Source: an optimization exercise on an open RTL-to-GDS flow (aim: small area). Production flows keep margins and buffers that such runs may drop.
Only simulation tests tie the RTL to the original design; equivalence was not proved.
The series may have gaps, and a smaller design here may also do less where the tests do not look.
Power and IR drop assume default switching activity.

## flow/config.mk

```make
export PLATFORM = sky130hd
export DESIGN_NAME = GameUI
export DESIGN_NICKNAME = GameUI
export VERILOG_FILES = /design/flow/design.v
export SDC_FILE = /design/flow/constraint.sdc
export NUM_CORES = 4
export LEC_CHECK = 0
export CAP_MARGIN = 20
export CORE_MARGIN = 2
export CORE_UTILIZATION = 40
export PLACE_DENSITY = 0.6
export SLEW_MARGIN = 20
```

## flow/constraint.sdc

```tcl
create_clock -name core_clock -period 12.0 [get_ports {myClock}]
set_input_delay 2.4000 -clock core_clock [delete_from_list [all_inputs] [get_ports {myClock}]]
set_output_delay 2.4000 -clock core_clock [all_outputs]
set_load 0.01 [all_outputs]
```

## flow/design.v

```verilog
`timescale 1ns / 1ps
module GameUI(input myClock, input rst, input left_button_result, input right_button_result, input center_button_result, input [12:0]pixel_index, output reg [15:0]oled_data, output reg [3:0]anode_seg_output, output reg [6:0]led_seg_output);
reg [7:0]x_coordinate;
reg [6:0]y_coordinate;
reg [3:0]points_counter;
reg [7:0] var1;  
reg [7:0] var2;  
reg [6:0] var3;  
reg [13:0] counter;
reg [15:0] counter2;
reg [13:0] counter3;
reg [14:0] counter4;
reg flag;
reg release_flag;
always @(posedge myClock)
if (rst)
begin
    points_counter = 0;
    var1 = 0;
    var2 = 0;
    var3 = 0;
    counter = 0;
    counter2 = 0;
    counter3 = 0;
    counter4 = 0;
    flag = 0;
    release_flag = 0;
end
else
begin
    y_coordinate = pixel_index/96;
    x_coordinate = pixel_index%96;
    if( y_coordinate >=0 && y_coordinate < 41) 
        oled_data = 16'h5FFD;  
    else
        oled_data = 16'h1620;     
    if(y_coordinate == 1)
    begin
        if(x_coordinate == 3 || x_coordinate == 6 )
            oled_data = 16'hFE81;  
    end 
    if(y_coordinate == 2)
    begin
        if(x_coordinate == 8)
            oled_data =  16'hFE81;
        if(x_coordinate >= 22 && x_coordinate <= 24)
            oled_data = 16'hFFFF;
    end 
    if(y_coordinate == 3)
    begin 
        if(x_coordinate == 1)
            oled_data = 16'hFE81;  
        if(x_coordinate >=4 && x_coordinate <=6)
            oled_data = 16'hFE81;  
        if(x_coordinate >= 21 && x_coordinate <= 27) 
            oled_data = 16'hFFFF;  
    end
    if(y_coordinate == 4)
    begin 
        if(x_coordinate >= 3 && x_coordinate <= 7)
            oled_data = 16'hFE81;  
        if(x_coordinate == 10)
            oled_data = 16'hFE81;  
        if(x_coordinate >= 18 && x_coordinate <= 30)
            oled_data = 16'hFFFF;  
        if(x_coordinate >= 75 && x_coordinate <= 77)
            oled_data = 16'hFFFF;  
    end 
    if(y_coordinate == 5)
    begin
        if(x_coordinate >=2 && x_coordinate <= 8)
            oled_data = 16'hFE81;  
        if(x_coordinate >= 17 && x_coordinate <= 31)
            oled_data = 16'hFFFF;  
        if(x_coordinate >= 45 && x_coordinate <= 49)
                oled_data = 16'hFFFF;  
        if(x_coordinate >= 73 && x_coordinate <= 81)
                    oled_data = 16'hFFFF;  
    end 
    if(y_coordinate == 6)
    begin
        if(x_coordinate == 0)
            oled_data = 16'hFE81;  
        if(x_coordinate >=2 && x_coordinate <= 8)
            oled_data = 16'hFE81;  
        if(x_coordinate == 10)
            oled_data = 16'hFE81;  
        if(x_coordinate >=14 && x_coordinate <= 32)
            oled_data = 16'hFFFF;   
        if(x_coordinate >= 44 && x_coordinate <= 52)
            oled_data = 16'hFFFF;  
        if(x_coordinate >= 72 && x_coordinate <= 82)
                oled_data = 16'hFFFF;  
    end
    if(y_coordinate == 7)
    begin
        if(x_coordinate >=2 && x_coordinate <= 8)
            oled_data = 16'hFE81;  
        if(x_coordinate >= 14 && x_coordinate <= 33)
                oled_data = 16'hFFFF;  
        if(x_coordinate >= 42 && x_coordinate <= 53)
            oled_data = 16'hFFFF;  
        if(x_coordinate >= 69 && x_coordinate <= 83)
            oled_data = 16'hFFFF;  
    end
    if(y_coordinate == 8)
    begin
        if(x_coordinate >= 3 && x_coordinate <= 7)
            oled_data = 16'hFE81;  
        if(x_coordinate == 10)
            oled_data = 16'hFE81;  
        if(x_coordinate >= 14 && x_coordinate <= 33)
            oled_data = 16'hFFFF;  
        if(x_coordinate >= 39 && x_coordinate <= 56)
                oled_data = 16'hFFFF;  
        if(x_coordinate >= 68 && x_coordinate <= 84)
                oled_data = 16'hFFFF;  
    end 
    if(y_coordinate == 9)
    begin
        if(x_coordinate == 1)
            oled_data = 16'hFE81;  
        if(x_coordinate >=4 && x_coordinate <= 6)
            oled_data = 16'hFE81;  
        if(x_coordinate >= 16 && x_coordinate <= 31)
                oled_data = 16'hFFFF;  
        if(x_coordinate >= 37 && x_coordinate <= 57)
                    oled_data = 16'hFFFF;  
        if(x_coordinate >= 70 && x_coordinate <= 86)
            oled_data = 16'hFFFF;  
    end
    if(y_coordinate == 10)
    begin
        if(x_coordinate == 9)
            oled_data = 16'hFE81;  
        if(x_coordinate >= 18 && x_coordinate <= 30)
                oled_data = 16'hFFFF;  
        if(x_coordinate >= 37 && x_coordinate <= 58)
                    oled_data = 16'hFFFF;  
        if(x_coordinate >= 70 && x_coordinate <= 86)
                        oled_data = 16'hFFFF;  
    end
    if(y_coordinate == 11)
    begin
        if(x_coordinate == 3 || x_coordinate == 7)
            oled_data = 16'hFE81;
        if(x_coordinate >= 18 && x_coordinate <= 28)
                oled_data = 16'hFFFF;  
        if(x_coordinate >= 39 && x_coordinate <= 59)
            oled_data = 16'hFFFF;  
        if(x_coordinate >= 71 && x_coordinate <= 85)
                oled_data = 16'hFFFF;  
    end
    if(y_coordinate == 12)
    begin
        if(x_coordinate == 5)
            oled_data = 16'hFE81;
        if(x_coordinate >= 21 && x_coordinate <= 27)
                oled_data = 16'hFFFF;  
        if(x_coordinate >= 40 && x_coordinate <= 55)
                    oled_data = 16'hFFFF;  
        if(x_coordinate >= 74 && x_coordinate <= 84)
                        oled_data = 16'hFFFF;  
    end 
    if(y_coordinate == 13)
    begin 
        if(x_coordinate >= 23  && x_coordinate <= 26)
        oled_data = 16'hFFFF;  
        if(x_coordinate >= 43 && x_coordinate <= 52)
            oled_data = 16'hFFFF;  
        if(x_coordinate >= 74 && x_coordinate <= 79)
            oled_data = 16'hFFFF;  
    end
    if(y_coordinate == 14)
    begin
        if(x_coordinate >= 44 && x_coordinate <= 45)
            oled_data = 16'hFFFF;  
        if(x_coordinate >= 48 && x_coordinate <= 50)
            oled_data = 16'hFFFF;  
        if(x_coordinate>= 56 && x_coordinate <= 60)
            oled_data = 16'd0;  
    end 
    if(y_coordinate == 15)
    begin
        if(x_coordinate >= 55 && x_coordinate <= 56)
            oled_data = 16'd0;  
        if(x_coordinate >= 57 && x_coordinate <= 60)
            oled_data = 16'hFFFF;  
        if(x_coordinate >= 61 && x_coordinate <= 62)
            oled_data = 16'd0;  
        if(x_coordinate >= 70 && x_coordinate <= 71)
                oled_data = 16'd0;  
    end
    if(y_coordinate == 16)
    begin
        if(x_coordinate >= 54 && x_coordinate <= 55)
            oled_data = 16'd0;  
        if(x_coordinate >=56 && x_coordinate <= 61)
            oled_data = 16'hFFFF;  
        if(x_coordinate == 62)
            oled_data = 16'd0;  
        if(x_coordinate >= 69 && x_coordinate <= 70)
            oled_data = 16'd0;          
        if(x_coordinate == 72)
            oled_data = 16'd0;  
    end
    if(y_coordinate == 17)
    begin
        if((x_coordinate >= 39 && x_coordinate <= 42) || x_coordinate == 53 || x_coordinate == 54 || x_coordinate == 63 || x_coordinate == 64 || (x_coordinate >= 68 && x_coordinate <= 69) || (x_coordinate>=72 && x_coordinate <= 73)) 
            oled_data = 16'd0;  
         if((x_coordinate >= 55 && x_coordinate <= 62) || x_coordinate == 70 || x_coordinate === 71)
            oled_data = 16'hFFFF;    
    end
    if(y_coordinate == 18)
    begin
        if((x_coordinate >= 37 && x_coordinate <= 39) || (x_coordinate >= 42 && x_coordinate <= 43) || (x_coordinate >= 51 && x_coordinate <= 53) || x_coordinate == 65 || x_coordinate == 67 || x_coordinate == 68 || x_coordinate == 73 || x_coordinate == 74)
            oled_data = 16'd0;  
        if(x_coordinate == 40 || x_coordinate == 41 || (x_coordinate >= 54 && x_coordinate <= 64) || (x_coordinate >= 69 && x_coordinate <= 72))     
            oled_data = 16'hFFFF;  
    end
    if(y_coordinate == 19)
    begin
        if(x_coordinate == 36 || x_coordinate == 37 || x_coordinate == 43 || x_coordinate == 44 || x_coordinate == 50 || x_coordinate == 51 || (x_coordinate >= 65 && x_coordinate <= 67) || x_coordinate == 74 || x_coordinate == 75 ||(x_coordinate >= 88 && x_coordinate <= 90))
            oled_data = 16'd0;  
        if((x_coordinate >= 38 && x_coordinate <= 42) || (x_coordinate >= 52 && x_coordinate <= 64) || (x_coordinate >= 68 && x_coordinate <= 73))
            oled_data = 16'hFFFF;  
    end
    if(y_coordinate == 20)
    begin
        if((x_coordinate >= 15 && x_coordinate <= 18) || x_coordinate == 35 || x_coordinate == 36 || x_coordinate == 44 || x_coordinate == 49 || x_coordinate == 50 || x_coordinate == 66 || x_coordinate == 67 || x_coordinate == 75 || x_coordinate == 76 || x_coordinate == 87 || x_coordinate == 88 || x_coordinate == 91 || x_coordinate == 92)
            oled_data = 16'd0;  
        if((x_coordinate >= 37 && x_coordinate <= 43) || (x_coordinate >= 51 && x_coordinate <= 65) || (x_coordinate >= 68 && x_coordinate <= 74) || x_coordinate == 89 || x_coordinate == 90)     
            oled_data = 16'hFFFF; 
    end
    if(y_coordinate == 21)
    begin
        if((x_coordinate >= 13 && x_coordinate <= 15) || x_coordinate == 19 || (x_coordinate >= 29 && x_coordinate <= 32) || x_coordinate == 35 || x_coordinate == 45 || x_coordinate == 48 || x_coordinate == 49 || x_coordinate == 66 || x_coordinate == 76 ||(x_coordinate >= 85 && x_coordinate <= 87 ) || x_coordinate == 93)
            oled_data = 16'd0;  
        if((x_coordinate >= 16 && x_coordinate <= 18) || (x_coordinate >= 36 && x_coordinate <= 44) || (x_coordinate >= 50 && x_coordinate <= 65) || (x_coordinate >= 67 && x_coordinate <= 75) || (x_coordinate >= 88 && x_coordinate <= 92))
            oled_data = 16'hFFFF;  
    end
    if(y_coordinate == 22)
    begin 
        if(x_coordinate == 12 || x_coordinate == 13 || x_coordinate == 20 || x_coordinate == 28 || x_coordinate == 32 || x_coordinate == 33 || x_coordinate == 34 || x_coordinate == 45 || x_coordinate == 46 || x_coordinate == 47 || x_coordinate == 66 || x_coordinate == 77 || x_coordinate == 78 || x_coordinate == 83 || x_coordinate == 84 || x_coordinate == 94)
            oled_data =  16'd0;  
        if((x_coordinate >= 14 && x_coordinate <= 19)|| (x_coordinate>= 29 && x_coordinate <= 31)||(x_coordinate >= 35 && x_coordinate <= 44) || (x_coordinate >= 48 && x_coordinate <= 65) || (x_coordinate >= 67 && x_coordinate <= 76) || (x_coordinate >= 85 && x_coordinate <=93))
            oled_data = 16'hFFFF;  
    end
   if(y_coordinate == 23)
   begin 
       if(x_coordinate == 11 || x_coordinate == 12 || x_coordinate == 21 || (x_coordinate >= 26 && x_coordinate <= 28) || x_coordinate == 33 || x_coordinate == 34 || x_coordinate == 46 || x_coordinate == 47 || x_coordinate == 65 || x_coordinate == 78 || x_coordinate == 83 || x_coordinate == 94)
        oled_data = 16'd0;  
       if((x_coordinate >= 13 && x_coordinate <= 20) || (x_coordinate >= 29 && x_coordinate <= 32) || (x_coordinate >= 35 && x_coordinate <= 45)||(x_coordinate >= 48 && x_coordinate <=64) || (x_coordinate >= 66 && x_coordinate <= 77) || (x_coordinate>= 84 && x_coordinate <= 93))
         oled_data = 16'hFFFF;  
   end 
   if(y_coordinate == 24)
   begin
        if(x_coordinate == 10 || x_coordinate == 11 || x_coordinate == 22 || x_coordinate == 26 || x_coordinate == 33 || x_coordinate == 47 || x_coordinate == 64 || x_coordinate == 65 || x_coordinate == 78 || x_coordinate == 79 || x_coordinate == 82 || x_coordinate == 95)
            oled_data = 16'd0;  
        if((x_coordinate >= 12 && x_coordinate <= 21) || (x_coordinate >= 27 && x_coordinate <= 32) || (x_coordinate >= 34 && x_coordinate <= 46) || (x_coordinate >= 52 && x_coordinate <= 62) || x_coordinate == 66 || x_coordinate == 67 || (x_coordinate >=69 && x_coordinate <= 77) || (x_coordinate >= 83 && x_coordinate <=94))
            oled_data = 16'hFFFF;  
        if((x_coordinate >=48 && x_coordinate <= 51) || x_coordinate == 63)
            oled_data = 16'h0B9D;  
        if(x_coordinate == 68)
            oled_data = 16'hCE79;  
   end  
   if(y_coordinate == 25)
   begin 
        if(x_coordinate == 10 || x_coordinate == 22 || x_coordinate == 25 || x_coordinate == 32 || x_coordinate == 48 || x_coordinate == 64 || x_coordinate == 79 || x_coordinate == 81 || x_coordinate == 95)
            oled_data = 16'd0;  
        if((x_coordinate >= 11 && x_coordinate <= 21) || (x_coordinate >= 26 && x_coordinate <= 31) || (x_coordinate >= 33 && x_coordinate <= 47 ) || (x_coordinate >= 58 && x_coordinate <= 60) || (x_coordinate >= 70 && x_coordinate <= 75) || (x_coordinate >= 84 && x_coordinate <= 95))
            oled_data = 16'hFFFF;  
        if((x_coordinate >= 49 && x_coordinate <= 57) || (x_coordinate >= 61 && x_coordinate <= 63) || (x_coordinate >= 76 && x_coordinate <= 78) || x_coordinate == 82 || x_coordinate == 83) 
            oled_data = 16'h0B9D;  
        if(x_coordinate >= 65 && x_coordinate <= 69)
            oled_data = 16'hCE79;            
   end  
   if(y_coordinate == 26)
   begin
        if(x_coordinate == 9 || x_coordinate == 10 || x_coordinate == 22 || x_coordinate == 23 || x_coordinate == 25 || x_coordinate == 31 || x_coordinate == 32 || (x_coordinate >= 49 && x_coordinate <= 52) || x_coordinate == 63 || x_coordinate == 80)
            oled_data = 16'd0;  
        if((x_coordinate >= 11 && x_coordinate <= 21) || (x_coordinate >= 26 && x_coordinate <= 30 ) || (x_coordinate >= 34 && x_coordinate <= 45 ) || (x_coordinate >= 71 && x_coordinate <= 73) || (x_coordinate >= 84 && x_coordinate <=92))
            oled_data = 16'hFFFF;  
        if(x_coordinate == 33 || (x_coordinate >= 46 && x_coordinate <= 48)|| (x_coordinate >= 53 && x_coordinate <= 62) || (x_coordinate >= 74 && x_coordinate <= 79) || (x_coordinate >= 81 && x_coordinate <= 83) || (x_coordinate >= 93 && x_coordinate <= 95))
           oled_data = 16'h0B9D;  
       if(x_coordinate >= 64 && x_coordinate <= 70)
            oled_data = 16'hCE79;  
   end
   if(y_coordinate == 27)
   begin 
    if(x_coordinate == 9  || x_coordinate == 23 || x_coordinate == 24 || x_coordinate == 31 || x_coordinate == 52 || x_coordinate == 63 || x_coordinate == 81 )
        oled_data = 16'd0;  
    if((x_coordinate >= 12 && x_coordinate <= 22) || (x_coordinate >= 35 && x_coordinate <= 43) || (x_coordinate >= 85 && x_coordinate <= 89))
        oled_data = 16'hFFFF;
    if(x_coordinate == 10 || x_coordinate == 11 || (x_coordinate >= 32 && x_coordinate <= 34) || (x_coordinate >= 44 && x_coordinate <= 51) || (x_coordinate >= 53 && x_coordinate <= 62) || (x_coordinate >= 72 && x_coordinate <= 80 ) || (x_coordinate >= 82 && x_coordinate <= 84) || (x_coordinate >= 90 && x_coordinate <= 95))    
        oled_data = 16'h0B9D;  
       if(x_coordinate >= 64 && x_coordinate <= 71)
             oled_data = 16'hCE79;  
   end
   if(y_coordinate == 28)
   begin
    if(x_coordinate == 8 || x_coordinate == 9 || x_coordinate == 23 || x_coordinate == 24 || x_coordinate == 31 || x_coordinate == 53 || x_coordinate == 62 || x_coordinate == 81)
        oled_data = 16'd0;  
    if((x_coordinate >= 12 && x_coordinate <= 22) || (x_coordinate >= 36 && x_coordinate <= 41))
        oled_data = 16'hFFFF;  
    if(x_coordinate == 10 || x_coordinate == 11 || (x_coordinate >=25 && x_coordinate <= 28) || (x_coordinate >= 32 && x_coordinate <= 35) ||(x_coordinate >= 42 && x_coordinate <= 52) || (x_coordinate >=54 && x_coordinate <= 61) || x_coordinate == 63 || (x_coordinate >= 73 && x_coordinate <= 80) || (x_coordinate >= 82 && x_coordinate <= 95))    
        oled_data = 16'h0B9D;  
       if(x_coordinate >= 64 && x_coordinate <= 72)
              oled_data = 16'hCE79;  
   end 
   if(y_coordinate == 29)
   begin
    if(x_coordinate >= 3 && x_coordinate <= 7 || x_coordinate == 24 || x_coordinate == 30 || x_coordinate == 53 || x_coordinate == 61 || x_coordinate == 62 || x_coordinate == 81)
        oled_data = 16'd0;   
    if((x_coordinate >= 17 && x_coordinate <= 19) || (x_coordinate >= 37 && x_coordinate <= 41))
        oled_data = 16'hFFFF;  
    if((x_coordinate >= 11 && x_coordinate <= 16 ) || (x_coordinate >= 20 && x_coordinate <= 23) || (x_coordinate  >= 31 && x_coordinate <= 36) || (x_coordinate >= 42 && x_coordinate <=52) || (x_coordinate >= 54 && x_coordinate <= 60) || x_coordinate == 63 || x_coordinate ==  64 || (x_coordinate >= 73 && x_coordinate <= 80) || (x_coordinate >= 82 && x_coordinate <= 95))
        oled_data = 16'h0B9D;   
    if(x_coordinate >= 8 && x_coordinate <= 10)
        oled_data = 16'h0401; 
    if(x_coordinate >= 65 && x_coordinate <= 72)
        oled_data = 16'hCE79;   
   end 
   if(y_coordinate == 30)
   begin 
        if(x_coordinate == 2 || x_coordinate == 24 || x_coordinate == 29 || x_coordinate == 30 || x_coordinate == 54 || x_coordinate == 60 || x_coordinate == 61 || (x_coordinate >= 81 && x_coordinate <= 83))
            oled_data = 16'd0;  
        if((x_coordinate >=3 && x_coordinate <=5) || x_coordinate == 38 || x_coordinate == 39)
            oled_data = 16'hFFFF;  
        if((x_coordinate >= 13 && x_coordinate <= 23) || (x_coordinate >= 31 && x_coordinate <= 37) || (x_coordinate >= 40 && x_coordinate <= 53) || (x_coordinate >= 55 && x_coordinate <= 59) || (x_coordinate >= 62 && x_coordinate <= 66) || (x_coordinate >= 73 && x_coordinate <= 80) || (x_coordinate >= 84 && x_coordinate <= 95))
            oled_data = 16'h0B9D;  
        if(x_coordinate >= 6 && x_coordinate <= 12)
            oled_data = 16'h0401;  
        if(x_coordinate >= 67 && x_coordinate <= 72)
            oled_data = 16'hCE79;  
   end
   if(y_coordinate == 31)
   begin
        if(x_coordinate == 1 || x_coordinate == 25 || x_coordinate == 29 || x_coordinate == 54 || x_coordinate == 59 || x_coordinate == 60 || x_coordinate == 83 || x_coordinate == 84 || x_coordinate == 75)
            oled_data = 16'd0;  
        if(x_coordinate >= 2 && x_coordinate <= 4)
            oled_data = 16'hFFFF;  
        if((x_coordinate >= 14 && x_coordinate <= 24 ) || (x_coordinate >= 26 && x_coordinate <=28) || (x_coordinate >= 30 && x_coordinate <= 53 ) || (x_coordinate >= 55 && x_coordinate <= 58 ) || (x_coordinate >= 61 && x_coordinate <= 67) || x_coordinate == 73 || x_coordinate == 74 || (x_coordinate >= 76 && x_coordinate <= 82) || (x_coordinate >= 85 && x_coordinate <= 95))
            oled_data = 16'h0B9D;  
        if(x_coordinate == 5 || x_coordinate == 6 || (x_coordinate >= 8 && x_coordinate <= 13))
            oled_data = 16'h0401;  
        if(x_coordinate >= 68 && x_coordinate <= 72)
            oled_data = 16'hCE79;  
        if(x_coordinate == 7)    
            oled_data = 16'hF8C0;  
   end
   if(y_coordinate == 32)
   begin 
        if(x_coordinate == 0 || x_coordinate == 25 || x_coordinate == 28 || x_coordinate == 29 || x_coordinate == 54 || x_coordinate == 59 || (x_coordinate >= 69 && x_coordinate  <= 72) || x_coordinate == 74 || x_coordinate == 76 || x_coordinate == 85)
            oled_data = 16'd0; 
        if(x_coordinate == 1 || x_coordinate == 2 ||(x_coordinate >= 15 && x_coordinate <= 24) || x_coordinate == 26 || x_coordinate == 27 || (x_coordinate >= 30 && x_coordinate <= 53) || (x_coordinate >= 55 && x_coordinate <= 58 ) || (x_coordinate >= 60 && x_coordinate <= 68) || x_coordinate == 73 || (x_coordinate >= 77 && x_coordinate <= 84) || (x_coordinate >= 86 && x_coordinate <= 95))
            oled_data = 16'h0B9D; 
        if((x_coordinate >= 3 && x_coordinate <= 9) || (x_coordinate >= 11 && x_coordinate <= 14))
            oled_data = 16'h0401;  
        if(x_coordinate == 10 || x_coordinate == 75)
            oled_data = 16'hF8C0;  
   end
   if(y_coordinate == 33)
   begin
        if(x_coordinate == 25 || x_coordinate == 27 || x_coordinate == 55 || x_coordinate == 58 || x_coordinate == 59 || x_coordinate == 69 || x_coordinate == 72 || x_coordinate == 73 || x_coordinate == 77 || x_coordinate == 85)
            oled_data = 16'd0;
        if(x_coordinate == 0 || x_coordinate == 1 || (x_coordinate >= 16 && x_coordinate <= 24 ) || x_coordinate == 26 || (x_coordinate >= 28 && x_coordinate <= 54) || x_coordinate == 56 || x_coordinate == 57 || (x_coordinate >= 60 && x_coordinate <= 68) || (x_coordinate >= 78 && x_coordinate <= 84 ) || (x_coordinate >= 86 && x_coordinate <=95))
            oled_data = 16'h0B9D;  
        if(x_coordinate >= 2 && x_coordinate <= 15)
            oled_data = 16'h0401;  
        if(x_coordinate == 70 || x_coordinate == 71)
            oled_data = 16'h8C71;  
        if(x_coordinate >= 74 && x_coordinate <= 76)
                oled_data = 16'hF8C0;  
   end
   if(y_coordinate == 34)
   begin 
        if(x_coordinate == 26 || x_coordinate == 55 || x_coordinate == 58 || x_coordinate == 69 || x_coordinate == 72 || x_coordinate == 78 || x_coordinate == 86)
            oled_data = 16'd0;  
        if(x_coordinate == 0 || x_coordinate == 1 || (x_coordinate >= 17 && x_coordinate <= 25) || (x_coordinate >= 27 && x_coordinate <= 54) || x_coordinate == 56 || x_coordinate == 57 || (x_coordinate >= 59 && x_coordinate <= 68) || (x_coordinate >= 79 && x_coordinate <= 85) || (x_coordinate >= 87 && x_coordinate <= 95))
            oled_data = 16'h0B9D;  
        if(x_coordinate == 2 || x_coordinate == 3 || (x_coordinate >= 5 && x_coordinate <= 16))
            oled_data = 16'h0401;  
        if(x_coordinate == 4 || (x_coordinate >= 73 && x_coordinate <= 77))
            oled_data = 16'hF8C0;  
        if(x_coordinate == 70 || x_coordinate == 71)
            oled_data = 16'h8C71;  
   end
   if(y_coordinate == 35)
   begin
        if(x_coordinate == 26 || x_coordinate == 56 || x_coordinate == 57 || x_coordinate == 69 || x_coordinate == 71 || x_coordinate == 79 || x_coordinate == 87) 
            oled_data = 16'd0;  
        if(x_coordinate == 0 || (x_coordinate >= 18 && x_coordinate <= 25) || (x_coordinate >= 27 && x_coordinate <= 55) || (x_coordinate >= 58 && x_coordinate <= 68) || (x_coordinate >= 80 && x_coordinate <= 86) || (x_coordinate >= 88 && x_coordinate <= 95))
            oled_data = 16'h0B9D;  
        if((x_coordinate >= 1 && x_coordinate <= 6) || (x_coordinate >= 8 && x_coordinate <= 12 ) || (x_coordinate >= 14 && x_coordinate <= 17 ))
            oled_data = 16'h0401;  
        if(x_coordinate == 7 || x_coordinate == 13 || (x_coordinate >= 72 && x_coordinate <= 78))
            oled_data = 16'hF8C0;  
        if(x_coordinate == 70)
                oled_data = 16'h8C71;  
   end
   if(y_coordinate == 36)
   begin 
        if(x_coordinate == 25 || x_coordinate == 56 || x_coordinate == 69 || x_coordinate == 70 || x_coordinate == 80 || x_coordinate == 88)
            oled_data = 16'd0;  
        if(x_coordinate == 0 || (x_coordinate >= 18 && x_coordinate <= 24) || (x_coordinate >= 26 && x_coordinate <= 55) || (x_coordinate >= 57 && x_coordinate <= 68) || (x_coordinate >= 81 && x_coordinate <= 87) || (x_coordinate >= 89 && x_coordinate <= 95))
            oled_data  = 16'h0B9D;  
        if((x_coordinate >= 1 && x_coordinate <= 9) || (x_coordinate >= 11 && x_coordinate <= 15) || x_coordinate == 17)    
            oled_data = 16'h0401;  
        if(x_coordinate == 10 || x_coordinate == 16 || (x_coordinate >= 71 && x_coordinate <= 79))
            oled_data = 16'hF8C0;  
   end
   if(y_coordinate == 37)
   begin
        if(x_coordinate == 24 || x_coordinate == 57 || x_coordinate == 69 || x_coordinate == 81 || x_coordinate == 89 || x_coordinate == 90) 
            oled_data = 16'd0;  
        if(x_coordinate == 0 || (x_coordinate >= 18 && x_coordinate <= 23) || (x_coordinate >= 25 && x_coordinate <= 56) || (x_coordinate >= 58 && x_coordinate <= 68) || (x_coordinate >= 82 && x_coordinate <= 88) || (x_coordinate >= 91 && x_coordinate <= 95))
            oled_data = 16'h0B9D;  
        if(x_coordinate >= 1 && x_coordinate <= 17)
            oled_data = 16'h0401;  
        if(x_coordinate >= 70 && x_coordinate <= 80)
            oled_data = 16'hF8C0;    
   end
   if(y_coordinate == 38)
   begin
        if(x_coordinate == 24 || x_coordinate == 57 || (x_coordinate >= 68 && x_coordinate <= 82) || (x_coordinate >= 91 && x_coordinate <= 92))
            oled_data = 16'd0;  
        if(x_coordinate == 0 || (x_coordinate >= 18 && x_coordinate <= 23) || (x_coordinate >= 25 && x_coordinate <= 56) || (x_coordinate >= 58 && x_coordinate <= 67) || (x_coordinate >= 83 && x_coordinate <= 90)|| (x_coordinate >= 93 && x_coordinate <= 95))
            oled_data = 16'h0B9D;  
        if(x_coordinate == 1 || (x_coordinate >= 3 && x_coordinate <= 13) || (x_coordinate >= 15 && x_coordinate <= 17))
            oled_data = 16'h0401;  
        if(x_coordinate == 2 || x_coordinate == 14)
            oled_data = 16'hF8C0;  
   end 
   if(y_coordinate == 39)  
   begin
        if(x_coordinate == 23 || x_coordinate == 24 || x_coordinate == 58 || x_coordinate == 68 || x_coordinate == 82 || x_coordinate == 93)
            oled_data = 16'd0;  
        if(x_coordinate == 0 || (x_coordinate >= 18 && x_coordinate <= 22) || (x_coordinate >= 25 && x_coordinate <= 57 ) || (x_coordinate >= 58 && x_coordinate <= 67) || (x_coordinate >= 83 && x_coordinate <= 92) || x_coordinate == 94 || x_coordinate == 95)
            oled_data = 16'h0B9D;  
        if((x_coordinate >= 1 && x_coordinate <= 6) || (x_coordinate >= 8 && x_coordinate <= 17))
            oled_data = 16'h0401;  
        if(x_coordinate == 7)
            oled_data = 16'hF8C0;  
        if(x_coordinate >= 69 && x_coordinate <= 81)
            oled_data = 16'hFF80;  
   end
   if(y_coordinate == 40)
   begin
        if(x_coordinate == 68 || x_coordinate == 82)
            oled_data = 16'd0;  
        if(x_coordinate >= 1 && x_coordinate <= 17)
            oled_data = 16'h0401;  
        if(x_coordinate >= 69 && x_coordinate <= 81)
            oled_data = 16'hFF80;  
   end
   if(y_coordinate == 41)
   begin
        if(x_coordinate == 68 || x_coordinate == 82)
            oled_data = 16'd0;  
        if((x_coordinate >= 1 && x_coordinate <= 3) || (x_coordinate>=5 && x_coordinate <= 10) || (x_coordinate >= 12 && x_coordinate <= 15))
            oled_data = 16'h0401;  
        if(x_coordinate >= 69 && x_coordinate <= 81)
            oled_data = 16'hFF80;  
        if(x_coordinate == 4 || x_coordinate == 11)
            oled_data = 16'hF8C0;  
   end 
   if(y_coordinate == 42)
   begin
        if(x_coordinate == 68 || x_coordinate == 82)
            oled_data = 16'd0;  
        if(x_coordinate >= 2 && x_coordinate <= 15)
            oled_data = 16'h0401;  
        if(x_coordinate >= 69 && x_coordinate <= 81)
                oled_data = 16'hFF80;  
        if(x_coordinate >= 27 && x_coordinate <= 58)
                oled_data = 16'h4DDD;  
   end
   if(y_coordinate == 43)
   begin
         if(x_coordinate == 68 || x_coordinate == 82)
             oled_data = 16'd0;  
         if(x_coordinate >= 5 && x_coordinate <= 12)
             oled_data = 16'h0401;  
        if(x_coordinate >= 69 && x_coordinate <= 81)
            oled_data = 16'hFF80;  
        if(x_coordinate >= 25 && x_coordinate <= 60)
            oled_data = 16'h4DDD;  
   end
   if(y_coordinate == 44)
   begin
        if(x_coordinate == 68 || x_coordinate == 82)
            oled_data = 16'd0;  
        if(x_coordinate >= 8 && x_coordinate <= 10)
            oled_data = 16'hB4E0;  
        if(x_coordinate >= 13 && x_coordinate <= 15)
            oled_data = 16'h0401;  
        if(x_coordinate >= 69 && x_coordinate <= 81)
            oled_data = 16'hFF80;  
        if(x_coordinate >= 24 && x_coordinate <= 61)
            oled_data = 16'h4DDD;  
   end
   if(y_coordinate == 45)
   begin
        if(x_coordinate == 68 || x_coordinate == 82)
            oled_data = 16'd0;  
        if((x_coordinate >= 8 && x_coordinate <= 10) || x_coordinate == 12)
            oled_data = 16'hB4E0;  
        if((x_coordinate >= 3 && x_coordinate <= 5)||(x_coordinate >= 13 && x_coordinate <= 15))
            oled_data = 16'h0401;  
        if(x_coordinate >= 69 && x_coordinate <= 81)
            oled_data = 16'hFF80;  
        if(x_coordinate >= 73 && x_coordinate <= 77)
            oled_data = 16'hF8C0;
        if(x_coordinate >= 23 && x_coordinate <= 63)
            oled_data = 16'h4DDD;  
   end
   if(y_coordinate == 46)
   begin
        if(x_coordinate == 68 || x_coordinate == 82)
            oled_data = 16'd0;  
        if((x_coordinate >= 8 && x_coordinate <= 10) || x_coordinate == 12)
            oled_data = 16'hB4E0;  
        if(x_coordinate >= 2 && x_coordinate <= 5)
            oled_data = 16'h0401;  
        if(x_coordinate >= 69 && x_coordinate <= 81)
            oled_data = 16'hFF80;  
        if(x_coordinate >= 73 && x_coordinate <= 77)
            oled_data = 16'hF8C0;  
        if(x_coordinate >= 22 && x_coordinate <= 63)
            oled_data = 16'h4DDD;  
   end
   if(y_coordinate == 47)
   begin
        if(x_coordinate == 68 || x_coordinate == 82)
            oled_data = 16'd0;  
        if((x_coordinate == 5)||(x_coordinate >= 8 && x_coordinate <= 12))
            oled_data = 16'hB4E0;  
        if(x_coordinate >= 3 && x_coordinate <= 5)
            oled_data = 16'h0401;  
        if(x_coordinate >= 69 && x_coordinate <= 81)
            oled_data = 16'hFF80;  
        if(x_coordinate == 73 || x_coordinate == 77)
            oled_data = 16'hF8C0;  
        if(x_coordinate >= 20 && x_coordinate <= 62)
            oled_data = 16'h4DDD;  
   end   
   if(y_coordinate == 48)
   begin
        if(x_coordinate == 68 || x_coordinate == 82)
            oled_data = 16'd0;  
        if(x_coordinate >= 5 && x_coordinate <= 10)
            oled_data = 16'hB4E0;  
        if(x_coordinate >= 69 && x_coordinate <= 81)
            oled_data = 16'hFF80;  
        if(x_coordinate == 73 || x_coordinate == 74 || x_coordinate == 77)
            oled_data = 16'hF8C0;  
        if(x_coordinate >= 19 && x_coordinate <= 61)
            oled_data = 16'h4DDD;  
   end 
   if(y_coordinate == 49)
   begin
        if(x_coordinate == 68 || x_coordinate == 82)
            oled_data = 16'd0;  
        if((x_coordinate >= 8 && x_coordinate <= 10))
            oled_data = 16'hB4E0;  
        if(x_coordinate >= 69 && x_coordinate <= 81)
            oled_data = 16'hFF80;  
        if(x_coordinate == 73 || x_coordinate == 77)
            oled_data = 16'hF8C0;  
        if(x_coordinate >= 19 && x_coordinate <= 59)
            oled_data = 16'h4DDD;  
   end
   if(y_coordinate == 50)
   begin
        if(x_coordinate >= 68 && x_coordinate <= 82)
            oled_data = 16'd0;  
        if((x_coordinate >= 8 && x_coordinate <= 10))
            oled_data = 16'hB4E0;  
        if(x_coordinate >= 18 && x_coordinate <= 56)
            oled_data = 16'h4DDD;  
   end   
   if(y_coordinate == 51)
   begin
        if((x_coordinate >= 8 && x_coordinate <= 10))
            oled_data = 16'hB4E0;  
        if(x_coordinate >= 19 && x_coordinate <= 54)
            oled_data = 16'h4DDD;  
   end 
   if(y_coordinate == 52)
   begin
        if((x_coordinate >= 8 && x_coordinate <= 10))
            oled_data = 16'hB4E0;  
        if(x_coordinate >= 19 && x_coordinate <= 51)
            oled_data = 16'h4DDD;  
   end 
   if(y_coordinate == 53)
   begin    
        if(x_coordinate >= 20 && x_coordinate <= 46)
            oled_data = 16'h4DDD;  
   end 
   if(y_coordinate == 54)
   begin    
        if(x_coordinate >= 27 && x_coordinate <= 43)
            oled_data = 16'h4DDD;  
   end   
     if(center_button_result == 1)
     begin 
        release_flag = 1;
     end 
     if(right_button_result == 1 && release_flag == 0)
     begin
        if(var2 + 6 != 95)
        begin
        var2 = (counter2 == 16'b1111_1111_1111_1111)? var2 + 1 : var2;
        counter2 = (counter2 == 16'b1111_1111_1111_1111)?0:counter2 +1;
        end     
     end
     if(left_button_result == 1 && release_flag == 0)
     begin
        if(var2 != 0)
        var2 = (counter2 == 16'b1111_1111_1111_1111)? var2 - 1 : var2;
        counter2 = (counter2 == 16'b1111_1111_1111_1111)?0:counter2 +1;
     end 
 if(release_flag == 0)begin    
     if(y_coordinate == 0)
     begin
        if(x_coordinate >= 1 + var2 && x_coordinate <=5 + var2)
        begin
            oled_data = 16'd0; 
        end 
     end   
     if(y_coordinate == 1)
     begin 
        if(x_coordinate >= 0 + var2 && x_coordinate <= 6 + var2)
        begin 
            oled_data = 16'd0;
        end
     end 
     if(y_coordinate == 2)
     begin
        if(x_coordinate >= 0 + var2 && x_coordinate <= 6 + var2)
        begin
            oled_data = 16'd0; 
        end
     end
     if(y_coordinate == 3)
     begin 
        if(x_coordinate >= 0 + var2 && x_coordinate <= 6 + var2)
        begin 
            oled_data = 16'd0;
        end 
     end
     if(y_coordinate == 4)
     begin
        if(x_coordinate >= 0 + var2 && x_coordinate <= 6 + var2)
        begin 
            oled_data = 16'd0;
        end  
     end
     if(y_coordinate == 5)
     begin
        if(x_coordinate >= 1 + var2 && x_coordinate <= 5 + var2)
        begin
            oled_data = 16'd0;
        end 
     end
 end    
     if(release_flag == 1)
     begin
        if(y_coordinate == var3)
        begin
            if(x_coordinate >= 1 + var2 && x_coordinate <=5 + var2)
            begin
                oled_data = 16'd0; 
            end 
        end   
        if(y_coordinate == 1 + var3)
        begin 
            if(x_coordinate >= 0 + var2 && x_coordinate <= 6 + var2)
            begin 
                oled_data = 16'd0;
            end
        end 
        if(y_coordinate == 2 + var3)
        begin
            if(x_coordinate >= 0 + var2 && x_coordinate <= 6 + var2)
            begin
                oled_data = 16'd0; 
            end
        end
        if(y_coordinate == 3 + var3)
        begin 
            if(x_coordinate >= 0 + var2 && x_coordinate <= 6 + var2)
            begin 
                oled_data = 16'd0;
            end 
        end
        if(y_coordinate == 4 + var3)
        begin
            if(x_coordinate >= 0 + var2 && x_coordinate <= 6 + var2)
            begin 
                oled_data = 16'd0;
            end  
        end
        if(y_coordinate == 5 + var3)
        begin
            if(x_coordinate >= 1 + var2 && x_coordinate <= 5 + var2)
            begin
                oled_data = 16'd0;
            end 
        end 
        if(var3 != 58)
        begin 
        var3 = (counter3 == 14'b11_1111_1111_1111)? var3 + 1 : var3;
        counter3 = (counter3 == 14'b11_1111_1111_1111)?0:counter3 +1;
        end 
        else 
        begin
            var3 = 0;
            release_flag =0;
        end 
     end
     if (flag == 0)
     begin
         if(y_coordinate == 56)
         begin
             if(x_coordinate >= var1 + 2 && x_coordinate <= var1 + 20)
                 oled_data = 16'h9491;
         end 
         if(y_coordinate == 57)
         begin
             if(x_coordinate >= var1  && x_coordinate <= var1 + 1) 
                 oled_data = 16'h9491;
             if(x_coordinate >= var1 + 3 && x_coordinate <= var1 + 19 )
                 oled_data = 16'd0;
             if(x_coordinate >= var1 + 20 && x_coordinate <= var1 + 21)
                 oled_data = 16'h9491;    
         end
         if(y_coordinate == 58)
         begin
             if(x_coordinate >= var1 && x_coordinate <= var1 + 1) 
                 oled_data = 16'h9491;
             if(x_coordinate >= var1 + 3 && x_coordinate <= var1 + 19)
                 oled_data = 16'd0;
             if(x_coordinate >= var1 + 20  && x_coordinate <= var1 + 21 )
                 oled_data = 16'h9491;    
         end
         if(y_coordinate >= 59 && y_coordinate <64)
         begin
             if(x_coordinate >= var1  && x_coordinate <= var1 + 22) 
                 oled_data = 16'h9491;
         end
         var1 = (counter == 14'b11_1111_1111_1111)? var1 + 1 : var1;
         counter = (counter == 14'b11_1111_1111_1111)?0:counter +1;
         if(var1 + 22 == 95)
         begin   
             flag = 1;
         end     
      end 
 if (flag == 1)
     begin
         if(y_coordinate == 56)
         begin
             if(x_coordinate >= var1 + 2 && x_coordinate <= var1 + 20)
                 oled_data = 16'h9491;
         end 
         if(y_coordinate == 57)
         begin
             if(x_coordinate >= var1  && x_coordinate <= var1 + 1) 
                 oled_data = 16'h9491;
             if(x_coordinate >= var1 + 3 && x_coordinate <= var1 + 19 )
                 oled_data = 16'd0;
             if(x_coordinate >= var1 + 21 && x_coordinate <= var1 + 21)
                 oled_data = 16'h9491;    
         end
         if(y_coordinate == 58)
         begin
             if(x_coordinate >= var1 && x_coordinate <= var1 + 1) 
                 oled_data = 16'h9491;
             if(x_coordinate >= var1 + 3 && x_coordinate <= var1 + 20)
                 oled_data = 16'd0;
             if(x_coordinate >= var1 + 21  && x_coordinate <= var1 + 22)
                 oled_data = 16'h9491;    
         end
         if(y_coordinate >= 59 && y_coordinate <64)
         begin
             if(x_coordinate >= var1  && x_coordinate <= var1 + 22) 
                 oled_data = 16'h9491;
         end
         var1 = (counter == 14'b11_1111_1111_1111)? var1 - 1 : var1;
         counter = (counter == 14'b11_1111_1111_1111)?0:counter +1;
         if(var1 == 0)
         begin   
             flag = 0;
         end     
      end        
      if(var3 == 57)
      begin
        if(points_counter != 4'd10)
        begin
         if(var2 > var1 && var2+6 < var1 + 21 )
         begin     
               points_counter = (counter4 == 14'b11_1111_1111_1111)? points_counter + 1 : points_counter;
               counter4 = (counter4 == 14'b11_1111_1111_1111)?0:counter4 +1;            
         end
        end    
        else 
            points_counter = 4'd0;
      end 
      case(points_counter)
        4'd0: begin anode_seg_output = 4'b1100; led_seg_output = 7'b1000000; end
        4'd1: begin anode_seg_output = 4'b1100; led_seg_output = 7'b1111001; end
        4'd2: begin anode_seg_output = 4'b1100; led_seg_output = 7'b0100100; end
        4'd3: begin anode_seg_output = 4'b1100; led_seg_output = 7'b0110000; end
        4'd4: begin anode_seg_output = 4'b1100; led_seg_output = 7'b0011001; end
        4'd5: begin anode_seg_output = 4'b1100; led_seg_output = 7'b0010010; end
        4'd6: begin anode_seg_output = 4'b1100; led_seg_output = 7'b0000010; end
        4'd7: begin anode_seg_output = 4'b1100; led_seg_output = 7'b1111000; end 
        4'd8: begin anode_seg_output = 4'b1100; led_seg_output = 7'b0000000; end 
        4'd9: begin anode_seg_output = 4'b1100; led_seg_output = 7'b0010000; end
      endcase
end 
endmodule
```

## flow/run.sh

```bash
#!/bin/bash
# synth_recipe.tcl (not shown) runs the flow's synth.tcl, then flattens the netlist and writes it again
# the make line also repeats each setting of config.mk as NAME=value (left out here)
make -C /OpenROAD-flow-scripts/flow DESIGN_CONFIG=/design/flow/config.mk WORK_HOME=/design/flow/orfs CLKGATE_MAP_FILE= SYNTH_SCRIPT=/design/flow/synth_recipe.tcl finish
```

==> results.txt, run 1 <==
register bit count reported by yosys -> 111
H-tree Lvls -> 3
initial antenna violation count -> 4
WP depth -> 25
CP most frequent cell -> o21a_1
Post-Syn Area per Cell -> 6.93 sq um
DRC -> 0
WHS -> 451 ps
drt wl/cell -> 33.9 microns
most frequent cells in the layout -> 361 x nor2_1, 323 x nand2_1, 238 x a21oi_1
TritonCTS clock tree -> done
via count -> 28000
Final setup viols -> 0
input/output buffers -> 40
CTS max path bufs -> 2
Reg-to-Reg End -> led_seg_output[3]$_DFFE_PP_
setup tns final -> 0 ps
io pins -> 45
FFs w/ async S/R, synth -> 0
Reg-to-Reg Start -> flag$_SDFF_PP0_
slowest cell on the critical path -> nor4b_1
CP bufs+invs -> 4
clock-pin transition on the worst setup and hold timing paths -> 90 ps
Worst Tran Pin Value -> 1250 ps
post-route ant nets -> 0
Area growth, synth to finish -> 7.49%
Achievable Freq -> 97.7 MHz
RSZ-0062 raised after global routing -> false
Hold Startpoint -> counter4[14]$_SDFFE_PP0P_
Hold Vio Cnt, Final -> 0
Reg2Reg Depth -> 28
most common cell after layout, fill and taps aside -> nor2_1
slowest stage delay, CP -> 680 ps
largest net degree at the start of global routing -> 51
std cell rows -> 85
Post-synth EDFFs -> 23
Crit Path Class -> input port to register
nets@finish -> 3363
sequential area share after synthesis -> 0.112
outcome -> timing/DRC/antenna clean
die height -> 238 microns
post-DP HPWL -> 101000 microns
CTS sink count -> 111
-- run 1: logic make-up (layout without fill, tap and decap cells) --
family | after synthesis | in the layout | share of synthesized area
buffers and inverters | 275 | 256 | 0.0527
XOR/XNOR | 209 | 209 | 0.0850
flip-flops | 111 | 111 | 0.112
other | 2 | 5 | 0.000342
AND/OR/NAND/NOR | 1345 | 1345 | 0.308
adder cells (fa/ha/maj) | 197 | 197 | 0.112
AO/OA/AOI/OAI | 1005 | 1005 | 0.317
multiplexers | 26 | 26 | 0.0128
-- run 1: synthesized netlist by cell type (all sizes together) (42+ instances only) --
library cell    n
nand2         324
nor3          119
o22ai          42
a211oi         42
xor2           64
nand4          62
o21a           62
clkbuf        122
nand3         146
a31oi          46
buf            56
dfxtp          88
a21oi         242
o21ai         206
a21o           53
xnor2         144
inv            91
ha            197
nor2          370
-- run 1: sequential cells by signal, summed over array words and instances (netlist names) --
signal and cells:
counter3 14, flag 1, release_flag 1, counter 14
var1 8, points_counter 4, oled_data 16, counter4 15
counter2 16, var2 8, led_seg_output 7, var3 7
-- run 1: layer usage --
metal,part of all wire,routed length [microns],vias to the layer above,track usage
li1,-,-,11800,-
met1,0.39,50900,13400,0.571
met2,0.41,53000,2278,0.657
met3,0.13,17200,568,0.137
met4,0.071,9210,4,0.251
met5,0.0011,142,-,0
-- run 1: power by group --
part / internal [W] / switching [W]
logic: 0.000333 / 0.000838
registers: 0.000402 / 0.0000111
clock network: 0.000148 / 0.000167
total: 0.000883 / 0.00102
-- run 1: final cells by class --
class                      instances  area, sq um
clock inverter                     7         77.6
inverter                          97          370
multi-input combinational       2786        18500
sequential                       111         2450
fill                            5582        30400
tap                              696          871
clock buffer                       9          225
timing repair buffer             143         1150
antenna                            1         2.50
-- run 1: metrics by stage --
stage / setup slack, ps / area (sq um) / util
floorplan: 3440 / 22000 / -
global placement: 1840 / 23300 / 0.431
detailed placement: 1460 / 23300 / 0.431
CTS: 1810 / 23600 / 0.437
global route: 1110 / 23600 / 0.437
finish: 1760 / 23600 / 0.437
-- run 1: worst register-to-register path: cells and delay by family (launching register included) --
kind	cells	cell delay [ps]
adders and majority gates	2	560
DFF	1	830
muxes	1	330
AOI/OAI and AO/OA	10	2750
xor gates and xnor gates	1	460
and+or+nand+nor	12	3470
buffers and inverters	2	190
Figure 1. Routed clock nets over the placement (run 1).
The bar under the picture is 50 microns long.
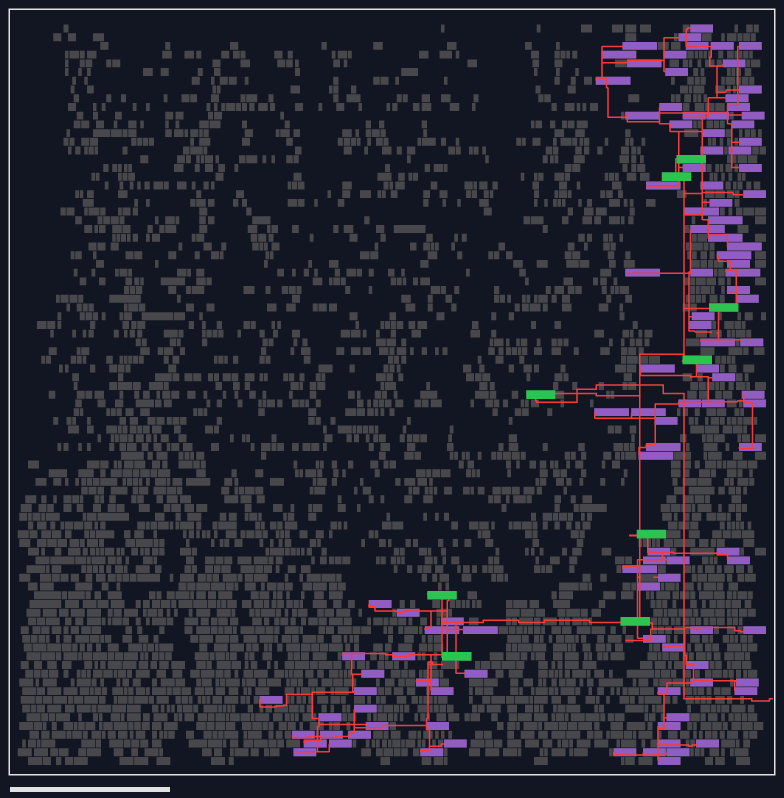
cells driving clock nets: drawn in green, count 9. flip-flops: drawn in purple, count 111. clock wires: drawn in red, length 1670 microns.
There are 10 routed clock nets.
clock latency on the worst-skew pair: 380 ps
clk_skew: 20.9 ps
clk pwr: 0.000314 W
clock share of power: 0.166

Figure 2. Routing view (run 1).
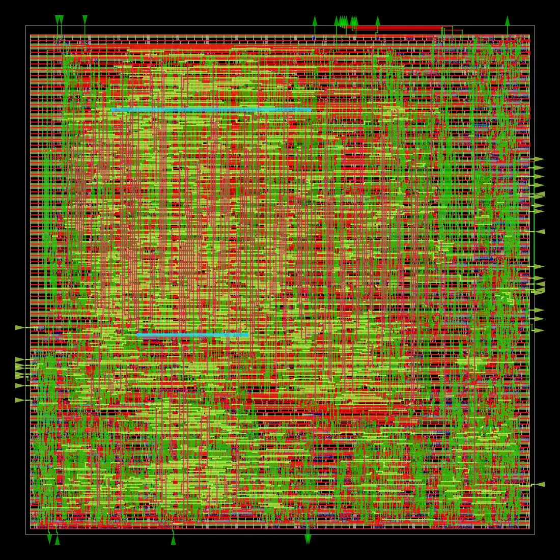
All-Layer GR Usage: 0.445
WL met1: 50900 microns
DR WL met3: 17200 microns

Figure 3. Nets reached from selected ports (run 1).
The bar under the picture is 50 microns long.
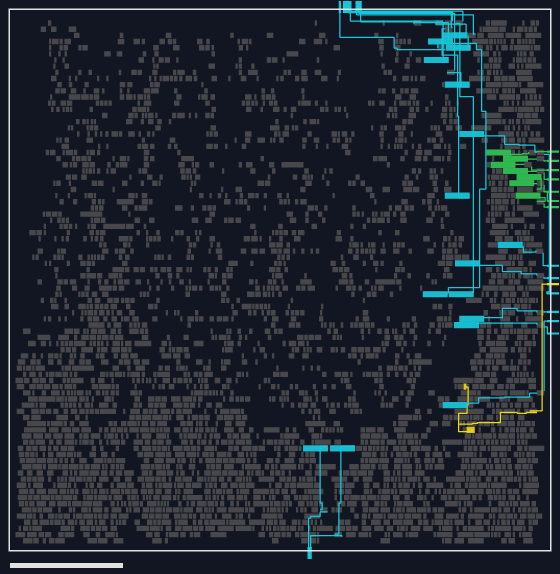
`oled_data`: drawn in cyan, direction output, edge 8 top, 6 right, 2 bottom, end cells 16, buffers 16, wire 1280 microns. `left_button_result`: drawn in yellow, direction input, edge right, end cells 3, buffers 1, wire 137 microns. `led_seg_output`: drawn in green, direction output, edge right, end cells 7, buffers 7, wire 75.3 microns.

Figure 4. Metal 4 (run 1).
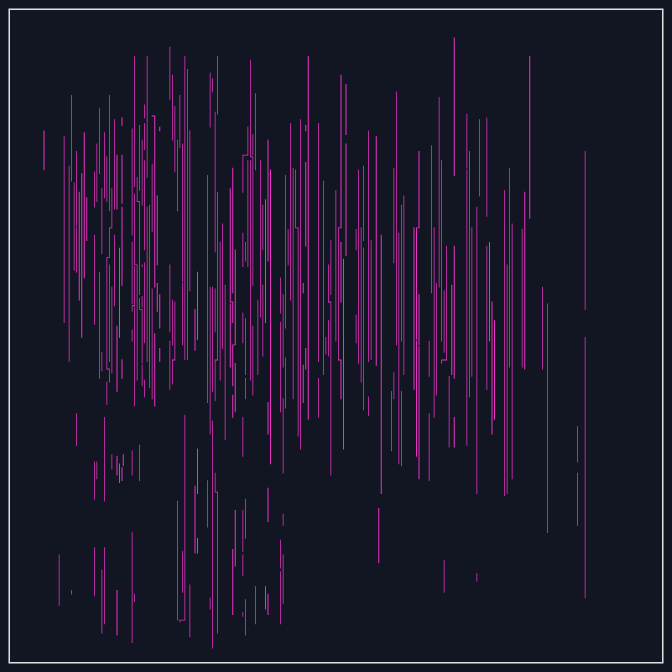

==> run 2: too many edits to list; what changed since run 1 <==
flow/design.v: 824 -> 1244 lines; modules unchanged: 0
  GameUI: edited, 823 -> 124 lines
  GameUI_bg: new, 1103 lines
  GameUI_div3: new, 17 lines
==> module GameUI_div3 as of run 2 <==
module GameUI_div3(input [7:0] q, output [5:0] y, output [1:0] r);
wire [1:0] s6 = q[7:6];
wire d5 = s6[1] | (s6[0] & q[5]);
wire [1:0] s5 = {(s6[0] & ~q[5]) | (s6[1] & q[5]), (~s6[1] & ~s6[0] & q[5]) | (s6[1] & ~q[5])};
wire d4 = s5[1] | (s5[0] & q[4]);
wire [1:0] s4 = {(s5[0] & ~q[4]) | (s5[1] & q[4]), (~s5[1] & ~s5[0] & q[4]) | (s5[1] & ~q[4])};
wire d3 = s4[1] | (s4[0] & q[3]);
wire [1:0] s3 = {(s4[0] & ~q[3]) | (s4[1] & q[3]), (~s4[1] & ~s4[0] & q[3]) | (s4[1] & ~q[3])};
wire d2 = s3[1] | (s3[0] & q[2]);
wire [1:0] s2 = {(s3[0] & ~q[2]) | (s3[1] & q[2]), (~s3[1] & ~s3[0] & q[2]) | (s3[1] & ~q[2])};
wire d1 = s2[1] | (s2[0] & q[1]);
wire [1:0] s1 = {(s2[0] & ~q[1]) | (s2[1] & q[1]), (~s2[1] & ~s2[0] & q[1]) | (s2[1] & ~q[1])};
wire d0 = s1[1] | (s1[0] & q[0]);
wire [1:0] s0 = {(s1[0] & ~q[0]) | (s1[1] & q[0]), (~s1[1] & ~s1[0] & q[0]) | (s1[1] & ~q[0])};
assign y = {d5, d4, d3, d2, d1, d0};
assign r = s0;
endmodule
==> module GameUI as of run 2 <==
module GameUI(input myClock, input rst, input left_button_result, input right_button_result, input center_button_result, input [12:0]pixel_index, output [15:0]oled_data, output [3:0]anode_seg_output, output [6:0]led_seg_output);
localparam TW = 14;   
localparam BW = 16;   
reg [6:0]    var1;            
reg          flag;            
reg [TW-1:0] counter;         
reg [6:0]    var2;            
reg [BW-1:0] counter2;        
reg          release_flag;    
reg [5:0]    var3;            
reg [TW-1:0] counter3;        
reg [3:0]    points_counter;  
reg [TW-1:0] counter4;        
reg [3:0]    cidx;            
wire [5:0] y_coordinate;
wire [1:0] xr;
GameUI_div3 u_div(.q(pixel_index[12:5]), .y(y_coordinate), .r(xr));
wire [6:0] x_coordinate = {xr, pixel_index[4:0]};    
wire w1 = &counter;                                   
wire v1_72 = var1[6] & var1[3];                       
wire v1_1 = ~|var1[6:1];                              
wire trans = ~flag & w1 & v1_72;                      
wire flag_n = flag ? ~(w1 & v1_1) : trans;
wire [6:0] var1_n = var1 + {{6{flag & w1}}, w1};
wire [TW-1:0] counter_n = (counter + 1'b1) | trans;
wire rel1 = release_flag | center_button_result;
wire v2_89 = var2[6] & var2[4] & var2[3] & var2[0];   
wire v2_0 = ~|var2;
wire ra = right_button_result & ~rel1 & ~v2_89;
wire la = left_button_result & ~rel1;
wire c2_hi = &counter2[BW-1:1];
wire up = ra & c2_hi & counter2[0];                   
wire down = la & c2_hi & (counter2[0] ^ ra) & ~v2_0;  
wire [BW-1:0] counter2_n = counter2 + {ra & la, ra ^ la};
wire [6:0] var2_n = var2 + {{6{down}}, up | down};
wire v3_58 = var3[5] & var3[4] & var3[3] & var3[1];   
wire rel_n = rel1 & ~v3_58;
wire [TW+5:0] fall_n = ({var3, counter3} + 1'b1) & {(TW+6){rel_n}};
wire w3 = &counter3;
wire at57 = (var3[5:1] == 5'b11100) & (var3[0] ^ w3);    
wire [7:0] dcatch = {1'b0, var2} - {1'b0, var1_n};     
wire caught = ~dcatch[7] & ~|dcatch[6:4] & |dcatch[3:0] & ~&dcatch[3:0];   
wire pc10 = points_counter[3] & points_counter[1];     
wire cnt_en = at57 & ~pc10 & caught;
wire [TW+3:0] pts_inc = {points_counter, counter4} + cnt_en;
wire [3:0] points_n = pts_inc[TW+3:TW] & ~{4{at57 & pc10}};
wire [3:0] bg;
GameUI_bg u_bg(.y(y_coordinate), .x(x_coordinate), .c(bg));
wire [7:0] bdx = {1'b0, x_coordinate} - {1'b0, var2_n};
wire [6:0] bdy = {1'b0, y_coordinate} - {1'b0, var3};
wire bx_wide = ~|bdx[7:3] & ~&bdx[2:0];                  
wire bx_narrow = bx_wide & |bdx[2:0] & (bdx[2:0] != 3'd6);  
wire by_mid = ~|bdy[6:3] & |bdy[2:0] & (bdy[2:0] != 3'd5) & ~&bdy[2:1];  
wire by_end = ~|bdy[6:3] & ((bdy[2:0] == 3'd0) | (bdy[2:0] == 3'd5));    
wire ball = (by_mid & bx_wide) | (by_end & bx_narrow);
wire [7:0] cdx = {1'b0, x_coordinate} - {1'b0, var1};
wire [4:0] d = cdx[4:0];
wire cin = ~|cdx[7:5];
wire rows = &y_coordinate[5:3];                         
wire r56 = rows & (y_coordinate[2:0] == 3'd0);
wire r57 = rows & (y_coordinate[2:0] == 3'd1);
wire r58 = rows & (y_coordinate[2:0] == 3'd2);
wire rlo = rows & (y_coordinate[2:0] >= 3'd3);          
reg cgrey, cblack;
always @* begin
    cgrey = 1'b0; cblack = 1'b0;
    if (r56)
        cgrey = (d >= 5'd2) && (d <= (trans ? 5'd21 : 5'd20));
    if (r57 || r58) begin
        cblack = (d >= 5'd3) && (d <= (trans ? (r58 ? 5'd21 : 5'd20) : (flag && r58) ? 5'd20 : 5'd19));
        if (trans)
            cgrey = (d <= 5'd2) || (r57 ? (d == 5'd21 || d == 5'd22) : (d == 5'd22 || d == 5'd23));
        else if (flag)
            cgrey = (d <= 5'd1) || d == 5'd21 || (r58 && d == 5'd22);
        else
            cgrey = (d <= 5'd1) || d == 5'd20 || d == 5'd21;
    end
    if (rlo)
        cgrey = d <= (trans ? 5'd23 : 5'd22);
    cgrey = cgrey & cin;
    cblack = cblack & cin;
end
localparam [3:0] C_GREY = 4'd4;
localparam [3:0] C_BLACK = 4'd15;
wire [3:0] cidx_n = cgrey ? C_GREY : (cblack | ball) ? C_BLACK : bg;
always @(posedge myClock) begin
    cidx <= cidx_n;
    if (rst) begin
        var1 <= 7'd0; flag <= 1'b0; counter <= 1'b0;
        var2 <= 7'd0; counter2 <= 1'b0;
        release_flag <= 1'b0; var3 <= 6'd0; counter3 <= 1'b0;
        points_counter <= 4'd0; counter4 <= 1'b0;
    end else begin
        var1 <= var1_n; flag <= flag_n; counter <= counter_n;
        var2 <= var2_n; counter2 <= counter2_n;
        release_flag <= rel_n; {var3, counter3} <= fall_n;
        points_counter <= points_n; counter4 <= pts_inc[TW-1:0];
    end
end
assign anode_seg_output = 4'b1100;
assign led_seg_output[0] = (points_counter[2] & ~points_counter[1] & ~points_counter[0]) | (~points_counter[3] & ~points_counter[2] & ~points_counter[1] & points_counter[0]);
assign led_seg_output[1] = (points_counter[2] & ~points_counter[1] & points_counter[0]) | (points_counter[2] & points_counter[1] & ~points_counter[0]);
assign led_seg_output[2] = (~points_counter[3] & ~points_counter[2] & points_counter[1] & ~points_counter[0]);
assign led_seg_output[3] = (points_counter[2] & ~points_counter[1] & ~points_counter[0]) | (points_counter[2] & points_counter[1] & points_counter[0]) | (~points_counter[3] & ~points_counter[2] & ~points_counter[1] & points_counter[0]);
assign led_seg_output[4] = (points_counter[0]) | (points_counter[3] & points_counter[1]) | (points_counter[2] & ~points_counter[1]);
assign led_seg_output[5] = (points_counter[1] & points_counter[0]) | (~points_counter[3] & ~points_counter[2] & points_counter[1]) | (~points_counter[3] & ~points_counter[2] & points_counter[0]);
assign led_seg_output[6] = (~points_counter[3] & ~points_counter[2] & ~points_counter[1]) | (points_counter[2] & points_counter[1] & points_counter[0]);
assign oled_data[0] = (~cidx[3] & cidx[2]) | (~cidx[3] & ~cidx[0]) | (cidx[3] & ~cidx[2] & cidx[1]) | (cidx[3] & ~cidx[1] & cidx[0]);
assign oled_data[1] = (cidx[3] & ~cidx[2] & ~cidx[1] & cidx[0]);
assign oled_data[2] = (cidx[3] & ~cidx[2] & cidx[0]) | (cidx[2] & ~cidx[1] & cidx[0]);
assign oled_data[3] = (~cidx[3] & cidx[2] & cidx[0]) | (cidx[3] & ~cidx[2] & cidx[0]) | (cidx[3] & ~cidx[1] & cidx[0]);
assign oled_data[4] = (~cidx[3] & cidx[2]) | (cidx[3] & ~cidx[2] & cidx[0]) | (cidx[3] & ~cidx[1] & cidx[0]);
assign oled_data[5] = (~cidx[3] & cidx[1]) | (~cidx[2] & cidx[0]);
assign oled_data[6] = (~cidx[3] & cidx[1]) | (~cidx[3] & cidx[2] & cidx[0]) | (cidx[3] & ~cidx[2] & cidx[0]) | (cidx[3] & cidx[2] & ~cidx[0]);
assign oled_data[7] = (cidx[3] & ~cidx[2]) | (~cidx[2] & cidx[1]) | (cidx[2] & ~cidx[1]);
assign oled_data[8] = (cidx[3] & ~cidx[2] & ~cidx[1]) | (cidx[3] & ~cidx[2] & cidx[0]) | (cidx[2] & ~cidx[1] & cidx[0]);
assign oled_data[9] = (cidx[3] & ~cidx[2]) | (cidx[3] & ~cidx[1] & cidx[0]) | (~cidx[2] & ~cidx[1] & cidx[0]) | (~cidx[3] & cidx[2] & cidx[1] & cidx[0]);
assign oled_data[10] = (~cidx[3]) | (~cidx[2]);
assign oled_data[11] = (cidx[3] & ~cidx[2]) | (cidx[3] & ~cidx[1]) | (cidx[1] & ~cidx[0]) | (~cidx[3] & cidx[2] & cidx[0]);
assign oled_data[12] = (cidx[3] & ~cidx[2]) | (~cidx[2] & cidx[0]) | (cidx[2] & ~cidx[1] & ~cidx[0]);
assign oled_data[13] = (cidx[3] & ~cidx[0]) | (~cidx[3] & ~cidx[2] & cidx[1]) | (cidx[3] & ~cidx[2] & ~cidx[1]);
assign oled_data[14] = (cidx[3] & ~cidx[2]) | (cidx[3] & ~cidx[0]) | (~cidx[3] & cidx[2] & cidx[0]);
assign oled_data[15] = (~cidx[3] & cidx[1]) | (cidx[3] & ~cidx[0]) | (cidx[2] & ~cidx[0]) | (cidx[3] & ~cidx[2] & ~cidx[1]);
endmodule
--- a/flow/config.mk
+++ b/flow/config.mk
@@ -6,4 +6,5 @@
 export NUM_CORES = 4
 export LEC_CHECK = 0
+export ABC_AREA = 1
 export CAP_MARGIN = 20
 export CORE_MARGIN = 2
Figure 5. Metal 4 (run 2).
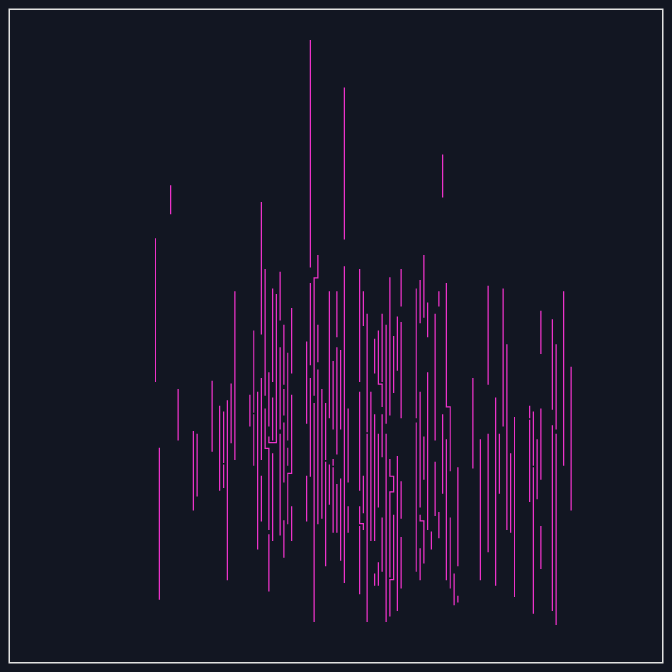
The longest straight run is 76.8 microns. The layer holds 7.2% of the routed length. 92 nets have wire on it.
via count: 11600
Post-Route WL: 42800 microns

Figure 6. Routing view (run 2).
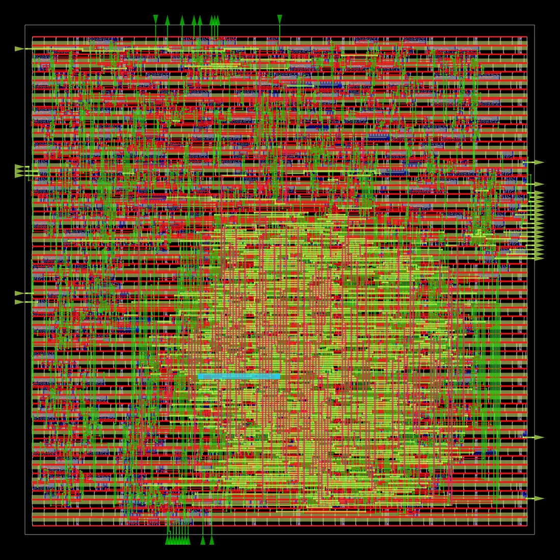
DR WL met3: 6370 microns
drt wl/cell: 22.4 microns
top sig layer: met5

Figure 7. Routed metal per tile (run 2).
32 x 32 tiles, from white (low) to dark blue (high), scaled to the fullest tile. Values are wire area over tile area, all layers added.
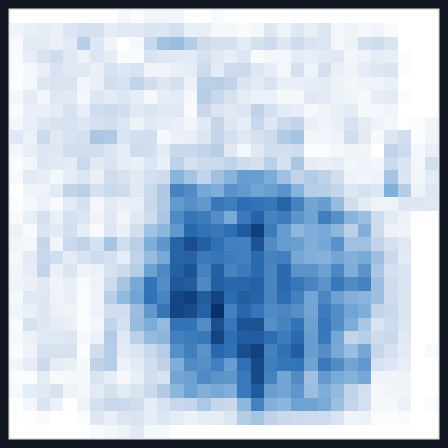
21% of the tiles are over half the peak. The fullest tile reaches 1.2. The emptiest ninth of the die: upper right. 11% of the tiles are nearly empty. The mean over all tiles is 0.31.
All-Layer GR Usage: 0.331

==> run 2 against run 1 <==
Net effect: hold slack gained 20 ps; sequential power shrank 26%; sequential share of layout area grew 6.4 points; die area shrank 56%; register-to-register slack gained 2400 ps; worst setup slack gained 2900 ps; critical path depth shrank 1; critical endpoint is now cidx[0]$_SDFF_PP0_; area after synthesis shrank 56%; global-route usage shrank 11 points; synthesized cell count shrank 51%.
==> results.txt, run 2 <==
std cell rows -> 56
RSZ-0062 raised after global routing -> false
switch share -> 0.461
io pins -> 45
FFs w/ async S/R, synth -> 0
Filler cells -> 2521
Seq pwr share -> 0.270
nets@finish -> 1679
register bit count reported by yosys -> 88
post-DP HPWL -> 30700 microns
clk_skew -> 11.0 ps
Hold Startpoint -> counter2[9]$_SDFF_PP0_
Final setup viols -> 0
Seq group -> 0.000307 W
clock share of power -> 0.237
H-tree Lvls -> 3
Area after DPL -> 10200 sq um
Worst Tran Pin Value -> 1050 ps
Crit Path Class -> input port to register
clk pwr -> 0.000269 W
largest power group -> combinational cells
P_int -> 0.000611 W
setup tns final -> 0 ps
outcome -> timing/DRC/antenna clean
input/output buffers -> 40
run 2: cells by family (layout without fill, tap and decap cells):
family | Yosys count | count (layout) | synth area share
simple gates | 753 | 753 | 0.360
xor+xnor | 31 | 31 | 0.0284
flops | 88 | 88 | 0.184
mux | 1 | 1 | 0.00118
fa+ha+maj | 78 | 78 | 0.107
buf+inv | 278 | 301 | 0.117
other cells | 2 | 6 | 0.000784
compound gates | 331 | 331 | 0.202
run 2: critical path: stages:
cell and delay [ps]:
clkdlybuf4s50_1 490, inv_1 60, nand2_1 80, nand3_1 100, nand2_2 120, nand2_2 80
nand2_2 90, nand4_1 140, nand2_2 110, inv_2 40, nand2_2 50, buf_4 390
inv_2 320, ha_1 500, nor2_2 570, inv_1 120, nor2_1 420, o21ai_0 170
a21oi_1 160, nor2_1 60, o21ai_0 700, nand2_1 100, nand2_1 140, a21oi_1 100
run 2: final cells by class:
| type | count | area [sq um] | area share |
|---|---|---|---|
| multi-input combinational | 1198 | 6710 | 0.637 |
| sequential | 88 | 1760 | 0.167 |
| inverter | 231 | 872 | 0.0829 |
| timing repair buffer | 55 | 510 | 0.0485 |
| tap | 319 | 399 | 0.0379 |
| clock buffer | 9 | 225 | 0.0214 |
| clock inverter | 6 | 45.0 | 0.00428 |
| antenna | 2 | 5.00 | 0.000476 |
run 2: metrics by stage:
| stage | instances | utilization | worst slack [ps] | hold slack (ps) |
|---|---|---|---|---|
| floorplan | 1564 | - | 6080 | 430 |
| global placement | 1890 | 0.436 | 4560 | 450 |
| detailed placement | 1890 | 0.436 | 4610 | 458 |
| CTS | 1905 | 0.448 | 4960 | 474 |
| global route | 1906 | 0.448 | 4420 | 492 |
| finish | 1908 | 0.448 | 4690 | 471 |
run 2: routing by layer:
| layer | wire length, microns | up-vias | GRT usage |
|---|---|---|---|
| met4 | 3060 | 2 | 0.182 |
| met2 | 16900 | 885 | 0.469 |
| met5 | 23 | - | 0.0198 |
| li1 | - | 5285 | - |
| met3 | 6370 | 315 | 0.148 |
| met1 | 16400 | 5136 | 0.416 |
run 2: final timing paths:
| kind | end | slack (ps) | depth (start not counted) |
|---|---|---|---|
| setup / recovery | cidx[0]$_SDFF_PP0_ | 4690 | 24 |
| hold / removal | counter2[9]$_SDFF_PP0_ | 470 | 2 |
| setup reg to reg | points_counter[2]$_SDFF_PP0_ | 5690 | 40 |
| hold reg to reg | counter2[9]$_SDFF_PP0_ | 470 | 2 |

## separate check: timing with driven ports
No port has a modelled driver above. Below, the same layouts with a new extraction and two added sets of constraints.
Step 1 assumes that a clkbuf_16 drives the clock port and a buf_2 every other input.
Step 2 also shifts input and output timing later by t, the mid clock arrival at the registers, as if the neighbouring blocks saw the same clock.
Three values: no drivers, after step 1, after step 2; two values: the first two.
run	t, ns	slack for setup (ns)	hold slack, ns
run 1	0.434	1.762 / 1.785 / 1.351	0.451 / 0.451 / 0.451
run 2	0.391	4.689 / 4.709 / 4.319	0.471 / 0.471 / 0.471
After both steps setup and hold are still met in every run listed. The setup slack of run 1, which loses most, moves by +0.023 ns with the drivers and by -0.411 ns with both steps.
